Source: an optimization exercise on an open RTL-to-GDS flow (aim: small area). Production flows keep margins and buffers that such runs may drop.
At most, simulation tests tie the RTL to the original design; equivalence was not proved.
Some runs may be left out. An edit can pass the tests and still lose a function that they never use.
Only the layout flow was run in runs 2 to 4; the RTL was not checked for function there.

**Run 1: full-chip view from the flow's report step**

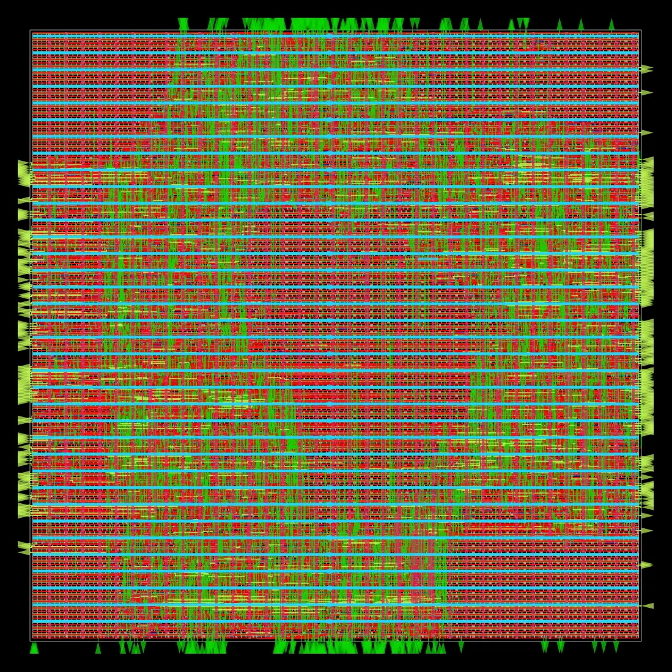
**Run 1: cell density map**

25 x 25 tiles, from dark purple (low) to yellow (high), 0 to 100% covered.
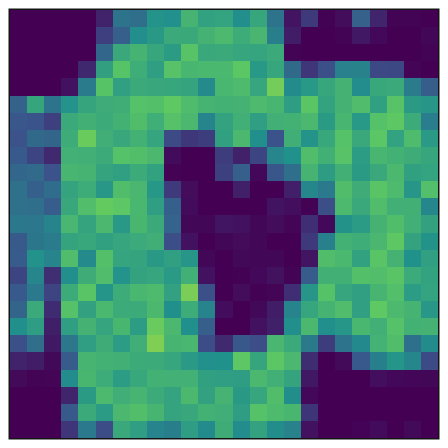
**Run 1: wires at chosen ports, followed through buffers**

Scale: 1 px per um.
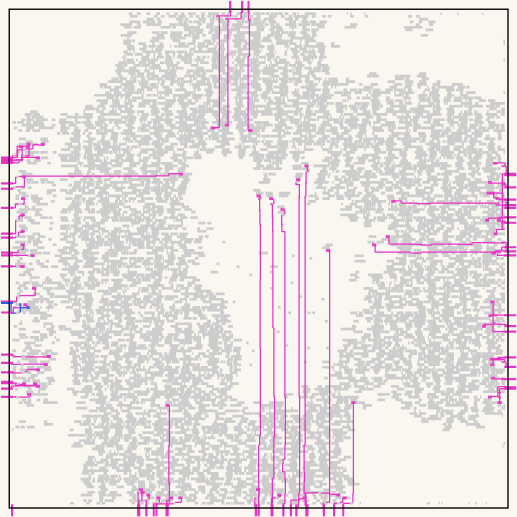
**Run 1: clock distribution**

Scale: 1 px per um.
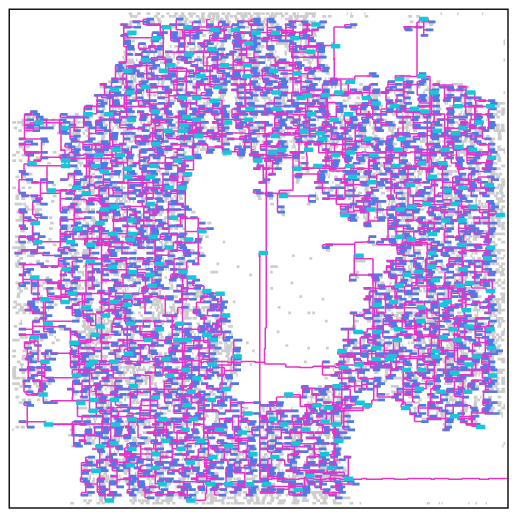
==> flow/design.v <==
module arbiter (
    clk, reset, req1, req2, ack1, ack2
);
    input wire clk, reset, req1, req2;
    output wire ack1, ack2;
    reg prio;
    always @(posedge clk) begin
        if (reset)
            prio <= 1'b0;
        else if (req1 && req2)
            prio <= ~prio;
    end
    assign ack1 = req1 && !(req2 && prio);
    assign ack2 = req2 && !(req1 && !prio);
endmodule
module router_input_ctrl #(
    parameter W = 64
) (
    clk, reset, si, ri, di, dout, req, ack
);
    input wire clk, reset, si, ack;
    input wire [W-1:0] di;
    output wire ri, req;
    output wire [W-1:0] dout;
    reg l_full, i_full;
    reg [W-1:0] l_buf, i_buf;
    always @(posedge clk) begin
        if (reset) begin
            l_full <= 1'b0;
            i_full <= 1'b0;
        end
        else begin
            l_full <= i_full && !ack;
            i_full <= l_full || si;
        end
        l_buf <= i_buf;
        i_buf <= si ? di : l_buf;
    end
    assign ri = !l_full;
    assign req = i_full;
    assign dout = i_buf;
endmodule
module router_output_ctrl #(
    parameter W = 64
) (
    clk, reset, req1, req2, ack1, ack2, di1, di2, dout, so, ro
);
    input wire clk, reset, req1, req2, ro;
    input wire [W-1:0] di1, di2;
    output wire ack1, ack2;
    output wire [W-1:0] dout;
    output wire so;
    wire arb_ack1, arb_ack2;
    reg l_full, i_full;
    reg [W-1:0] l_buf, i_buf;
    arbiter arbitration (clk, reset, req1, req2, arb_ack1, arb_ack2);
    assign ack1 = !i_full && arb_ack1;
    assign ack2 = !i_full && arb_ack2;
    assign so = ro && l_full;
    assign dout = l_buf;
    always @(posedge clk) begin
        if (reset) begin
            l_full <= 1'b0;
            i_full <= 1'b0;
        end
        else begin
            l_full <= i_full || arb_ack1 || arb_ack2;
            i_full <= l_full && !so;
        end
        l_buf <= i_full ? i_buf : (arb_ack1 ? di1 : di2);
        i_buf <= l_buf;
    end
endmodule
module router (
    clk, reset,
    cwsi, cwri, cwdi,
    ccwsi, ccwri, ccwdi,
    pesi, peri, pedi,
    cwso, cwro, cwdo,
    ccwso, ccwro, ccwdo,
    peso, pero, pedo
);
    input wire clk, reset, cwsi, ccwsi, pesi, cwro, ccwro, pero;
    input wire [61:0] cwdi, ccwdi;
    input wire [63:0] pedi;
    output wire cwri, ccwri, peri, cwso, ccwso, peso;
    output wire [61:0] cwdo, ccwdo;
    output wire [63:0] pedo;
    wire [61:0] cw_in, ccw_in;
    wire [63:0] pe_in;
    wire cw_in_req, ccw_in_req, pe_in_req;
    wire cw_ack_cw, cw_ack_pe, ccw_ack_ccw, ccw_ack_pe, pe_ack_cw, pe_ack_ccw;
    wire cw_hop_continue = |cw_in[54:48];
    wire ccw_hop_continue = |ccw_in[54:48];
    wire pe_dir = pe_in[62];
    wire [61:0] cw_fwd = {cw_in[61:55], 1'b0, cw_in[54:49], cw_in[47:0]};
    wire [61:0] ccw_fwd = {ccw_in[61:55], 1'b0, ccw_in[54:49], ccw_in[47:0]};
    wire [61:0] pe_fwd = {pe_in[63], pe_in[61:56], pe_in[55:49], pe_in[47:0]};
    wire [55:0] cw_del = {cw_in[61], 1'b0, cw_in[60:55], cw_in[47:0]};
    wire [55:0] ccw_del = {ccw_in[61], 1'b1, ccw_in[60:55], ccw_in[47:0]};
    wire [55:0] pe_out;
    router_input_ctrl #(62) cw_input_ctrl (clk, reset, cwsi, cwri, cwdi, cw_in, cw_in_req,
        cw_ack_cw || pe_ack_cw);
    router_input_ctrl #(62) ccw_input_ctrl (clk, reset, ccwsi, ccwri, ccwdi, ccw_in, ccw_in_req,
        ccw_ack_ccw || pe_ack_ccw);
    router_input_ctrl #(64) pe_input_ctrl (clk, reset, pesi, peri, pedi, pe_in, pe_in_req,
        cw_ack_pe || ccw_ack_pe);
    router_output_ctrl #(62) cw_output_ctrl (clk, reset,
        cw_hop_continue && cw_in_req, !pe_dir && pe_in_req, cw_ack_cw, cw_ack_pe,
        cw_fwd, pe_fwd, cwdo, cwso, cwro);
    router_output_ctrl #(62) ccw_output_ctrl (clk, reset,
        ccw_hop_continue && ccw_in_req, pe_dir && pe_in_req, ccw_ack_ccw, ccw_ack_pe,
        ccw_fwd, pe_fwd, ccwdo, ccwso, ccwro);
    router_output_ctrl #(56) pe_output_ctrl (clk, reset,
        !cw_hop_continue && cw_in_req, !ccw_hop_continue && ccw_in_req, pe_ack_cw, pe_ack_ccw,
        cw_del, ccw_del, pe_out, peso, pero);
    assign pedo = {pe_out[55:48], 8'b0, pe_out[47:0]};
endmodule
module ring_noc(
    clk,reset,node0_polarity,node3_polarity,node1_polarity,node2_polarity,
    node0_pesi, node0_peri, node0_pedi,
    node0_peso, node0_pero, node0_pedo,
    node1_pesi, node1_peri, node1_pedi,
    node1_peso, node1_pero, node1_pedo,
    node2_pesi, node2_peri, node2_pedi,
    node2_peso, node2_pero, node2_pedo,
    node3_pesi, node3_peri, node3_pedi,
    node3_peso, node3_pero, node3_pedo
);
    input wire clk,reset;
    input wire node0_pesi,node0_pero;
    input wire node1_pesi,node1_pero;
    input wire node2_pesi,node2_pero;
    input wire node3_pesi,node3_pero;
    input wire [63:0] node0_pedi,node1_pedi,node2_pedi,node3_pedi;
    output wire node0_peri,node0_peso;
    output wire node1_peri,node1_peso;
    output wire node2_peri,node2_peso;
    output wire node3_peri,node3_peso;
    output wire [63:0] node0_pedo,node1_pedo,node2_pedo,node3_pedo;
    reg polarity;
    output wire node0_polarity,node3_polarity,node1_polarity,node2_polarity;
    assign node0_polarity = polarity;
    assign node1_polarity = polarity;
    assign node2_polarity = polarity;
    assign node3_polarity = polarity;
    always @(posedge clk) begin
        if (reset)
            polarity <= 1'b0;
        else
            polarity <= ~polarity;
    end
    wire [3:0] cwso, cwri, ccwso, ccwri;
    wire [61:0] cwdo [0:3];
    wire [61:0] ccwdo [0:3];
    router node0 (
        clk, reset,
        cwso[3], cwri[0], cwdo[3],
        ccwso[1], ccwri[0], ccwdo[1],
        node0_pesi, node0_peri, node0_pedi,
        cwso[0], cwri[1], cwdo[0],
        ccwso[0], ccwri[3], ccwdo[0],
        node0_peso, node0_pero, node0_pedo);
    router node1 (
        clk, reset,
        cwso[0], cwri[1], cwdo[0],
        ccwso[2], ccwri[1], ccwdo[2],
        node1_pesi, node1_peri, node1_pedi,
        cwso[1], cwri[2], cwdo[1],
        ccwso[1], ccwri[0], ccwdo[1],
        node1_peso, node1_pero, node1_pedo);
    router node2 (
        clk, reset,
        cwso[1], cwri[2], cwdo[1],
        ccwso[3], ccwri[2], ccwdo[3],
        node2_pesi, node2_peri, node2_pedi,
        cwso[2], cwri[3], cwdo[2],
        ccwso[2], ccwri[1], ccwdo[2],
        node2_peso, node2_pero, node2_pedo);
    router node3 (
        clk, reset,
        cwso[2], cwri[3], cwdo[2],
        ccwso[0], ccwri[3], ccwdo[0],
        node3_pesi, node3_peri, node3_pedi,
        cwso[3], cwri[0], cwdo[3],
        ccwso[3], ccwri[2], ccwdo[3],
        node3_peso, node3_pero, node3_pedo);
endmodule
==> flow/run.sh <==
#!/bin/bash
# synth_recipe.tcl (not shown) runs the flow's synth.tcl, then flattens the netlist and writes it again
# the make line also repeats each setting of config.mk as NAME=value (left out here)
make -C /OpenROAD-flow-scripts/flow DESIGN_CONFIG=/design/flow/config.mk WORK_HOME=/design/flow/orfs CLKGATE_MAP_FILE= SYNTH_SCRIPT=/design/flow/synth_recipe.tcl finish
==> flow/config.mk <==
export PLATFORM = sky130hd
export DESIGN_NAME = ring_noc
export DESIGN_NICKNAME = ring_noc
export VERILOG_FILES = /design/flow/design.v
export SDC_FILE = /design/flow/constraint.sdc
export NUM_CORES = 4
export LEC_CHECK = 0
export CAP_MARGIN = 20
export CORE_MARGIN = 2
export CORE_UTILIZATION = 35
export SLEW_MARGIN = 20
==> flow/constraint.sdc <==
create_clock -name core_clock -period 5.5 [get_ports {clk}]
set_input_delay 1.1000 -clock core_clock [delete_from_list [all_inputs] [get_ports {clk}]]
set_output_delay 1.1000 -clock core_clock [all_outputs]
set_load 0.01 [all_outputs]
==> results.json, run 1 <==
{
  "crit_family": "buffers and inverters",
  "worstMarginPinSlew_ns": 1.08,
  "reg2reg_setup_slack_ns": 2.18,
  "tritoncts": "yes",
  "grt_start_max_net_pins": 128,
  "ys_ff_latch": 2997,
  "final_common_cell": "dfxtp_1",
  "cp_max_fo": 2,
  "grt_pass1_wl_um": 359000,
  "cts_resized": 0,
  "fin_crit_sh": 0.608,
  "syn_inst": 6669,
  "cts-root-buf": "clkbuf_16",
  "dr.first_iter.drc_count": 3625,
  "grt.total_usage": 0.196,
  "path_buf_inv": 2,
  "nFillCells": 22100,
  "regArea_um2": 60000,
  "whs_ns": 0.281,
  "drive_gt1_frac": 0.184,
  "hp-class": "reg2reg",
  "synth_warnings": 6,
  "max_freq_mhz": 299,
  "postPlaceCellArea_um2": 93200,
  "synth_area_per_cell_um2": 12.8,
  "fin_setup_tns_ns": 0,
  "synth_area_um2": 85200,
  "yosys-top-cells-count": "dfxtp_1 (2997), mux2_2 (752), nand2_1 (667)",
  "synthFlopType": "dfxtp_1",
  "setup.worst_path.end_class": "primary output",
  "slowest_delay_ns": 0.53,
  "path_class": "in2out",
  "outcome": "complete, no violations",
  "rsz0062_at_grt": "false",
  "cpMostUsedCell": "clkdlybuf4s50_1",
  "vias_per_cell": 4.80,
  "min_period_ns": 3.34,
  "fin_skew_ns": 0.0879,
  "synth_most_common_cell": "dfxtp_1",
  "via_count": 50900,
  "syn2layout_area_growth_pct": 21.8,
  "cts.clk_slew.worst_paths_ns": 0.06,
  "synth.distinct_cells": 46,
  "synthArstFlopShare": 0,
  "seq_area_frac_synth": 0.704,
  "r2r_cells": 5,
  "insertion_delay_ns": 0.96,
  "final_cell_mix": "dfxtp_1 (2987), mux2_2 (752), nand2_1 (667), clkdlybuf4s50_1 (492), mux2i_1 (477)",
  "slew_headroom": 0.272,
  "numCtsBuffers": 317,
  "regToRegStartpoint": "node3.ccw_input_ctrl.i_buf[51]",
  "synth_top_area_share": 0.704,
  "antenna_found_initial": 26,
  "clock_path_buffers": 4,
  "max_cap_violations": 0,
  "reg2reg_to": "node3.pe_output_ctrl.l_buf[7]",
  "postCtsSetupBuffers": 0,
  "first_global_vias": 51700,
  "cts_num_sinks": 2997,
  "yosysTopAreaCell": "dfxtp_1",
  "holdPathStages": 0,
  "setup_viol": 0,
  "hpwlAfterDp_um": 157000,
  "start_kind": "input port",
  "slowest_stage": "clkdlybuf4s50_1",
  "min_to": "node3.cw_output_ctrl.i_buf[27]",
  "h-tree-depth": 5,
  "min_from": "node3.cw_output_ctrl.l_buf[27]",
  "synth_area_leaders": "dfxtp_1 (70%), mux2_2 (9.9%), mux2i_1 (5.6%)",
  "arrival_ns": 2.24,
  "rows": 181,
  "finalHoldViolations": 0,
  "die-area_um2": 247000,
  "firstDrtPassIters": 7,
  "synth_edf_count": 0,
  "ant_nets": 0,
  "multiInputGateArea_um2": 23500,
  "worstPathRequired_ns": 4.40,
  "gp_congestion": 0.782,
  "drv_slew": 0,
  "grt-ovfl-total": 0,
  "drc": 0,
  "crit_chain": "clkdlybuf4s50_1 > and2_1 > clkdlybuf4s50_1",
  "wl_per_cell_um": 23.6,
  "nets": 7435,
  "cts_hold_buf": 0
}
About 'full-chip view from the flow's report step':
Die Ht: 497 um
chip width: 497 um
Final Cell Area: 104000 um2
detailed-route wire length: 250000 um
Final Util: 0.428

About 'cell density map':
The emptiest ninth of the die: centre. The fullest tile reaches 80%. 1.1% of the tiles are over 75% full.
Starting Density: 0.351
Core Area: 243000 um2

About 'wires at chosen ports, followed through buffers':
Blue marks node1_pero, bits 1, direction input, edge left, end cells 2, buffers 1, wire 33.1 um. Magenta marks node0_pedi, bits 64, direction input, edge 22 left, 20 bottom, 19 right, 3 top, end cells 63, buffers 63, wire 4270 um.
IO Pins: 534
PortBufs: 497

About 'clock distribution':
Magenta marks clock wires, length 33.4 mm. Cyan marks clock-net drivers, count 317. Blue marks flip-flops, count 2997.
There are 318 routed clock nets. Position of the flops: widely spread.

[run 1: through the flow]
step	setup slack, ns	cells
after detailed placement	2.16	10100
final	2.16	10600
after global placement	2.16	10100
after CTS	2.15	10600
after global routing	2.11	10600
after floorplan	3.14	6700
[run 1: how the worst max path moves through the flow]
stage                          start    endpoint  slack, ns  depth (start not counted)
after detailed placement  node1_pero  node1_peso       2.16                          3
final                     node2_pero  node2_peso       2.16                          3
after global routing      node2_pero  node2_peso       2.11                          3
after CTS                 node1_pero  node1_peso       2.15                          3
after global placement    node1_pero  node1_peso       2.16                          3
after floorplan           node0_pero  node0_peso       3.14                          1
[run 1: metal layers]
| metal | routed length, um | part of all wire | up-vias | global-route usage |
|---|---|---|---|---|
| met5 | 13 | 0.000052 | - | 0 |
| met4 | 8000 | 0.032 | 2 | 0.0688 |
| met3 | 14900 | 0.060 | 446 | 0.0403 |
| met2 | 112000 | 0.45 | 1584 | 0.310 |
| met1 | 115000 | 0.46 | 25000 | 0.266 |
| li1 | - | - | 23800 | - |
[run 1: cell type report]
type,count,area share
clock buffers,441,0.0887
repair buffers,562,0.0536
multi-input cells,3273,0.227
well taps,3202,0.0386
inverters,18,0.000772
diodes,4,0.0000965
flip-flops and latches,2997,0.579
clock inverters,107,0.0129
[run 1: flip-flops by register name, indices dropped and copies added (netlist names), 63 cells and up]
name                       flops
node2.pe_input_ctrl.l_buf     63
node3.pe_input_ctrl.i_buf     63
node0.pe_input_ctrl.l_buf     63
node2.pe_input_ctrl.i_buf     63
node3.pe_input_ctrl.l_buf     63
node0.pe_input_ctrl.i_buf     63
node1.pe_input_ctrl.l_buf     63
node1.pe_input_ctrl.i_buf     63
[run 1: kinds of logic after synthesis]
family / count (synthesis) / synth area share
xor gates and xnor gates: 8 / 0.000823
and+or+nand+nor: 1097 / 0.0538
other: 1 / 0.0000440
DFF: 2997 / 0.704
buffers and inverters: 430 / 0.0226
muxes: 1229 / 0.155
AOI/OAI and AO/OA: 907 / 0.0630
==> run 1 -> run 2 <==
--- a/flow/design.v
+++ b/flow/design.v
@@ -24,6 +24,7 @@
     output wire [W-1:0] dout;
     reg l_full, i_full;
     reg [W-1:0] l_buf, i_buf;
+    wire keep = l_full && !si;
     always @(posedge clk) begin
         if (reset) begin
             l_full <= 1'b0;
@@ -34,7 +35,7 @@
             i_full <= l_full || si;
         end
         l_buf <= i_buf;
-        i_buf <= si ? di : l_buf;
+        i_buf <= ({W{si}} & di) | ({W{keep}} & l_buf);
     end
     assign ri = !l_full;
     assign req = i_full;
@@ -67,7 +68,7 @@
             l_full <= i_full || arb_ack1 || arb_ack2;
             i_full <= l_full && !so;
         end
-        l_buf <= i_full ? i_buf : (arb_ack1 ? di1 : di2);
+        l_buf <= ({W{i_full}} & i_buf) | ({W{ack1}} & di1) | ({W{ack2}} & di2);
         i_buf <= l_buf;
     end
 endmodule
--- a/flow/config.mk
+++ b/flow/config.mk
@@ -8,4 +8,5 @@
 export CAP_MARGIN = 20
 export CORE_MARGIN = 2
 export CORE_UTILIZATION = 35
+export CTS_BUF_LIST = sky130_fd_sc_hd__clkbuf_4
 export SLEW_MARGIN = 20
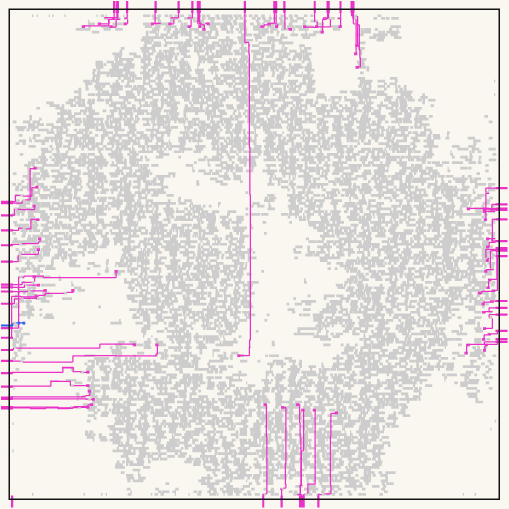
**Above:** run 2 (wires at chosen ports, followed through buffers).
Scale: 1 px per um.
Magenta marks node0_pedi, bits 64, direction input, edge 21 top, 20 left, 16 right, 7 bottom, end cells 63, buffers 63, wire 3440 um. Blue marks node1_pero, bits 1, direction input, edge left, end cells 2, buffers 1, wire 12.9 um.

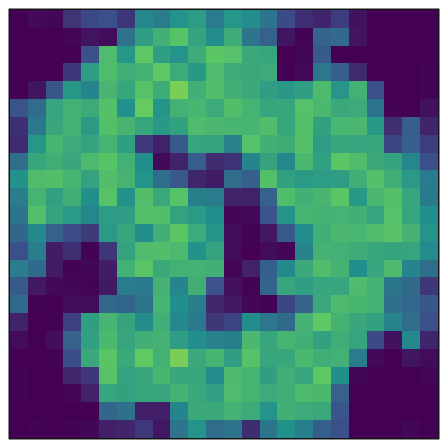
**Above:** run 2 (cell density map).
24 x 24 tiles, from dark purple (low) to yellow (high), 0 to 100% covered.
0.70% of the tiles are over 75% full. The mean over all tiles is 40%. 17% of the tiles are nearly empty. The fullest tile reaches 79%.

==> run 2 against run 1 <==
- die area down 3.5%
- design area down 4.9%
- via count up 6.1%
- highest routed layer unchanged
- worst hold slack worse by 0.076 ns
==> results.json, run 2 <==
{
  "grt-ovfl-total": 0,
  "synthMuxAreaShare": 0,
  "insertion_delay_ns": 1.46,
  "grt_start_max_net_pins": 88,
  "syn_inst": 5955,
  "pin_count": 534,
  "synth_edf_count": 0,
  "antenna_found_initial": 42,
  "synth_warnings": 6,
  "synth_top_family_by_area": "compound AO/OA/AOI/OAI gates",
  "fin_setup_tns_ns": 0,
  "hp-class": "in2reg",
  "synthFlopType": "dfxtp_1",
  "synthArstFlopShare": 0,
  "synth_compound_area_frac": 0.171,
  "cts_resized": 0,
  "synth-simple-area-share": 0.0691,
  "drv_slew": 0,
  "grt_pass1_wl_um": 405000,
  "dp_cells": 9243,
  "start_kind": "register",
  "h-tree-depth": 6,
  "rsz0062_at_grt": "false",
  "clock_path_buffers": 4,
  "postPlaceCellArea_um2": 89900,
  "floorplan.initialDensity": 0.353,
  "fin_crit_sh": 0.698,
  "finalNonFillerCells": 10500,
  "synth.distinct_cells": 38,
  "synth_area_um2": 82200,
  "gp_congestion": 0.814,
  "cts_num_sinks": 2997,
  "yosysTopAreaCell": "dfxtp_1",
  "die-area_um2": 239000,
  "wl_per_cell_um": 27.8,
  "regToRegStartpoint": "node0.ccw_output_ctrl.i_full",
  "fin_skew_ns": 0.152,
  "min_to": "node3.ccw_output_ctrl.i_full",
  "finalHoldViolations": 0,
  "cts.clk_slew.worst_paths_ns": 0.06,
  "tritoncts": "yes",
  "synth_area_per_cell_um2": 13.8,
  "reg2reg_setup_slack_ns": 2.22,
  "syn2layout_area_growth_pct": 20.1,
  "yosys-top-cells-count": "dfxtp_1 (2997), a22o_1 (709), a221o_1 (708)",
  "cts_hold_buf": 1,
  "dr.first_iter.drc_count": 5003,
  "cp_max_fo": 2,
  "dieWidth_um": 489,
  "r2r_cells": 4,
  "synth_xor_area_frac": 0.000426,
  "setup_viol": 0,
  "seq_area_frac_synth": 0.730,
  "worstMarginPinSlew_ns": 1.21,
  "min_period_ns": 3.84,
  "final_common_cell": "dfxtp_1",
  "synth_fa_ha_area_frac": 0,
  "setup.worst_path.end_class": "primary output",
  "outcome": "complete, no violations",
  "first_global_vias": 54600,
  "holdPathStages": 3,
  "slew_headroom": 0.191,
  "ys_ff_latch": 2997,
  "postCtsSetupBuffers": 0,
  "vias_per_cell": 5.16,
  "numCtsBuffers": 739,
  "cts-root-buf": "clkbuf_4",
  "reg2reg_to": "node0.ccw_output_ctrl.l_buf[6]",
  "arrival_ns": 2.74,
  "drive_gt1_frac": 0.167,
  "min_from": "reset",
  "hpwlAfterDp_um": 174000,
  "port-buffer-count": 497,
  "final_cell_mix": "dfxtp_1 (2976), clkbuf_4 (1009), a22o_1 (709), a221o_1 (708), and2_1 (700)",
  "firstDrtPassIters": 7,
  "synth_top_area_share": 0.730,
  "synth_most_common_cell": "dfxtp_1",
  "grt.total_usage": 0.237,
  "max_cap_violations": 0,
  "path_class": "reg2out",
  "drc": 0,
  "max_freq_mhz": 261,
  "rows": 177,
  "core_area_um2": 233000,
  "synth_area_leaders": "dfxtp_1 (73%), a221o_1 (8.6%), a22o_1 (7.6%)",
  "design_area_um2": 98700,
  "worstPathRequired_ns": 4.40,
  "nets": 7121,
  "fp.dieH_um": 489,
  "ant_nets": 0
}
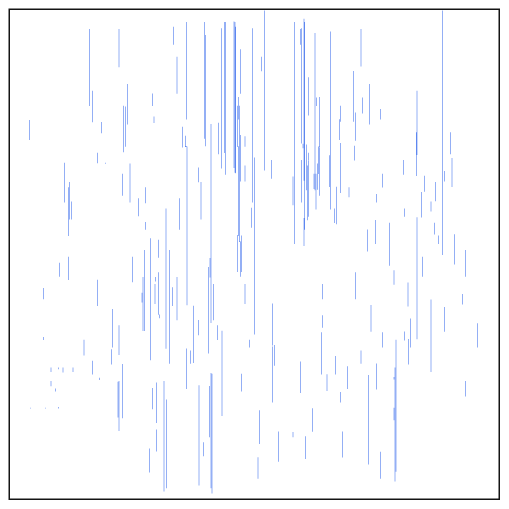
**Above:** run 2 (the metal 4 layer).
Scale: 1 px per um.
The wires run mostly vertical. The layer carries 9510 um of wire. The layer holds 3.3% of the routed length.
detailed-route wire length: 291000 um
via count: 53900

## run 2: worst max-delay path by stage
stage                               startpoint                             to  slack (ns)  cells after the start
floorplan                           node0_pero                     node0_peso        3.14                      1
global placement                    node2_pero                     node2_peso        2.14                      3
detailed placement                  node1_pesi  node1.pe_input_ctrl.i_buf[60]        2.12                      4
CTS                 node1.pe_input_ctrl.l_full                     node1_peri        1.50                      2
global route        node1.pe_input_ctrl.l_full                     node1_peri        1.50                      2
finish              node1.pe_input_ctrl.l_full                     node1_peri        1.66                      2
## run 2: layout make-up
cell class	instances	area, um2
Fill cell	21700	134000
Sequential cell	2997	60100
Multi-Input combinational cell	2523	20200
Clock buffer	1009	7570
Timing Repair Buffer	578	5680
Tap cell	3132	3920
Clock inverter	183	1110
Inverter	16	60.1
Antenna cell	21	52.6
## run 2: per-stage QoR
step / setup WS, ns / util / hold WS [ns]
floorplan: 3.14 / - / 0.331
global placement: 2.14 / 0.386 / 0.335
detailed placement: 2.12 / 0.386 / 0.334
CTS: 1.50 / 0.423 / 0.0298
global route: 1.50 / 0.423 / 0.0975
finish: 1.66 / 0.424 / 0.206
## run 2: cells by family (layout without fill, tap and decap cells)
family,Yosys count,count (layout)
buffers and inverters,466,1786
DFF,2997,2997
xor gates and xnor gates,4,4
and+or+nand+nor,951,951
other,1,53
AOI/OAI and AO/OA,1536,1536
## run 2: routing by layer
| metal | vias to the layer above | wire length, um | track usage |
|---|---|---|---|
| met2 | 2609 | 128000 | 0.360 |
| met5 | - | 115 | 0 |
| met1 | 27000 | 130000 | 0.321 |
| met3 | 483 | 23600 | 0.0607 |
| met4 | 20 | 9510 | 0.0922 |
| li1 | 23800 | - | - |
## run 2: critical path: stages (launching register included)
cell and delay (ns):
dfxtp_1 0.32, inv_1 0.26, clkdlybuf4s50_1 0.78
==> run 2 -> run 3 <==
--- a/flow/config.mk
+++ b/flow/config.mk
@@ -8,5 +8,6 @@
 export CAP_MARGIN = 20
 export CORE_MARGIN = 2
 export CORE_UTILIZATION = 35
-export CTS_BUF_LIST = sky130_fd_sc_hd__clkbuf_4
+export CTS_BUF_LIST = sky130_fd_sc_hd__clkbuf_8
+export CTS_CLUSTER_SIZE = 30
 export SLEW_MARGIN = 20
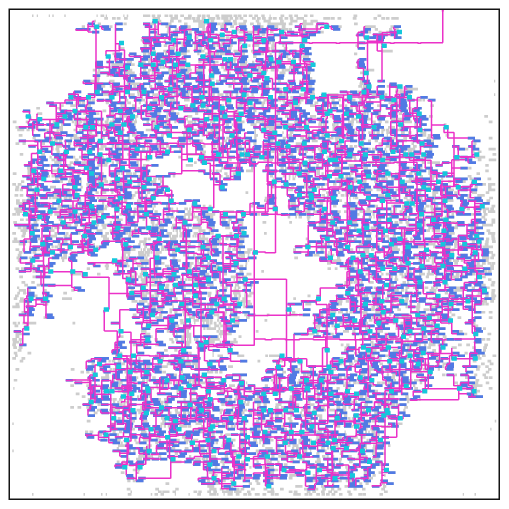
**Above:** run 3 (clock distribution).
Scale: 1 px per um.
Blue marks flip-flops, count 2997. Cyan marks clock-net drivers, count 462. Magenta marks clock wires, length 35.2 mm.
There are 463 routed clock nets.

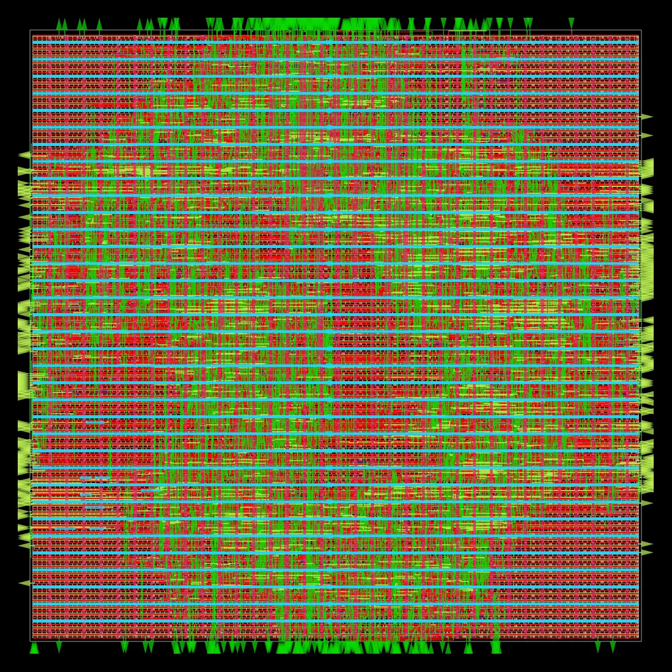
**Above:** run 3 (full-chip view from the flow's report step).
Finished Layout Cells: 10100
chip width: 489 um

==> run 3 against run 2 <==
- critical path depth did not move
- routed wire length shrank 0.94%
- count of clock-buffer cells in the layout decreased by 441
- critical path type unchanged
- critical endpoint unchanged
- highest routed layer unchanged
==> results.json, run 3 <==
{
  "fin_skew_ns": 0.108,
  "finalHoldViolations": 0,
  "syn2layout_area_growth_pct": 20.9,
  "start_kind": "register",
  "slowest_delay_ns": 0.79,
  "fin_util": 0.426,
  "path_class": "reg2out",
  "synth_area_leaders": "dfxtp_1 (73%), a221o_1 (8.6%), a22o_1 (7.6%)",
  "hpwlAfterDp_um": 174000,
  "numCtsBuffers": 462,
  "synthArstFlopShare": 0,
  "drive_gt1_frac": 0.119,
  "max_cap_violations": 0,
  "drt-total-wl_um": 289000,
  "nFillCells": 21400,
  "slew_headroom": 0.193,
  "port-buffer-count": 497,
  "arrival_ns": 2.50,
  "seq_area_frac_synth": 0.730,
  "grt-ovfl-total": 0,
  "synth_edf_count": 0,
  "setup.worst_path.end_class": "primary output",
  "syn_inst": 5955,
  "via_count": 52500,
  "dr_wl_met2_um": 127000,
  "cts_resized": 0,
  "slowest_stage": "clkdlybuf4s50_1",
  "grt_pass1_wl_um": 400000,
  "reg2reg_to": "node0.ccw_output_ctrl.l_buf[60]",
  "gp_congestion": 0.814,
  "synth_warnings": 6,
  "wl_met1_um": 129000,
  "nets": 6843,
  "met3_length_um": 23100,
  "fin_crit_sh": 0.655,
  "cts.clk_slew.worst_paths_ns": 0.06,
  "regArea_um2": 60100,
  "path_buf_inv": 2,
  "synth_area_per_cell_um2": 13.8,
  "cp_max_fo": 2,
  "holdPathStages": 0,
  "synth.distinct_cells": 38,
  "postCtsSetupBuffers": 0,
  "crit_family": "buffers and inverters",
  "max_freq_mhz": 277,
  "grt_start_max_net_pins": 88,
  "min_from": "node3.pe_output_ctrl.l_buf[51]",
  "drv_slew": 0,
  "synth_most_common_cell": "dfxtp_1",
  "synth_top_area_share": 0.730,
  "crit_chain": "inv_1 > clkdlybuf4s50_1",
  "cts-root-buf": "clkbuf_8",
  "min_to": "node3.pe_output_ctrl.i_buf[51]",
  "cp.depth": 2,
  "drc": 0,
  "final_cell_mix": "dfxtp_1 (2976), a22o_1 (709), a221o_1 (708), and2_1 (700), clkbuf_8 (568)",
  "wl_per_cell_um": 28.7,
  "synthFlopType": "dfxtp_1",
  "antenna_found_initial": 41,
  "fin_setup_tns_ns": 0,
  "rows": 177,
  "hp-class": "reg2reg",
  "outcome": "complete, no violations",
  "ant_nets": 0,
  "synth_area_um2": 82200,
  "dr.first_iter.drc_count": 5298,
  "r2r_cells": 4,
  "floorplan.initialDensity": 0.353,
  "routed.top_layer": "met5",
  "cts_hold_buf": 0,
  "rsz0062_at_grt": "false",
  "multiInputGateArea_um2": 20200,
  "h-tree-depth": 5,
  "yosysTopAreaCell": "dfxtp_1",
  "vias_per_cell": 5.21,
  "cts_num_sinks": 2997,
  "reg2reg_setup_slack_ns": 2.21,
  "grt.total_usage": 0.234,
  "core_area_um2": 233000,
  "dp_cells": 9243,
  "ys_ff_latch": 2997,
  "worstMarginPinSlew_ns": 1.21,
  "regToRegStartpoint": "node0.ccw_output_ctrl.i_full",
  "firstDrtPassIters": 5,
  "pin_count": 534,
  "final_common_cell": "dfxtp_1",
  "clock_path_buffers": 4,
  "tritoncts": "yes",
  "yosys-top-cells-count": "dfxtp_1 (2997), a22o_1 (709), a221o_1 (708)",
  "insertion_delay_ns": 1.13,
  "die-area_um2": 239000,
  "setup_viol": 0,
  "first_global_vias": 52300,
  "worstPathRequired_ns": 4.40,
  "min_period_ns": 3.60
}
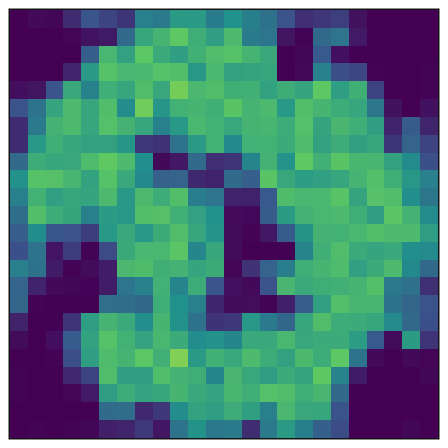
**Above:** run 3 (cell density map).
24 x 24 tiles, from dark purple (low) to yellow (high), 0 to 100% covered.
0.70% of the tiles are over 75% full. The mean over all tiles is 40%. The fullest tile reaches 81%. 17% of the tiles are nearly empty.

## run 3: metal layers
layer / track usage / vias to the layer above
met5: 0 / -
met4: 0.0853 / 16
met3: 0.0500 / 531
li1: - / 22900
met1: 0.324 / 26400
met2: 0.359 / 2532
## run 3: cells by family after synthesis
logic type,count (synthesis),share of synthesized area
DFF,2997,0.730
and+or+nand+nor,951,0.0691
AOI/OAI and AO/OA,1536,0.171
xor gates and xnor gates,4,0.000426
buffers and inverters,466,0.0294
other,1,0.0000456
## run 3: final cells by class
type | instances | share of cell area
Sequential cell | 2997 | 0.605
Multi-Input combinational cell | 2523 | 0.203
Clock buffer | 568 | 0.0787
Timing Repair Buffer | 577 | 0.0571
Tap cell | 3132 | 0.0394
Clock inverter | 231 | 0.0156
Inverter | 16 | 0.000605
Antenna cell | 20 | 0.000504
## run 3: through the flow
| step | cell area [um2] | hold slack, ns | worst slack, ns |
|---|---|---|---|
| final | 99300 | 0.264 | 1.90 |
| after global routing | 99300 | 0.255 | 1.82 |
| after CTS | 99200 | 0.248 | 1.79 |
| after detailed placement | 89900 | 0.334 | 2.12 |
| after global placement | 89800 | 0.335 | 2.14 |
| after floorplan | 82300 | 0.331 | 3.14 |
## run 3: how the worst max path moves through the flow
stage                                    endpoint                  startpoint  slack (ns)
global route                           node1_peri  node1.pe_input_ctrl.l_full        1.82
detailed placement  node1.pe_input_ctrl.i_buf[60]                  node1_pesi        2.12
global placement                       node2_peso                  node2_pero        2.14
floorplan                              node0_peso                  node0_pero        3.14
finish                                 node1_peri  node1.pe_input_ctrl.l_full        1.90
CTS                                    node1_peri  node1.pe_input_ctrl.l_full        1.79
==> run 3 -> run 4 <==
==> flow/flow/run.sh (new file) <==
#!/bin/bash
# Own layout flow: the standard flow (standard.sh, unchanged synthesis and
# steps) with two changes in how the layout is built:
#  - port buffers are sky130_fd_sc_hd__buf_1 instead of the default choice
#    (every input and output port still gets its own buffer);
#  - the clock tree uses clkbuf_8 buffers with larger sink clusters and no
#    dummy loads, which needs far fewer clock buffers for ~3000 flip-flops.
# Each tool's full output is kept: make's output in standard_flow.log, and
# ORFS's per-step logs under orfs/logs/.
set -uo pipefail
export BUFFER_PORTS_ARGS="-buffer_cell sky130_fd_sc_hd__buf_1"
export CTS_ARGS="-sink_clustering_enable -repair_clock_nets -dont_use_dummy_load -buf_list sky130_fd_sc_hd__clkbuf_8 -sink_clustering_size 20 -sink_clustering_max_diameter 60"
bash standard.sh > standard_flow.log 2>&1
status=$?
echo "standard.sh exit status $status"
exit $status
==> flow/standard.sh (new file) <==
#!/bin/bash
# synth_recipe.tcl (not shown) runs the flow's synth.tcl, then flattens the netlist and writes it again
# the make line also repeats each setting of config.mk as NAME=value (left out here)
make -C /OpenROAD-flow-scripts/flow DESIGN_CONFIG=/design/flow/config.mk WORK_HOME=/design/flow/orfs CLKGATE_MAP_FILE= SYNTH_SCRIPT=/design/flow/synth_recipe.tcl "${@:-finish}"
--- a/flow/config.mk
+++ b/flow/config.mk
@@ -7,7 +7,5 @@
 export LEC_CHECK = 0
 export CAP_MARGIN = 20
 export CORE_MARGIN = 2
-export CORE_UTILIZATION = 35
-export CTS_BUF_LIST = sky130_fd_sc_hd__clkbuf_8
-export CTS_CLUSTER_SIZE = 30
+export CORE_UTILIZATION = 50
 export SLEW_MARGIN = 20
removed: flow/run.sh
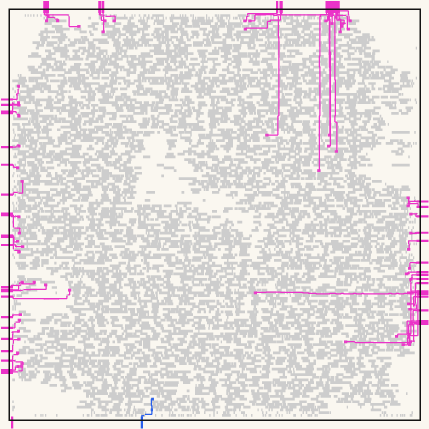
**Above:** run 4 (wires at chosen ports, followed through buffers).
Scale: 1 px per um.
Magenta marks node0_pedi, bits 64, direction input, edge 24 left, 21 top, 18 right, 1 bottom, end cells 63, buffers 63, wire 2370 um. Blue marks node1_pero, bits 1, direction input, edge bottom, end cells 2, buffers 1, wire 30.2 um.

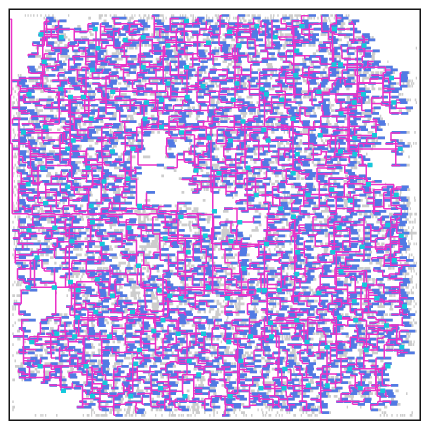
**Above:** run 4 (clock distribution).
Scale: 1 px per um.
Cyan marks clock-net drivers, count 181. Magenta marks clock wires, length 28.1 mm. Blue marks flip-flops, count 2997.
Position of the flops: widely spread.

==> run 4 against run 3 <==
- still clean
- non-clock buffer count down 2
- critical path depth up 3
- sequential share of layout area up 7.7 points
- die area down 30%
- first-iteration DRC count down 8.2%
- synthesized cell count unchanged
- synthesized area unchanged
- flip-flop and latch count unchanged
- setup slack better by 0.47 ns
- clock skew down 0.029 ns
- maximum frequency up 15%
- largest cell class unchanged
- highest routed layer unchanged
==> results.json, run 4 <==
{
  "outcome": "complete, no violations",
  "min_from": "node0.cw_output_ctrl.l_buf[50]",
  "hp-class": "reg2reg",
  "postCtsSetupBuffers": 0,
  "synthArstFlopShare": 0,
  "fin_crit_sh": 0.570,
  "grt_start_max_net_pins": 74,
  "port-buffer-count": 497,
  "regToRegStartpoint": "node1.ccw_output_ctrl.i_full",
  "crit_family": "buffers and inverters",
  "syn_inst": 5955,
  "drive_gt1_frac": 0.0540,
  "holdPathStages": 0,
  "pin_count": 534,
  "syn2layout_area_growth_pct": 7.18,
  "cts_num_sinks": 2997,
  "drc": 0,
  "synth_area_per_cell_um2": 13.8,
  "setup.worst_path.end_class": "register",
  "max_freq_mhz": 319,
  "tritoncts": "yes",
  "first_global_vias": 48200,
  "final_common_cell": "dfxtp_1",
  "synth_area_um2": 82200,
  "slowest_delay_ns": 0.72,
  "final_cell_mix": "dfxtp_1 (2976), a22o_1 (709), a221o_1 (708), and2_1 (700), buf_1 (492)",
  "path_buf_inv": 3,
  "yosys-top-cells-count": "dfxtp_1 (2997), a22o_1 (709), a221o_1 (708)",
  "setup_viol": 0,
  "rows": 148,
  "vias_per_cell": 5.83,
  "arrival_ns": 3.92,
  "max_cap_violations": 0,
  "numCtsBuffers": 181,
  "slowest_stage": "dfxtp_2",
  "firstDrtPassIters": 5,
  "synth_edf_count": 0,
  "insertion_delay_ns": 0.96,
  "seq_area_frac_synth": 0.730,
  "cts-root-buf": "clkbuf_8",
  "ant_nets": 0,
  "grt-ovfl-total": 0,
  "worstMarginPinSlew_ns": 1.24,
  "antenna_found_initial": 14,
  "rsz0062_at_grt": "false",
  "ys_ff_latch": 2997,
  "slew_headroom": 0.173,
  "h-tree-depth": 4,
  "reg2reg_setup_slack_ns": 2.36,
  "cts_hold_buf": 0,
  "min_to": "node0.cw_output_ctrl.i_buf[50]",
  "fin_skew_ns": 0.0792,
  "synth_top_area_share": 0.730,
  "gp_congestion": 0.816,
  "clock_path_buffers": 3,
  "synth.distinct_cells": 38,
  "drv_slew": 0,
  "synth_area_leaders": "dfxtp_1 (73%), a221o_1 (8.6%), a22o_1 (7.6%)",
  "r2r_cells": 5,
  "reg2reg_to": "node1.ccw_output_ctrl.l_buf[33]"
}
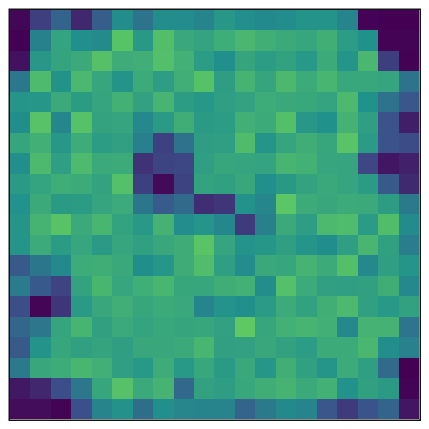
**Above:** run 4 (cell density map).
Scale: 1 px per um. 20 x 20 tiles, from dark purple (low) to yellow (high), 0 to 100% covered.
The mean over all tiles is 51%. The fullest tile reaches 75%. 3.0% of the tiles are nearly empty.
Final Util: 0.541
Core Area: 163000 um2
Starting Density: 0.504

run 4: worst register-to-register path, delay by kind of cell (launching register included):
| kind | cells | cell delay (ns) |
|---|---|---|
| compound gates | 2 | 0.87 |
| buf+inv | 3 | 1.40 |
| flops | 1 | 0.72 |
run 4: worst max-delay path by stage:
stage                                 endpoint  cells after the start                    startpoint
2_1_floorplan                       node0_peso                      1                    node0_pero
3_3_place_gp     node2.pe_input_ctrl.i_buf[38]                      4                    node2_pesi
3_5_place_dp     node2.pe_input_ctrl.i_buf[37]                      4                    node2_pesi
4_1_cts        node1.ccw_output_ctrl.l_buf[33]                      5  node1.ccw_output_ctrl.i_full
5_1_grt        node1.ccw_output_ctrl.l_buf[34]                      5  node1.ccw_output_ctrl.i_full
6_report       node1.ccw_output_ctrl.l_buf[33]                      5  node1.ccw_output_ctrl.i_full
run 4: layer usage:
metal / up-vias / wire length [um] / global-route usage
met5: - / 28 / 0
met3: 342 / 18700 / 0.0538
met4: 4 / 6250 / 0.0759
met2: 1958 / 112000 / 0.454
met1: 25100 / 117000 / 0.427
li1: 22000 / - / -
run 4: kinds of logic (layout without fill, tap and decap cells):
| group | Yosys count | count (layout) | share of synthesized area |
|---|---|---|---|
| buffers and inverters | 466 | 772 | 0.0294 |
| AND/OR/NAND/NOR | 951 | 951 | 0.0691 |
| flip-flops | 2997 | 2997 | 0.730 |
| other | 1 | 41 | 0.0000456 |
| AO/OA/AOI/OAI | 1536 | 1536 | 0.171 |
| XOR/XNOR | 4 | 4 | 0.000426 |
run 4: metrics by stage:
| stage | util | hold slack [ns] | instances | worst slack [ns] |
|---|---|---|---|---|
| detailed placement | 0.525 | 0.335 | 8285 | 2.16 |
| finish | 0.541 | 0.301 | 8476 | 2.36 |
| floorplan | - | 0.331 | 5986 | 3.14 |
| global placement | 0.525 | 0.333 | 8285 | 2.19 |
| global route | 0.540 | 0.297 | 8468 | 2.27 |
| CTS | 0.540 | 0.259 | 8466 | 2.34 |
run 4: final cells by class:
cell class,count,area [um2]
multi-input combinational,2523,20200
fill,13700,74900
clock buffer,181,2490
tap,2175,2720
timing repair buffer,575,2540
inverter,16,60.1
sequential,2997,60100
antenna,9,22.5
==> run 4 -> run 5 <==
--- a/flow/design.v
+++ b/flow/design.v
@@ -82,34 +82,38 @@
     peso, pero, pedo
 );
     input wire clk, reset, cwsi, ccwsi, pesi, cwro, ccwro, pero;
-    input wire [61:0] cwdi, ccwdi;
+    input wire [57:0] cwdi, ccwdi;
     input wire [63:0] pedi;
     output wire cwri, ccwri, peri, cwso, ccwso, peso;
-    output wire [61:0] cwdo, ccwdo;
+    output wire [57:0] cwdo, ccwdo;
     output wire [63:0] pedo;
-    wire [61:0] cw_in, ccw_in;
-    wire [63:0] pe_in;
+    wire [2:0] pe_count = pedi[55] ? 3'd7 : pedi[54] ? 3'd6 : pedi[53] ? 3'd5 :
+                          pedi[52] ? 3'd4 : pedi[51] ? 3'd3 : pedi[50] ? 3'd2 :
+                          pedi[49] ? 3'd1 : 3'd0;
+    wire [58:0] pe_packet = {pedi[63:56], pe_count, pedi[47:0]};
+    wire [57:0] cw_in, ccw_in;
+    wire [58:0] pe_in;
     wire cw_in_req, ccw_in_req, pe_in_req;
     wire cw_ack_cw, cw_ack_pe, ccw_ack_ccw, ccw_ack_pe, pe_ack_cw, pe_ack_ccw;
-    wire cw_hop_continue = |cw_in[54:48];
-    wire ccw_hop_continue = |ccw_in[54:48];
-    wire pe_dir = pe_in[62];
-    wire [61:0] cw_fwd = {cw_in[61:55], 1'b0, cw_in[54:49], cw_in[47:0]};
-    wire [61:0] ccw_fwd = {ccw_in[61:55], 1'b0, ccw_in[54:49], ccw_in[47:0]};
-    wire [61:0] pe_fwd = {pe_in[63], pe_in[61:56], pe_in[55:49], pe_in[47:0]};
-    wire [55:0] cw_del = {cw_in[61], 1'b0, cw_in[60:55], cw_in[47:0]};
-    wire [55:0] ccw_del = {ccw_in[61], 1'b1, ccw_in[60:55], ccw_in[47:0]};
+    wire cw_hop_continue = |cw_in[50:48];
+    wire ccw_hop_continue = |ccw_in[50:48];
+    wire pe_dir = pe_in[57];
+    wire [57:0] cw_fwd = {cw_in[57:51], cw_in[50:48] - 3'd1, cw_in[47:0]};
+    wire [57:0] ccw_fwd = {ccw_in[57:51], ccw_in[50:48] - 3'd1, ccw_in[47:0]};
+    wire [57:0] pe_fwd = {pe_in[58], pe_in[56:0]};
+    wire [55:0] cw_del = {cw_in[57], 1'b0, cw_in[56:51], cw_in[47:0]};
+    wire [55:0] ccw_del = {ccw_in[57], 1'b1, ccw_in[56:51], ccw_in[47:0]};
     wire [55:0] pe_out;
-    router_input_ctrl #(62) cw_input_ctrl (clk, reset, cwsi, cwri, cwdi, cw_in, cw_in_req,
+    router_input_ctrl #(58) cw_input_ctrl (clk, reset, cwsi, cwri, cwdi, cw_in, cw_in_req,
         cw_ack_cw || pe_ack_cw);
-    router_input_ctrl #(62) ccw_input_ctrl (clk, reset, ccwsi, ccwri, ccwdi, ccw_in, ccw_in_req,
+    router_input_ctrl #(58) ccw_input_ctrl (clk, reset, ccwsi, ccwri, ccwdi, ccw_in, ccw_in_req,
         ccw_ack_ccw || pe_ack_ccw);
-    router_input_ctrl #(64) pe_input_ctrl (clk, reset, pesi, peri, pedi, pe_in, pe_in_req,
+    router_input_ctrl #(59) pe_input_ctrl (clk, reset, pesi, peri, pe_packet, pe_in, pe_in_req,
         cw_ack_pe || ccw_ack_pe);
-    router_output_ctrl #(62) cw_output_ctrl (clk, reset,
+    router_output_ctrl #(58) cw_output_ctrl (clk, reset,
         cw_hop_continue && cw_in_req, !pe_dir && pe_in_req, cw_ack_cw, cw_ack_pe,
         cw_fwd, pe_fwd, cwdo, cwso, cwro);
-    router_output_ctrl #(62) ccw_output_ctrl (clk, reset,
+    router_output_ctrl #(58) ccw_output_ctrl (clk, reset,
         ccw_hop_continue && ccw_in_req, pe_dir && pe_in_req, ccw_ack_ccw, ccw_ack_pe,
         ccw_fwd, pe_fwd, ccwdo, ccwso, ccwro);
     router_output_ctrl #(56) pe_output_ctrl (clk, reset,
@@ -152,8 +156,8 @@
             polarity <= ~polarity;
     end
     wire [3:0] cwso, cwri, ccwso, ccwri;
-    wire [61:0] cwdo [0:3];
-    wire [61:0] ccwdo [0:3];
+    wire [57:0] cwdo [0:3];
+    wire [57:0] ccwdo [0:3];
     router node0 (
         clk, reset,
         cwso[3], cwri[0], cwdo[3],
--- a/flow/flow/run.sh
+++ b/flow/flow/run.sh
@@ -9,7 +9,7 @@
 # ORFS's per-step logs under orfs/logs/.
 set -uo pipefail
 export BUFFER_PORTS_ARGS="-buffer_cell sky130_fd_sc_hd__buf_1"
-export CTS_ARGS="-sink_clustering_enable -repair_clock_nets -dont_use_dummy_load -buf_list sky130_fd_sc_hd__clkbuf_8 -sink_clustering_size 20 -sink_clustering_max_diameter 60"
+export CTS_ARGS="-sink_clustering_enable -repair_clock_nets -dont_use_dummy_load -buf_list sky130_fd_sc_hd__clkbuf_8 -sink_clustering_size 16 -sink_clustering_max_diameter 50"
 bash standard.sh > standard_flow.log 2>&1
 status=$?
 echo "standard.sh exit status $status"
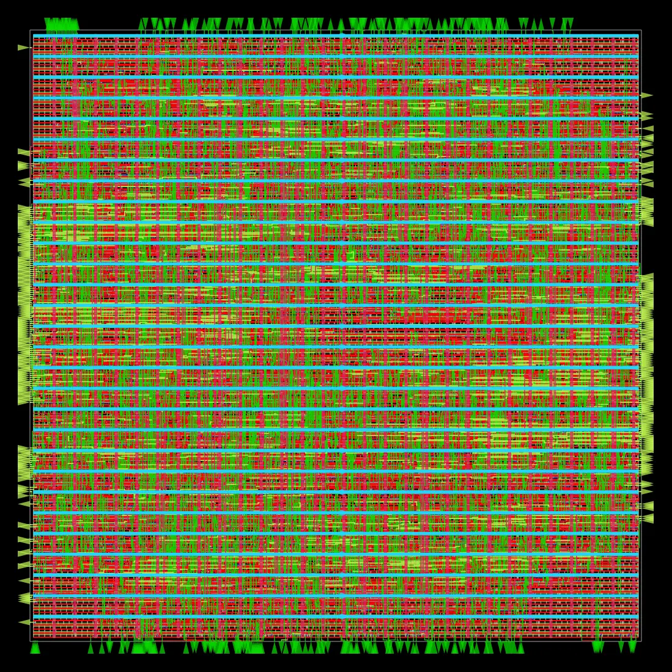
**Above:** run 5 (full-chip view from the flow's report step).
chip width: 401 um
Final Util: 0.545
Row Count: 145
Die Ht: 401 um

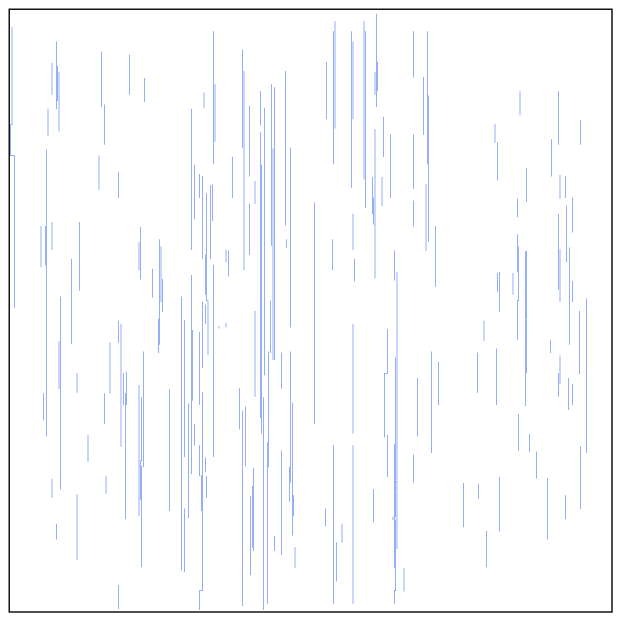
**Above:** run 5 (the metal 4 layer).
Scale: 1.5 px per um.
The longest straight run is 191 um. 111 nets have wire on it. The wires run mostly vertical. The layer holds 4.0% of the routed length.
detailed-route wire length: 253000 um
via count: 49100

==> run 5 against run 4 <==
- critical endpoint is now node0_peri
- design area is 3.3% lower
- largest cell class unchanged
- sequential share of layout area down 1.4 points
- worst hold slack hardly changed
==> results.json, run 5 <==
{
  "arrival_ns": 2.24,
  "use_met1": 0.419,
  "synth_area_um2": 78700,
  "wl_per_cell_um": 30.9,
  "drv_slew": 0,
  "gr-usage-met3": 0.0641,
  "reg2reg_to": "node2.pe_output_ctrl.l_buf[35]",
  "min_from": "node3.ccw_output_ctrl.l_buf[27]",
  "max_cap_violations": 0,
  "rsz0062_at_grt": "false",
  "numCtsBuffers": 209,
  "multiInputGateArea_um2": 20100,
  "first_global_vias": 49200,
  "synth_area_leaders": "dfxtp_1 (72%), a221o_1 (8.7%), a22o_1 (7.2%)",
  "final_common_cell": "dfxtp_1",
  "yosysTopAreaCell": "dfxtp_1",
  "synth_edf_count": 0,
  "synthMuxAreaShare": 0,
  "slowest_delay_ns": 0.46,
  "floorplan.initialDensity": 0.504,
  "fin_setup_tns_ns": 0,
  "fin_crit_sh": 0.607,
  "syn2layout_area_growth_pct": 8.19,
  "outcome": "complete, no violations",
  "firstDrtPassIters": 5,
  "cts_num_sinks": 2837,
  "critPathLaunch": "node0.pe_input_ctrl.l_full",
  "reg2reg_setup_slack_ns": 2.54,
  "drive_gt1_frac": 0.0604,
  "cts_hold_buf": 0,
  "path_class": "reg2out",
  "dr.first_iter.drc_count": 4399,
  "regToRegStartpoint": "node2.cw_input_ctrl.i_buf[48]",
  "seq_area_frac_synth": 0.721,
  "h-tree-depth": 4,
  "grt-ovfl-total": 0,
  "path_buf_inv": 2,
  "tritoncts": "yes",
  "worstMarginPinSlew_ns": 1.21,
  "synthArstFlopShare": 0,
  "synth_top_family_by_area": "compound AO/OA/AOI/OAI gates",
  "drc": 0,
  "port-buffer-count": 497,
  "ant_nets": 0,
  "gr-usage-met2": 0.478,
  "yosys-top-cells-count": "dfxtp_1 (2837), a221o_1 (688), a22o_1 (646)",
  "gp_congestion": 0.828,
  "core_area_um2": 156000,
  "synth_compound_area_frac": 0.169,
  "synth_xor_area_frac": 0.000445,
  "vias_per_cell": 5.99,
  "r2r_cells": 7,
  "setup.worst_path.end_class": "primary output",
  "synth.distinct_cells": 39,
  "grt_pass1_wl_um": 357000,
  "synth-simple-area-share": 0.0771,
  "grt_start_max_net_pins": 71,
  "crit_family": "buffers and inverters",
  "pin_count": 534,
  "postCtsSetupBuffers": 0,
  "setup_viol": 0,
  "nFillCells": 13200,
  "antenna_found_initial": 12,
  "holdPathStages": 0,
  "slew_headroom": 0.194,
  "ys_ff_latch": 2837,
  "synth_top_area_share": 0.721,
  "final_cell_mix": "dfxtp_1 (2816), a221o_1 (688), a22o_1 (646), buf_1 (492), and2_1 (444)",
  "hp-class": "reg2reg",
  "slowest_stage": "dfxtp_1",
  "synth_fa_ha_area_frac": 0.00254,
  "regArea_um2": 56900,
  "grt-busiest-layer": "met2",
  "syn_inst": 5778,
  "clock_path_buffers": 3,
  "synthFlopType": "dfxtp_1",
  "cts-root-buf": "clkbuf_8",
  "max_freq_mhz": 299,
  "synth_area_per_cell_um2": 13.6,
  "min_to": "node3.ccw_output_ctrl.i_buf[27]"
}
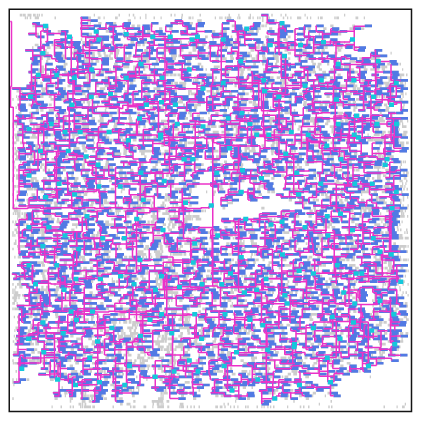
**Above:** run 5 (clock distribution).
Scale: 1 px per um.
Magenta marks clock wires, length 27.4 mm. Blue marks flip-flops, count 2837. Cyan marks clock-net drivers, count 209.
There are 210 routed clock nets.
Clk Latency, worst-skew pair: 0.97 ns
Post-Route Skew: 0.0758 ns

run 5: changes by cell type in the layout (fill, tap and decap cells not counted), moves of 28 or more:
cell	delta
dfxtp_1	-160
and4_1	+220
clkbuf_8	+28
inv_1	+32
a22o_1	-63
and2_1	-256
run 5: worst max-delay path by stage:
stage / depth (start not counted) / endpoint / slack, ns
detailed placement: 4 / node1.pe_input_ctrl.i_buf[17] / 2.34
global route: 2 / node0_peri / 2.06
global placement: 4 / node1.pe_input_ctrl.i_buf[23] / 2.39
floorplan: 1 / node0_peso / 3.14
CTS: 2 / node0_peri / 2.06
finish: 2 / node0_peri / 2.16
run 5: kinds of logic (layout without fill, tap and decap cells):
family,Yosys count,in the layout
flops,2837,2837
compound gates,1456,1456
simple gates,937,937
buf+inv,527,845
fa+ha+maj,16,16
xor+xnor,4,4
other cells,1,41
run 5: layout make-up:
type	count	share of cell area
Sequential cell	2837	0.667
Multi-Input combinational cell	2445	0.235
Clock buffer	209	0.0338
Timing Repair Buffer	584	0.0307
Tap cell	2058	0.0302
Inverter	52	0.00229
Antenna cell	9	0.000264
run 5: routing by layer:
metal | routed length [um] | part of all wire | up-vias
met5 | 0 | 0 | -
met4 | 10100 | 0.040 | 0
met3 | 20700 | 0.082 | 493
met2 | 113000 | 0.44 | 2084
met1 | 110000 | 0.43 | 24700
li1 | - | - | 21800
run 5: per-stage QoR:
stage | instance area, um2 | worst slack, ns | instances | hold slack, ns | utilization
after floorplan | 78900 | 3.14 | 5809 | 0.331 | -
after global placement | 82200 | 2.39 | 7972 | 0.334 | 0.526
after detailed placement | 82200 | 2.34 | 7973 | 0.334 | 0.526
after CTS | 85100 | 2.06 | 8182 | 0.266 | 0.544
after global routing | 85200 | 2.06 | 8187 | 0.313 | 0.545
final | 85200 | 2.16 | 8194 | 0.301 | 0.545
==> run 5 -> run 6 <==
--- a/flow/design.v
+++ b/flow/design.v
@@ -68,7 +68,7 @@
             l_full <= i_full || arb_ack1 || arb_ack2;
             i_full <= l_full && !so;
         end
-        l_buf <= ({W{i_full}} & i_buf) | ({W{ack1}} & di1) | ({W{ack2}} & di2);
+        l_buf <= ({W{i_full}} & i_buf) | ({W{!(i_full || arb_ack2)}} & di1) | ({W{ack2}} & di2);
         i_buf <= l_buf;
     end
 endmodule
@@ -98,8 +98,12 @@
     wire cw_hop_continue = |cw_in[50:48];
     wire ccw_hop_continue = |ccw_in[50:48];
     wire pe_dir = pe_in[57];
-    wire [57:0] cw_fwd = {cw_in[57:51], cw_in[50:48] - 3'd1, cw_in[47:0]};
-    wire [57:0] ccw_fwd = {ccw_in[57:51], ccw_in[50:48] - 3'd1, ccw_in[47:0]};
+    wire [2:0] cw_n = cw_in[50:48];
+    wire [2:0] ccw_n = ccw_in[50:48];
+    wire [2:0] cw_dec = {cw_n[2] ^ !(cw_n[1] || cw_n[0]), cw_n[1] ~^ cw_n[0], !cw_n[0]};
+    wire [2:0] ccw_dec = {ccw_n[2] ^ !(ccw_n[1] || ccw_n[0]), ccw_n[1] ~^ ccw_n[0], !ccw_n[0]};
+    wire [57:0] cw_fwd = {cw_in[57:51], cw_dec, cw_in[47:0]};
+    wire [57:0] ccw_fwd = {ccw_in[57:51], ccw_dec, ccw_in[47:0]};
     wire [57:0] pe_fwd = {pe_in[58], pe_in[56:0]};
     wire [55:0] cw_del = {cw_in[57], 1'b0, cw_in[56:51], cw_in[47:0]};
     wire [55:0] ccw_del = {ccw_in[57], 1'b1, ccw_in[56:51], ccw_in[47:0]};
--- a/flow/config.mk
+++ b/flow/config.mk
@@ -7,5 +7,5 @@
 export LEC_CHECK = 0
 export CAP_MARGIN = 20
 export CORE_MARGIN = 2
-export CORE_UTILIZATION = 50
+export CORE_UTILIZATION = 60
 export SLEW_MARGIN = 20
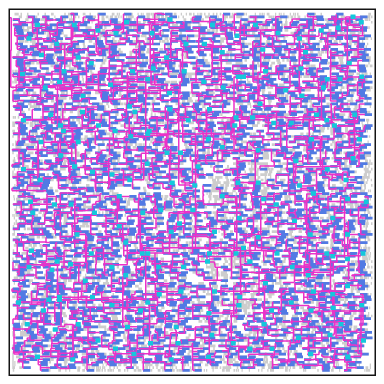
**Above:** run 6 (clock distribution).
Scale: 1 px per um.
Cyan marks clock-net drivers, count 204. Blue marks flip-flops, count 2837. Magenta marks clock wires, length 26.1 mm.
There are 205 routed clock nets.

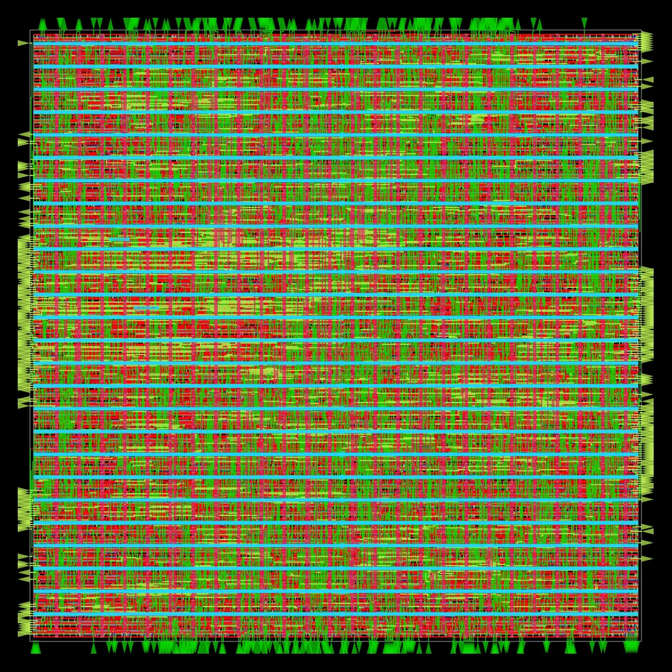
**Above:** run 6 (full-chip view from the flow's report step).
detailed-route wire length: 244000 um
chip width: 364 um

==> run 6 against run 5 <==
- still clean on timing, DRC and antenna
- cell count fell by 4.3%
- critical path depth did not move
- die area fell by 17%
- non-clock buffer count fell by 12
- highest routed layer is now met5
==> results.json, run 6 <==
{
  "outcome": "complete, no violations",
  "grt-ovfl-total": 0,
  "fin_ws_ns": 2.24,
  "postCtsSetupBuffers": 0,
  "syn_inst": 5721,
  "setup.worst_path.end_class": "primary output",
  "synth_most_common_cell": "dfxtp_1",
  "h-tree-depth": 4,
  "path_class": "reg2out",
  "final_common_cell": "dfxtp_1",
  "synth_edf_count": 0,
  "rsz0062_at_grt": "false",
  "finalHoldViolations": 0,
  "drv_slew": 0,
  "finalNonFillerCells": 7842,
  "pin_count": 534,
  "cts_resized": 0,
  "min_period_ns": 3.26,
  "tritoncts": "yes",
  "synth_warnings": 6,
  "grt_pass1_wl_um": 342000,
  "drive_gt1_frac": 0.0569,
  "die-area_um2": 133000,
  "yosys-top-cells-count": "dfxtp_1 (2837), a221o_1 (688), and2_1 (680)",
  "start_kind": "register",
  "fin_crit_sh": 0.592,
  "design_area_um2": 84000,
  "ant_nets": 0,
  "cts.clk_slew.worst_paths_ns": 0.10,
  "vias_per_cell": 6.23,
  "first_global_vias": 47300,
  "synth_area_um2": 78000,
  "numCtsBuffers": 204,
  "hpwlAfterDp_um": 138000,
  "grt_start_max_net_pins": 64,
  "dp_cells": 7630,
  "antenna_found_initial": 17,
  "seq_area_frac_synth": 0.728,
  "worstPathRequired_ns": 4.40,
  "final_cell_mix": "dfxtp_1 (2816), a221o_1 (688), and2_1 (680), a22o_1 (644), buf_1 (492)",
  "hp-class": "reg2reg",
  "via_count": 48800,
  "max_cap_violations": 0,
  "place_ws_ns": 2.06,
  "synth_top_area_share": 0.728,
  "nets": 6378,
  "cp_max_fo": 5,
  "multiInputGateArea_um2": 19400,
  "floorplan.initialDensity": 0.603,
  "syn2layout_area_growth_pct": 7.70,
  "regArea_um2": 56800,
  "firstDrtPassIters": 7,
  "clock_path_buffers": 3,
  "synth_area_per_cell_um2": 13.6,
  "cts-root-buf": "clkbuf_8",
  "synth.distinct_cells": 34,
  "synth_area_leaders": "dfxtp_1 (73%), a221o_1 (8.8%), a22o_1 (7.2%)",
  "arrival_ns": 2.16,
  "grt.total_usage": 0.360,
  "ys_ff_latch": 2837,
  "core_area_um2": 129000,
  "drc": 0,
  "yosysTopAreaCell": "dfxtp_1",
  "synthArstFlopShare": 0,
  "worstMarginPinSlew_ns": 1.26,
  "wl_per_cell_um": 31.1,
  "cts_num_sinks": 2837,
  "rows": 132,
  "insertion_delay_ns": 0.96,
  "port-buffer-count": 497,
  "gp_congestion": 0.828,
  "nFillCells": 10000,
  "setup_viol": 0,
  "dr.first_iter.drc_count": 5074,
  "synthFlopType": "dfxtp_1",
  "slew_headroom": 0.163,
  "max_freq_mhz": 307,
  "cts_hold_buf": 0,
  "fin_setup_tns_ns": 0,
  "fin_skew_ns": 0.0510,
  "postPlaceCellArea_um2": 81100
}
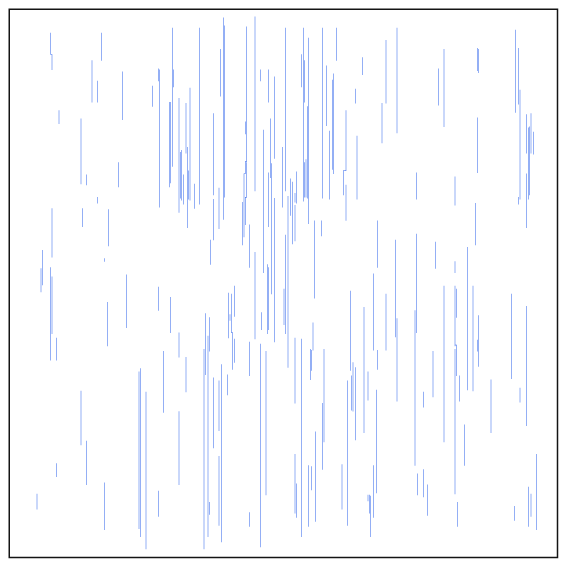
**Above:** run 6 (the metal 4 layer).
Scale: 1.5 px per um.
The longest straight run is 135 um. The layer carries 8810 um of wire. The wires run mostly vertical. The layer holds 3.6% of the routed length. 116 nets have wire on it.

## run 6: cell count changes after synthesis, sizes merged, moves of 12 or more
cell,before,now
buf,168,139
a211oi,8,24
nor4,24,0
a21oi,20,44
inv,52,40
and2,444,680
clkbuf,307,295
and4,220,0
## run 6: cell type report
cell class,instances,area share
Tap cell,1742,0.0260
Sequential cell,2837,0.677
Timing Repair Buffer,572,0.0305
Antenna cell,6,0.000179
Clock buffer,204,0.0334
Multi-Input combinational cell,2441,0.231
Inverter,40,0.00179
## run 6: through the flow
step,hold slack (ns),utilization
after floorplan,0.331,-
after global placement,0.331,0.627
after detailed placement,0.335,0.627
after CTS,0.269,0.649
after global routing,0.315,0.649
final,0.329,0.649
## run 6: worst max-delay path: stages (launching register included)
cell and delay [ns]:
dfxtp_1 0.66, inv_1 0.33, buf_1 0.20
## run 6: cell families (layout without fill, tap and decap cells)
logic type,after synthesis,in the layout,synth area share
AOI/OAI and AO/OA,1460,1460,0.170
xor gates and xnor gates,12,12,0.00135
adders and majority gates,16,16,0.00257
buffers and inverters,474,816,0.0272
DFF,2837,2837,0.728
other,1,38,0.0000481
and+or+nand+nor,921,921,0.0706
## run 6: worst paths after layout
kind                                  startpoint                        endpoint  slack [ns]  cells past startpoint
hold reg to reg   node3.ccw_input_ctrl.i_buf[48]  node3.ccw_input_ctrl.l_buf[48]        0.33                      0
setup reg to reg  node0.ccw_input_ctrl.i_buf[48]  node0.pe_output_ctrl.l_buf[24]        2.32                      7
setup / recovery      node1.pe_input_ctrl.l_full                      node1_peri        2.24                      2
hold / removal    node3.ccw_input_ctrl.i_buf[48]  node3.ccw_input_ctrl.l_buf[48]        0.33                      0
## run 6: metal layers
metal	track usage	part of all wire
met1	0.502	0.42
met2	0.567	0.45
met3	0.0649	0.087
met4	0.126	0.036
met5	0	0.000094
==> run 6 -> run 7 <==
==> flow/config.mk (replaced) <==
export PLATFORM = sky130hd
export DESIGN_NAME = ring_noc
export DESIGN_NICKNAME = ring_noc
export VERILOG_FILES = /design/flow/design.v
export SDC_FILE = /design/flow/constraint.sdc
export NUM_CORES = 4
export LEC_CHECK = 0
export CAP_MARGIN = 0
export CORE_MARGIN = 2
export CORE_UTILIZATION = 70
export SLEW_MARGIN = 0
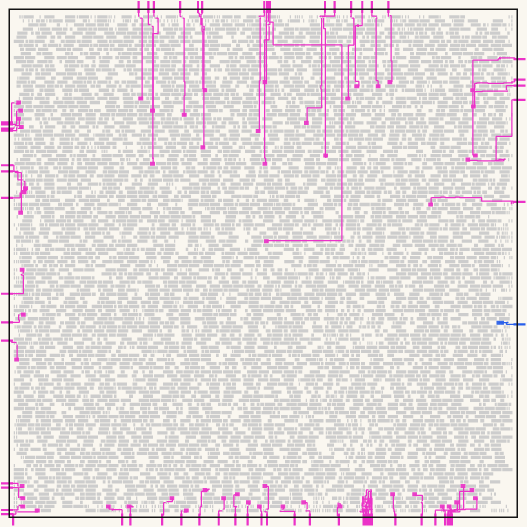
**Above:** run 7 (wires at chosen ports, followed through buffers).
Scale: 1.5 px per um.
Magenta marks node0_pedi, bits 64, direction input, edge 29 bottom, 16 top, 14 left, 5 right, end cells 64, buffers 63, wire 2420 um. Blue marks node1_pero, bits 1, direction input, edge right, end cells 2, buffers 1, wire 13.7 um.

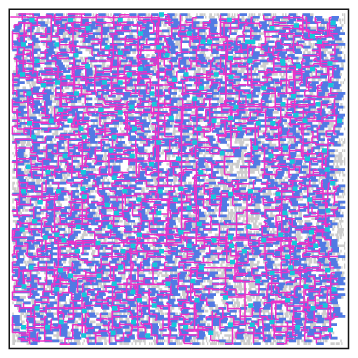
**Above:** run 7 (clock distribution).
Scale: 1 px per um.
Magenta marks clock wires, length 24.5 mm. Blue marks flip-flops, count 2837. Cyan marks clock-net drivers, count 199.
There are 200 routed clock nets.

==> run 7 against run 6 <==
- die area decreased by 14%
- worst hold slack got worse by 0.0079 ns
- design area decreased by 0.62%
- critical path depth unchanged
- routed wire length decreased by 5.5%
==> results.json, run 7 <==
{
  "outcome": "complete, no violations",
  "ys_ff_latch": 2837,
  "pin_count": 534,
  "synth_area_per_cell_um2": 13.6,
  "postPlaceCellArea_um2": 80700,
  "synth_area_leaders": "dfxtp_1 (73%), a221o_1 (8.8%), a22o_1 (7.2%)",
  "floorplan.initialDensity": 0.706,
  "fin_util": 0.755,
  "final_common_cell": "dfxtp_1",
  "path_buf_inv": 2,
  "setup.worst_path.end_class": "primary output",
  "yosysTopAreaCell": "dfxtp_1",
  "synth_warnings": 6,
  "dp_cells": 7369,
  "numCtsBuffers": 199,
  "tritoncts": "yes",
  "cts_resized": 0,
  "rsz0062_at_grt": "false",
  "hp-class": "reg2reg",
  "arrival_ns": 1.99,
  "finalHoldViolations": 0,
  "gp_congestion": 0.846,
  "syn_inst": 5721,
  "synth_edf_count": 0,
  "insertion_delay_ns": 0.94,
  "synth_most_common_cell": "dfxtp_1",
  "setup_viol": 0,
  "dr.first_iter.drc_count": 5046,
  "max_cap_violations": 0,
  "clock_path_buffers": 3,
  "wl_per_cell_um": 30.4,
  "antenna_found_initial": 5,
  "rows": 122,
  "drive_gt1_frac": 0.0548,
  "nets": 6364,
  "grt.total_usage": 0.397,
  "vias_per_cell": 6.46,
  "cp_max_fo": 5,
  "drc": 0,
  "ant_nets": 0,
  "firstDrtPassIters": 6,
  "cts_num_sinks": 2837,
  "fin_setup_tns_ns": 0,
  "hpwlAfterDp_um": 132000,
  "yosys-top-cells-count": "dfxtp_1 (2837), a221o_1 (688), and2_1 (680)",
  "synth_top_area_share": 0.728,
  "synth_area_um2": 78000,
  "h-tree-depth": 4,
  "max_freq_mhz": 324,
  "drv_slew": 0,
  "final_cell_mix": "dfxtp_1 (2816), a221o_1 (688), and2_1 (680), a22o_1 (644), buf_1 (492)",
  "start_kind": "register",
  "cts.clk_slew.worst_paths_ns": 0.10,
  "design_area_um2": 83500,
  "worstPathRequired_ns": 4.40,
  "synthArstFlopShare": 0,
  "via_count": 48900,
  "grt_start_max_net_pins": 64,
  "slowest_delay_ns": 0.64,
  "fin_skew_ns": 0.0539,
  "first_global_vias": 48200,
  "crit_family": "flip-flops",
  "postCtsSetupBuffers": 0,
  "syn2layout_area_growth_pct": 7.03,
  "slowest_stage": "dfxtp_1",
  "worstMarginPinSlew_ns": 1.23,
  "crit_chain": "inv_1 > buf_1",
  "nFillCells": 7429,
  "grt_pass1_wl_um": 327000,
  "grt-ovfl-total": 0,
  "synthFlopType": "dfxtp_1",
  "port-buffer-count": 497,
  "path_class": "reg2out",
  "seq_area_frac_synth": 0.728,
  "drt-total-wl_um": 230000,
  "slew_headroom": 0.175,
  "cts-root-buf": "clkbuf_8",
  "min_period_ns": 3.09,
  "fin_crit_sh": 0.562,
  "core_area_um2": 111000,
  "cts_hold_buf": 0
}
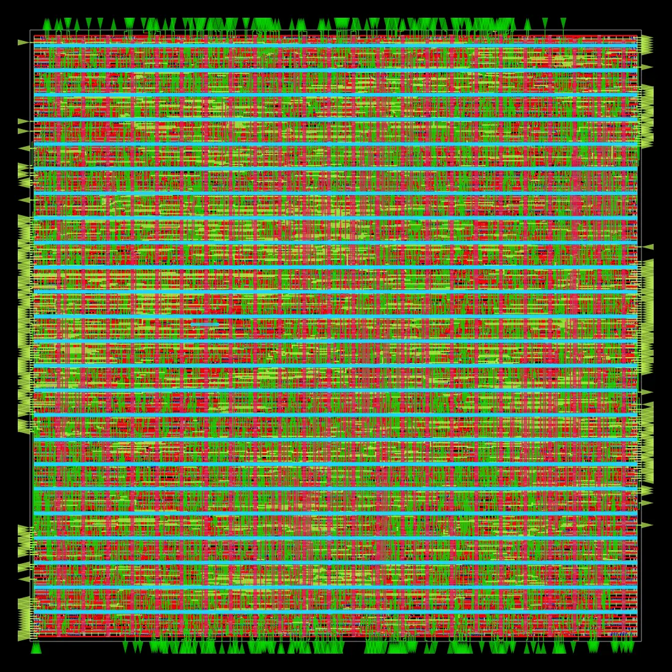
**Above:** run 7 (full-chip view from the flow's report step).
Die Ht: 338 um
Die Footprint: 114000 um2
chip width: 338 um
Finished Layout Cells: 7569

==> run 7: changes by cell type in the layout (fill, tap and decap cells not counted), sizes merged <==
cell,before,now
diode,6,1
clkbuf,209,204
buf,567,558
==> run 7: layer usage <==
layer,vias to the layer above,part of all wire,track usage
li1,21100,-,-
met1,24400,0.39,0.518
met2,2742,0.45,0.618
met3,647,0.095,0.0887
met4,2,0.058,0.220
met5,-,0.000056,0
==> run 7: cell families (layout without fill, tap and decap cells) <==
family	count (synthesis)	after routing	synth area share
flip-flops	2837	2837	0.728
AND/OR/NAND/NOR	921	921	0.0706
adder cells (fa/ha/maj)	16	16	0.00257
other	1	33	0.0000481
buffers and inverters	474	802	0.0272
AO/OA/AOI/OAI	1460	1460	0.170
XOR/XNOR	12	12	0.00135
==> run 7: final timing paths <==
kind	from	cells after the start	endpoint	slack [ns]
worst max register to register	node0.ccw_input_ctrl.i_buf[48]	7	node0.ccw_output_ctrl.l_buf[35]	2.42
worst min-delay path	node0.cw_output_ctrl.l_buf[48]	0	node0.cw_output_ctrl.i_buf[48]	0.32
worst max-delay path	node1.pe_input_ctrl.l_full	2	node1_peri	2.41
worst min register to register	node0.cw_output_ctrl.l_buf[48]	0	node0.cw_output_ctrl.i_buf[48]	0.32
==> run 7: final cells by class <==
| cell class | count | area (um2) | share of cell area |
|---|---|---|---|
| antenna | 1 | 2.50 | 0.0000300 |
| multi-input combinational | 2441 | 19400 | 0.233 |
| sequential | 2837 | 56800 | 0.681 |
| tap | 1488 | 1860 | 0.0223 |
| inverter | 40 | 150 | 0.00180 |
| clock buffer | 199 | 2740 | 0.0328 |
| timing repair buffer | 563 | 2460 | 0.0295 |
==> run 7: per-stage QoR <==
step                setup WS, ns  hold WS [ns]
global placement            2.34         0.332
CTS                         2.43         0.312
detailed placement          2.32         0.335
finish                      2.41         0.321
global route                2.34         0.332
floorplan                   3.14         0.331

==> screenshots <==
Cell density map.
Plate I
Scale: 1 px per um. 34 x 34 tiles, from dark purple (low) to yellow (high), 0 to 100% covered.
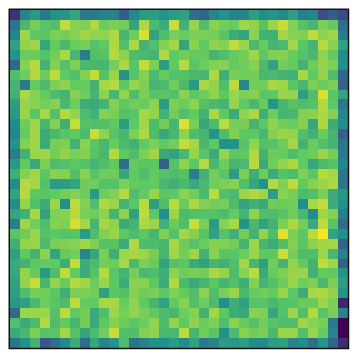
Plate II
Scale: 1 px per um. 36 x 36 tiles, from dark purple (low) to yellow (high), 0 to 100% covered.
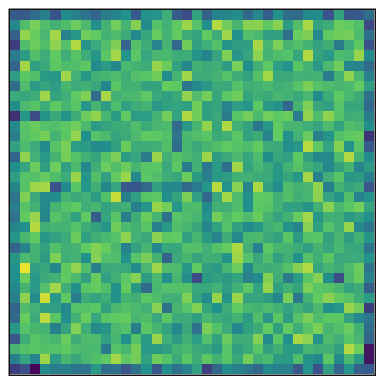
Plate III
Scale: 1 px per um. 20 x 20 tiles, from dark purple (low) to yellow (high), 0 to 100% covered.
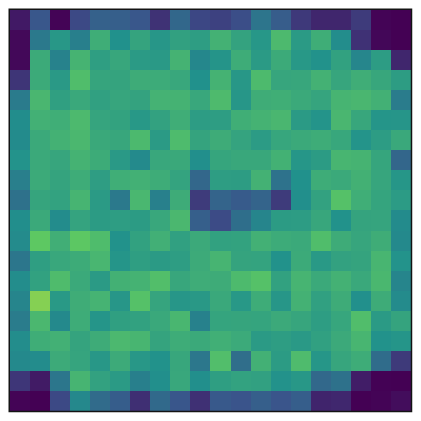
Plate II -> run 6
Plate III -> run 5
Plate I -> run 7
- lowest utilization: Plate III
- highest utilization: Plate I


## Gallery

The metal 4 layer.
(a)
Scale: 1 px per um.
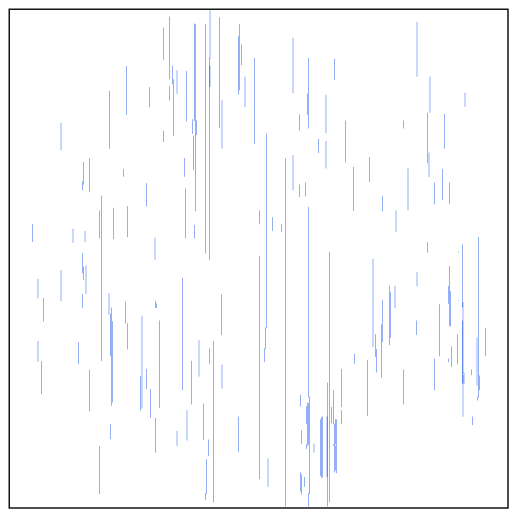
(b)
Scale: 1 px per um.
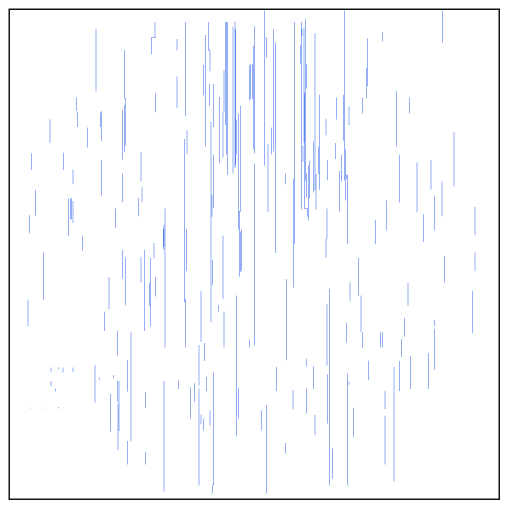
(c)
Scale: 1.5 px per um.
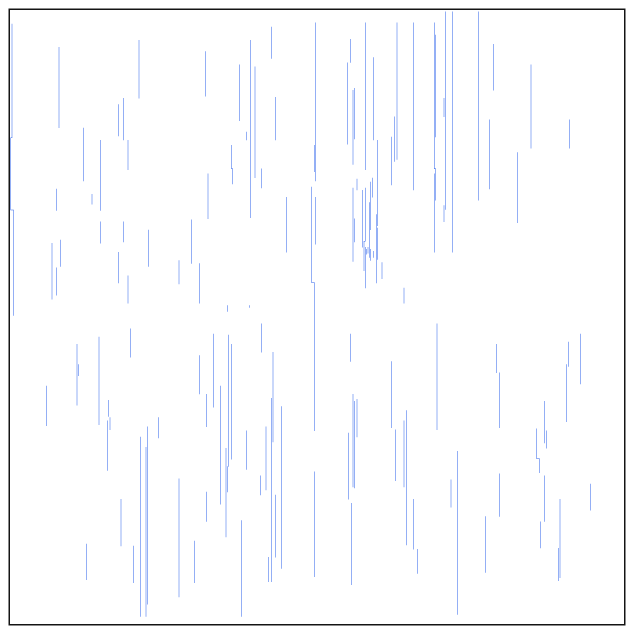
(d)
Scale: 1.5 px per um.
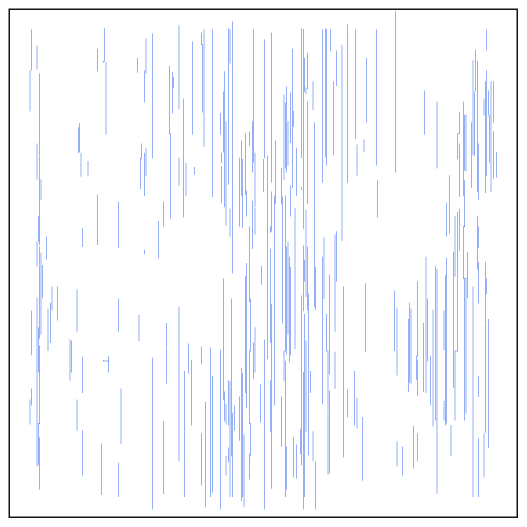
run 1: (a)
run 4: (c)
run 7: (d)
run 3: (b)
- smallest die: (d)

## separate check: timing with driven ports
In the flow no input, the clock included, has a driving cell. The finished layouts below were timed again as built, in two steps. Step 1 assumes that a clkbuf_16 drives the clock port and a buf_2 every other input. Step 2 adds t to the input delays and takes it off the output delays; t is the mean of the earliest and latest rising clock arrival at the registers after step 1. Input paths then give back, and output paths get back, about the clock's delay inside the block. a / b / c = no drivers / after step 1 / after step 2; a / b = the first two.
run | t (ns) | setup slack, ns | worst setup path after step 2 | slew at the worst register clock pin (ns) | worst data-port slew with drivers (ns)
run 1 | 1.012 | 2.156 / 2.129 / 2.129 | input to output | 0.07 / 0.07 | 0.20
run 2 | 1.475 | 1.662 / 1.577 / 2.062 | input to register | 0.08 / 0.08 | 0.27
run 3 | 1.164 | 1.895 / 1.812 / 2.077 | input to register | 0.07 / 0.07 | 0.28
run 4 | 1.004 | 2.363 / 2.363 / 2.175 | input to register | 0.13 / 0.13 | 0.17
run 5 | 1.011 | 2.160 / 2.077 / 2.298 | input to register | 0.10 / 0.10 | 0.11
run 6 | 1.012 | 2.243 / 2.167 / 1.938 | input to register | 0.11 / 0.11 | 0.17
run 7 | 0.991 | 2.409 / 2.330 / 2.173 | input to register | 0.10 / 0.10 | 0.13
After both steps every run listed still meets setup and hold. The setup slack of run 6, which loses most, moves by -0.076 ns with the drivers and by -0.305 ns with both steps.
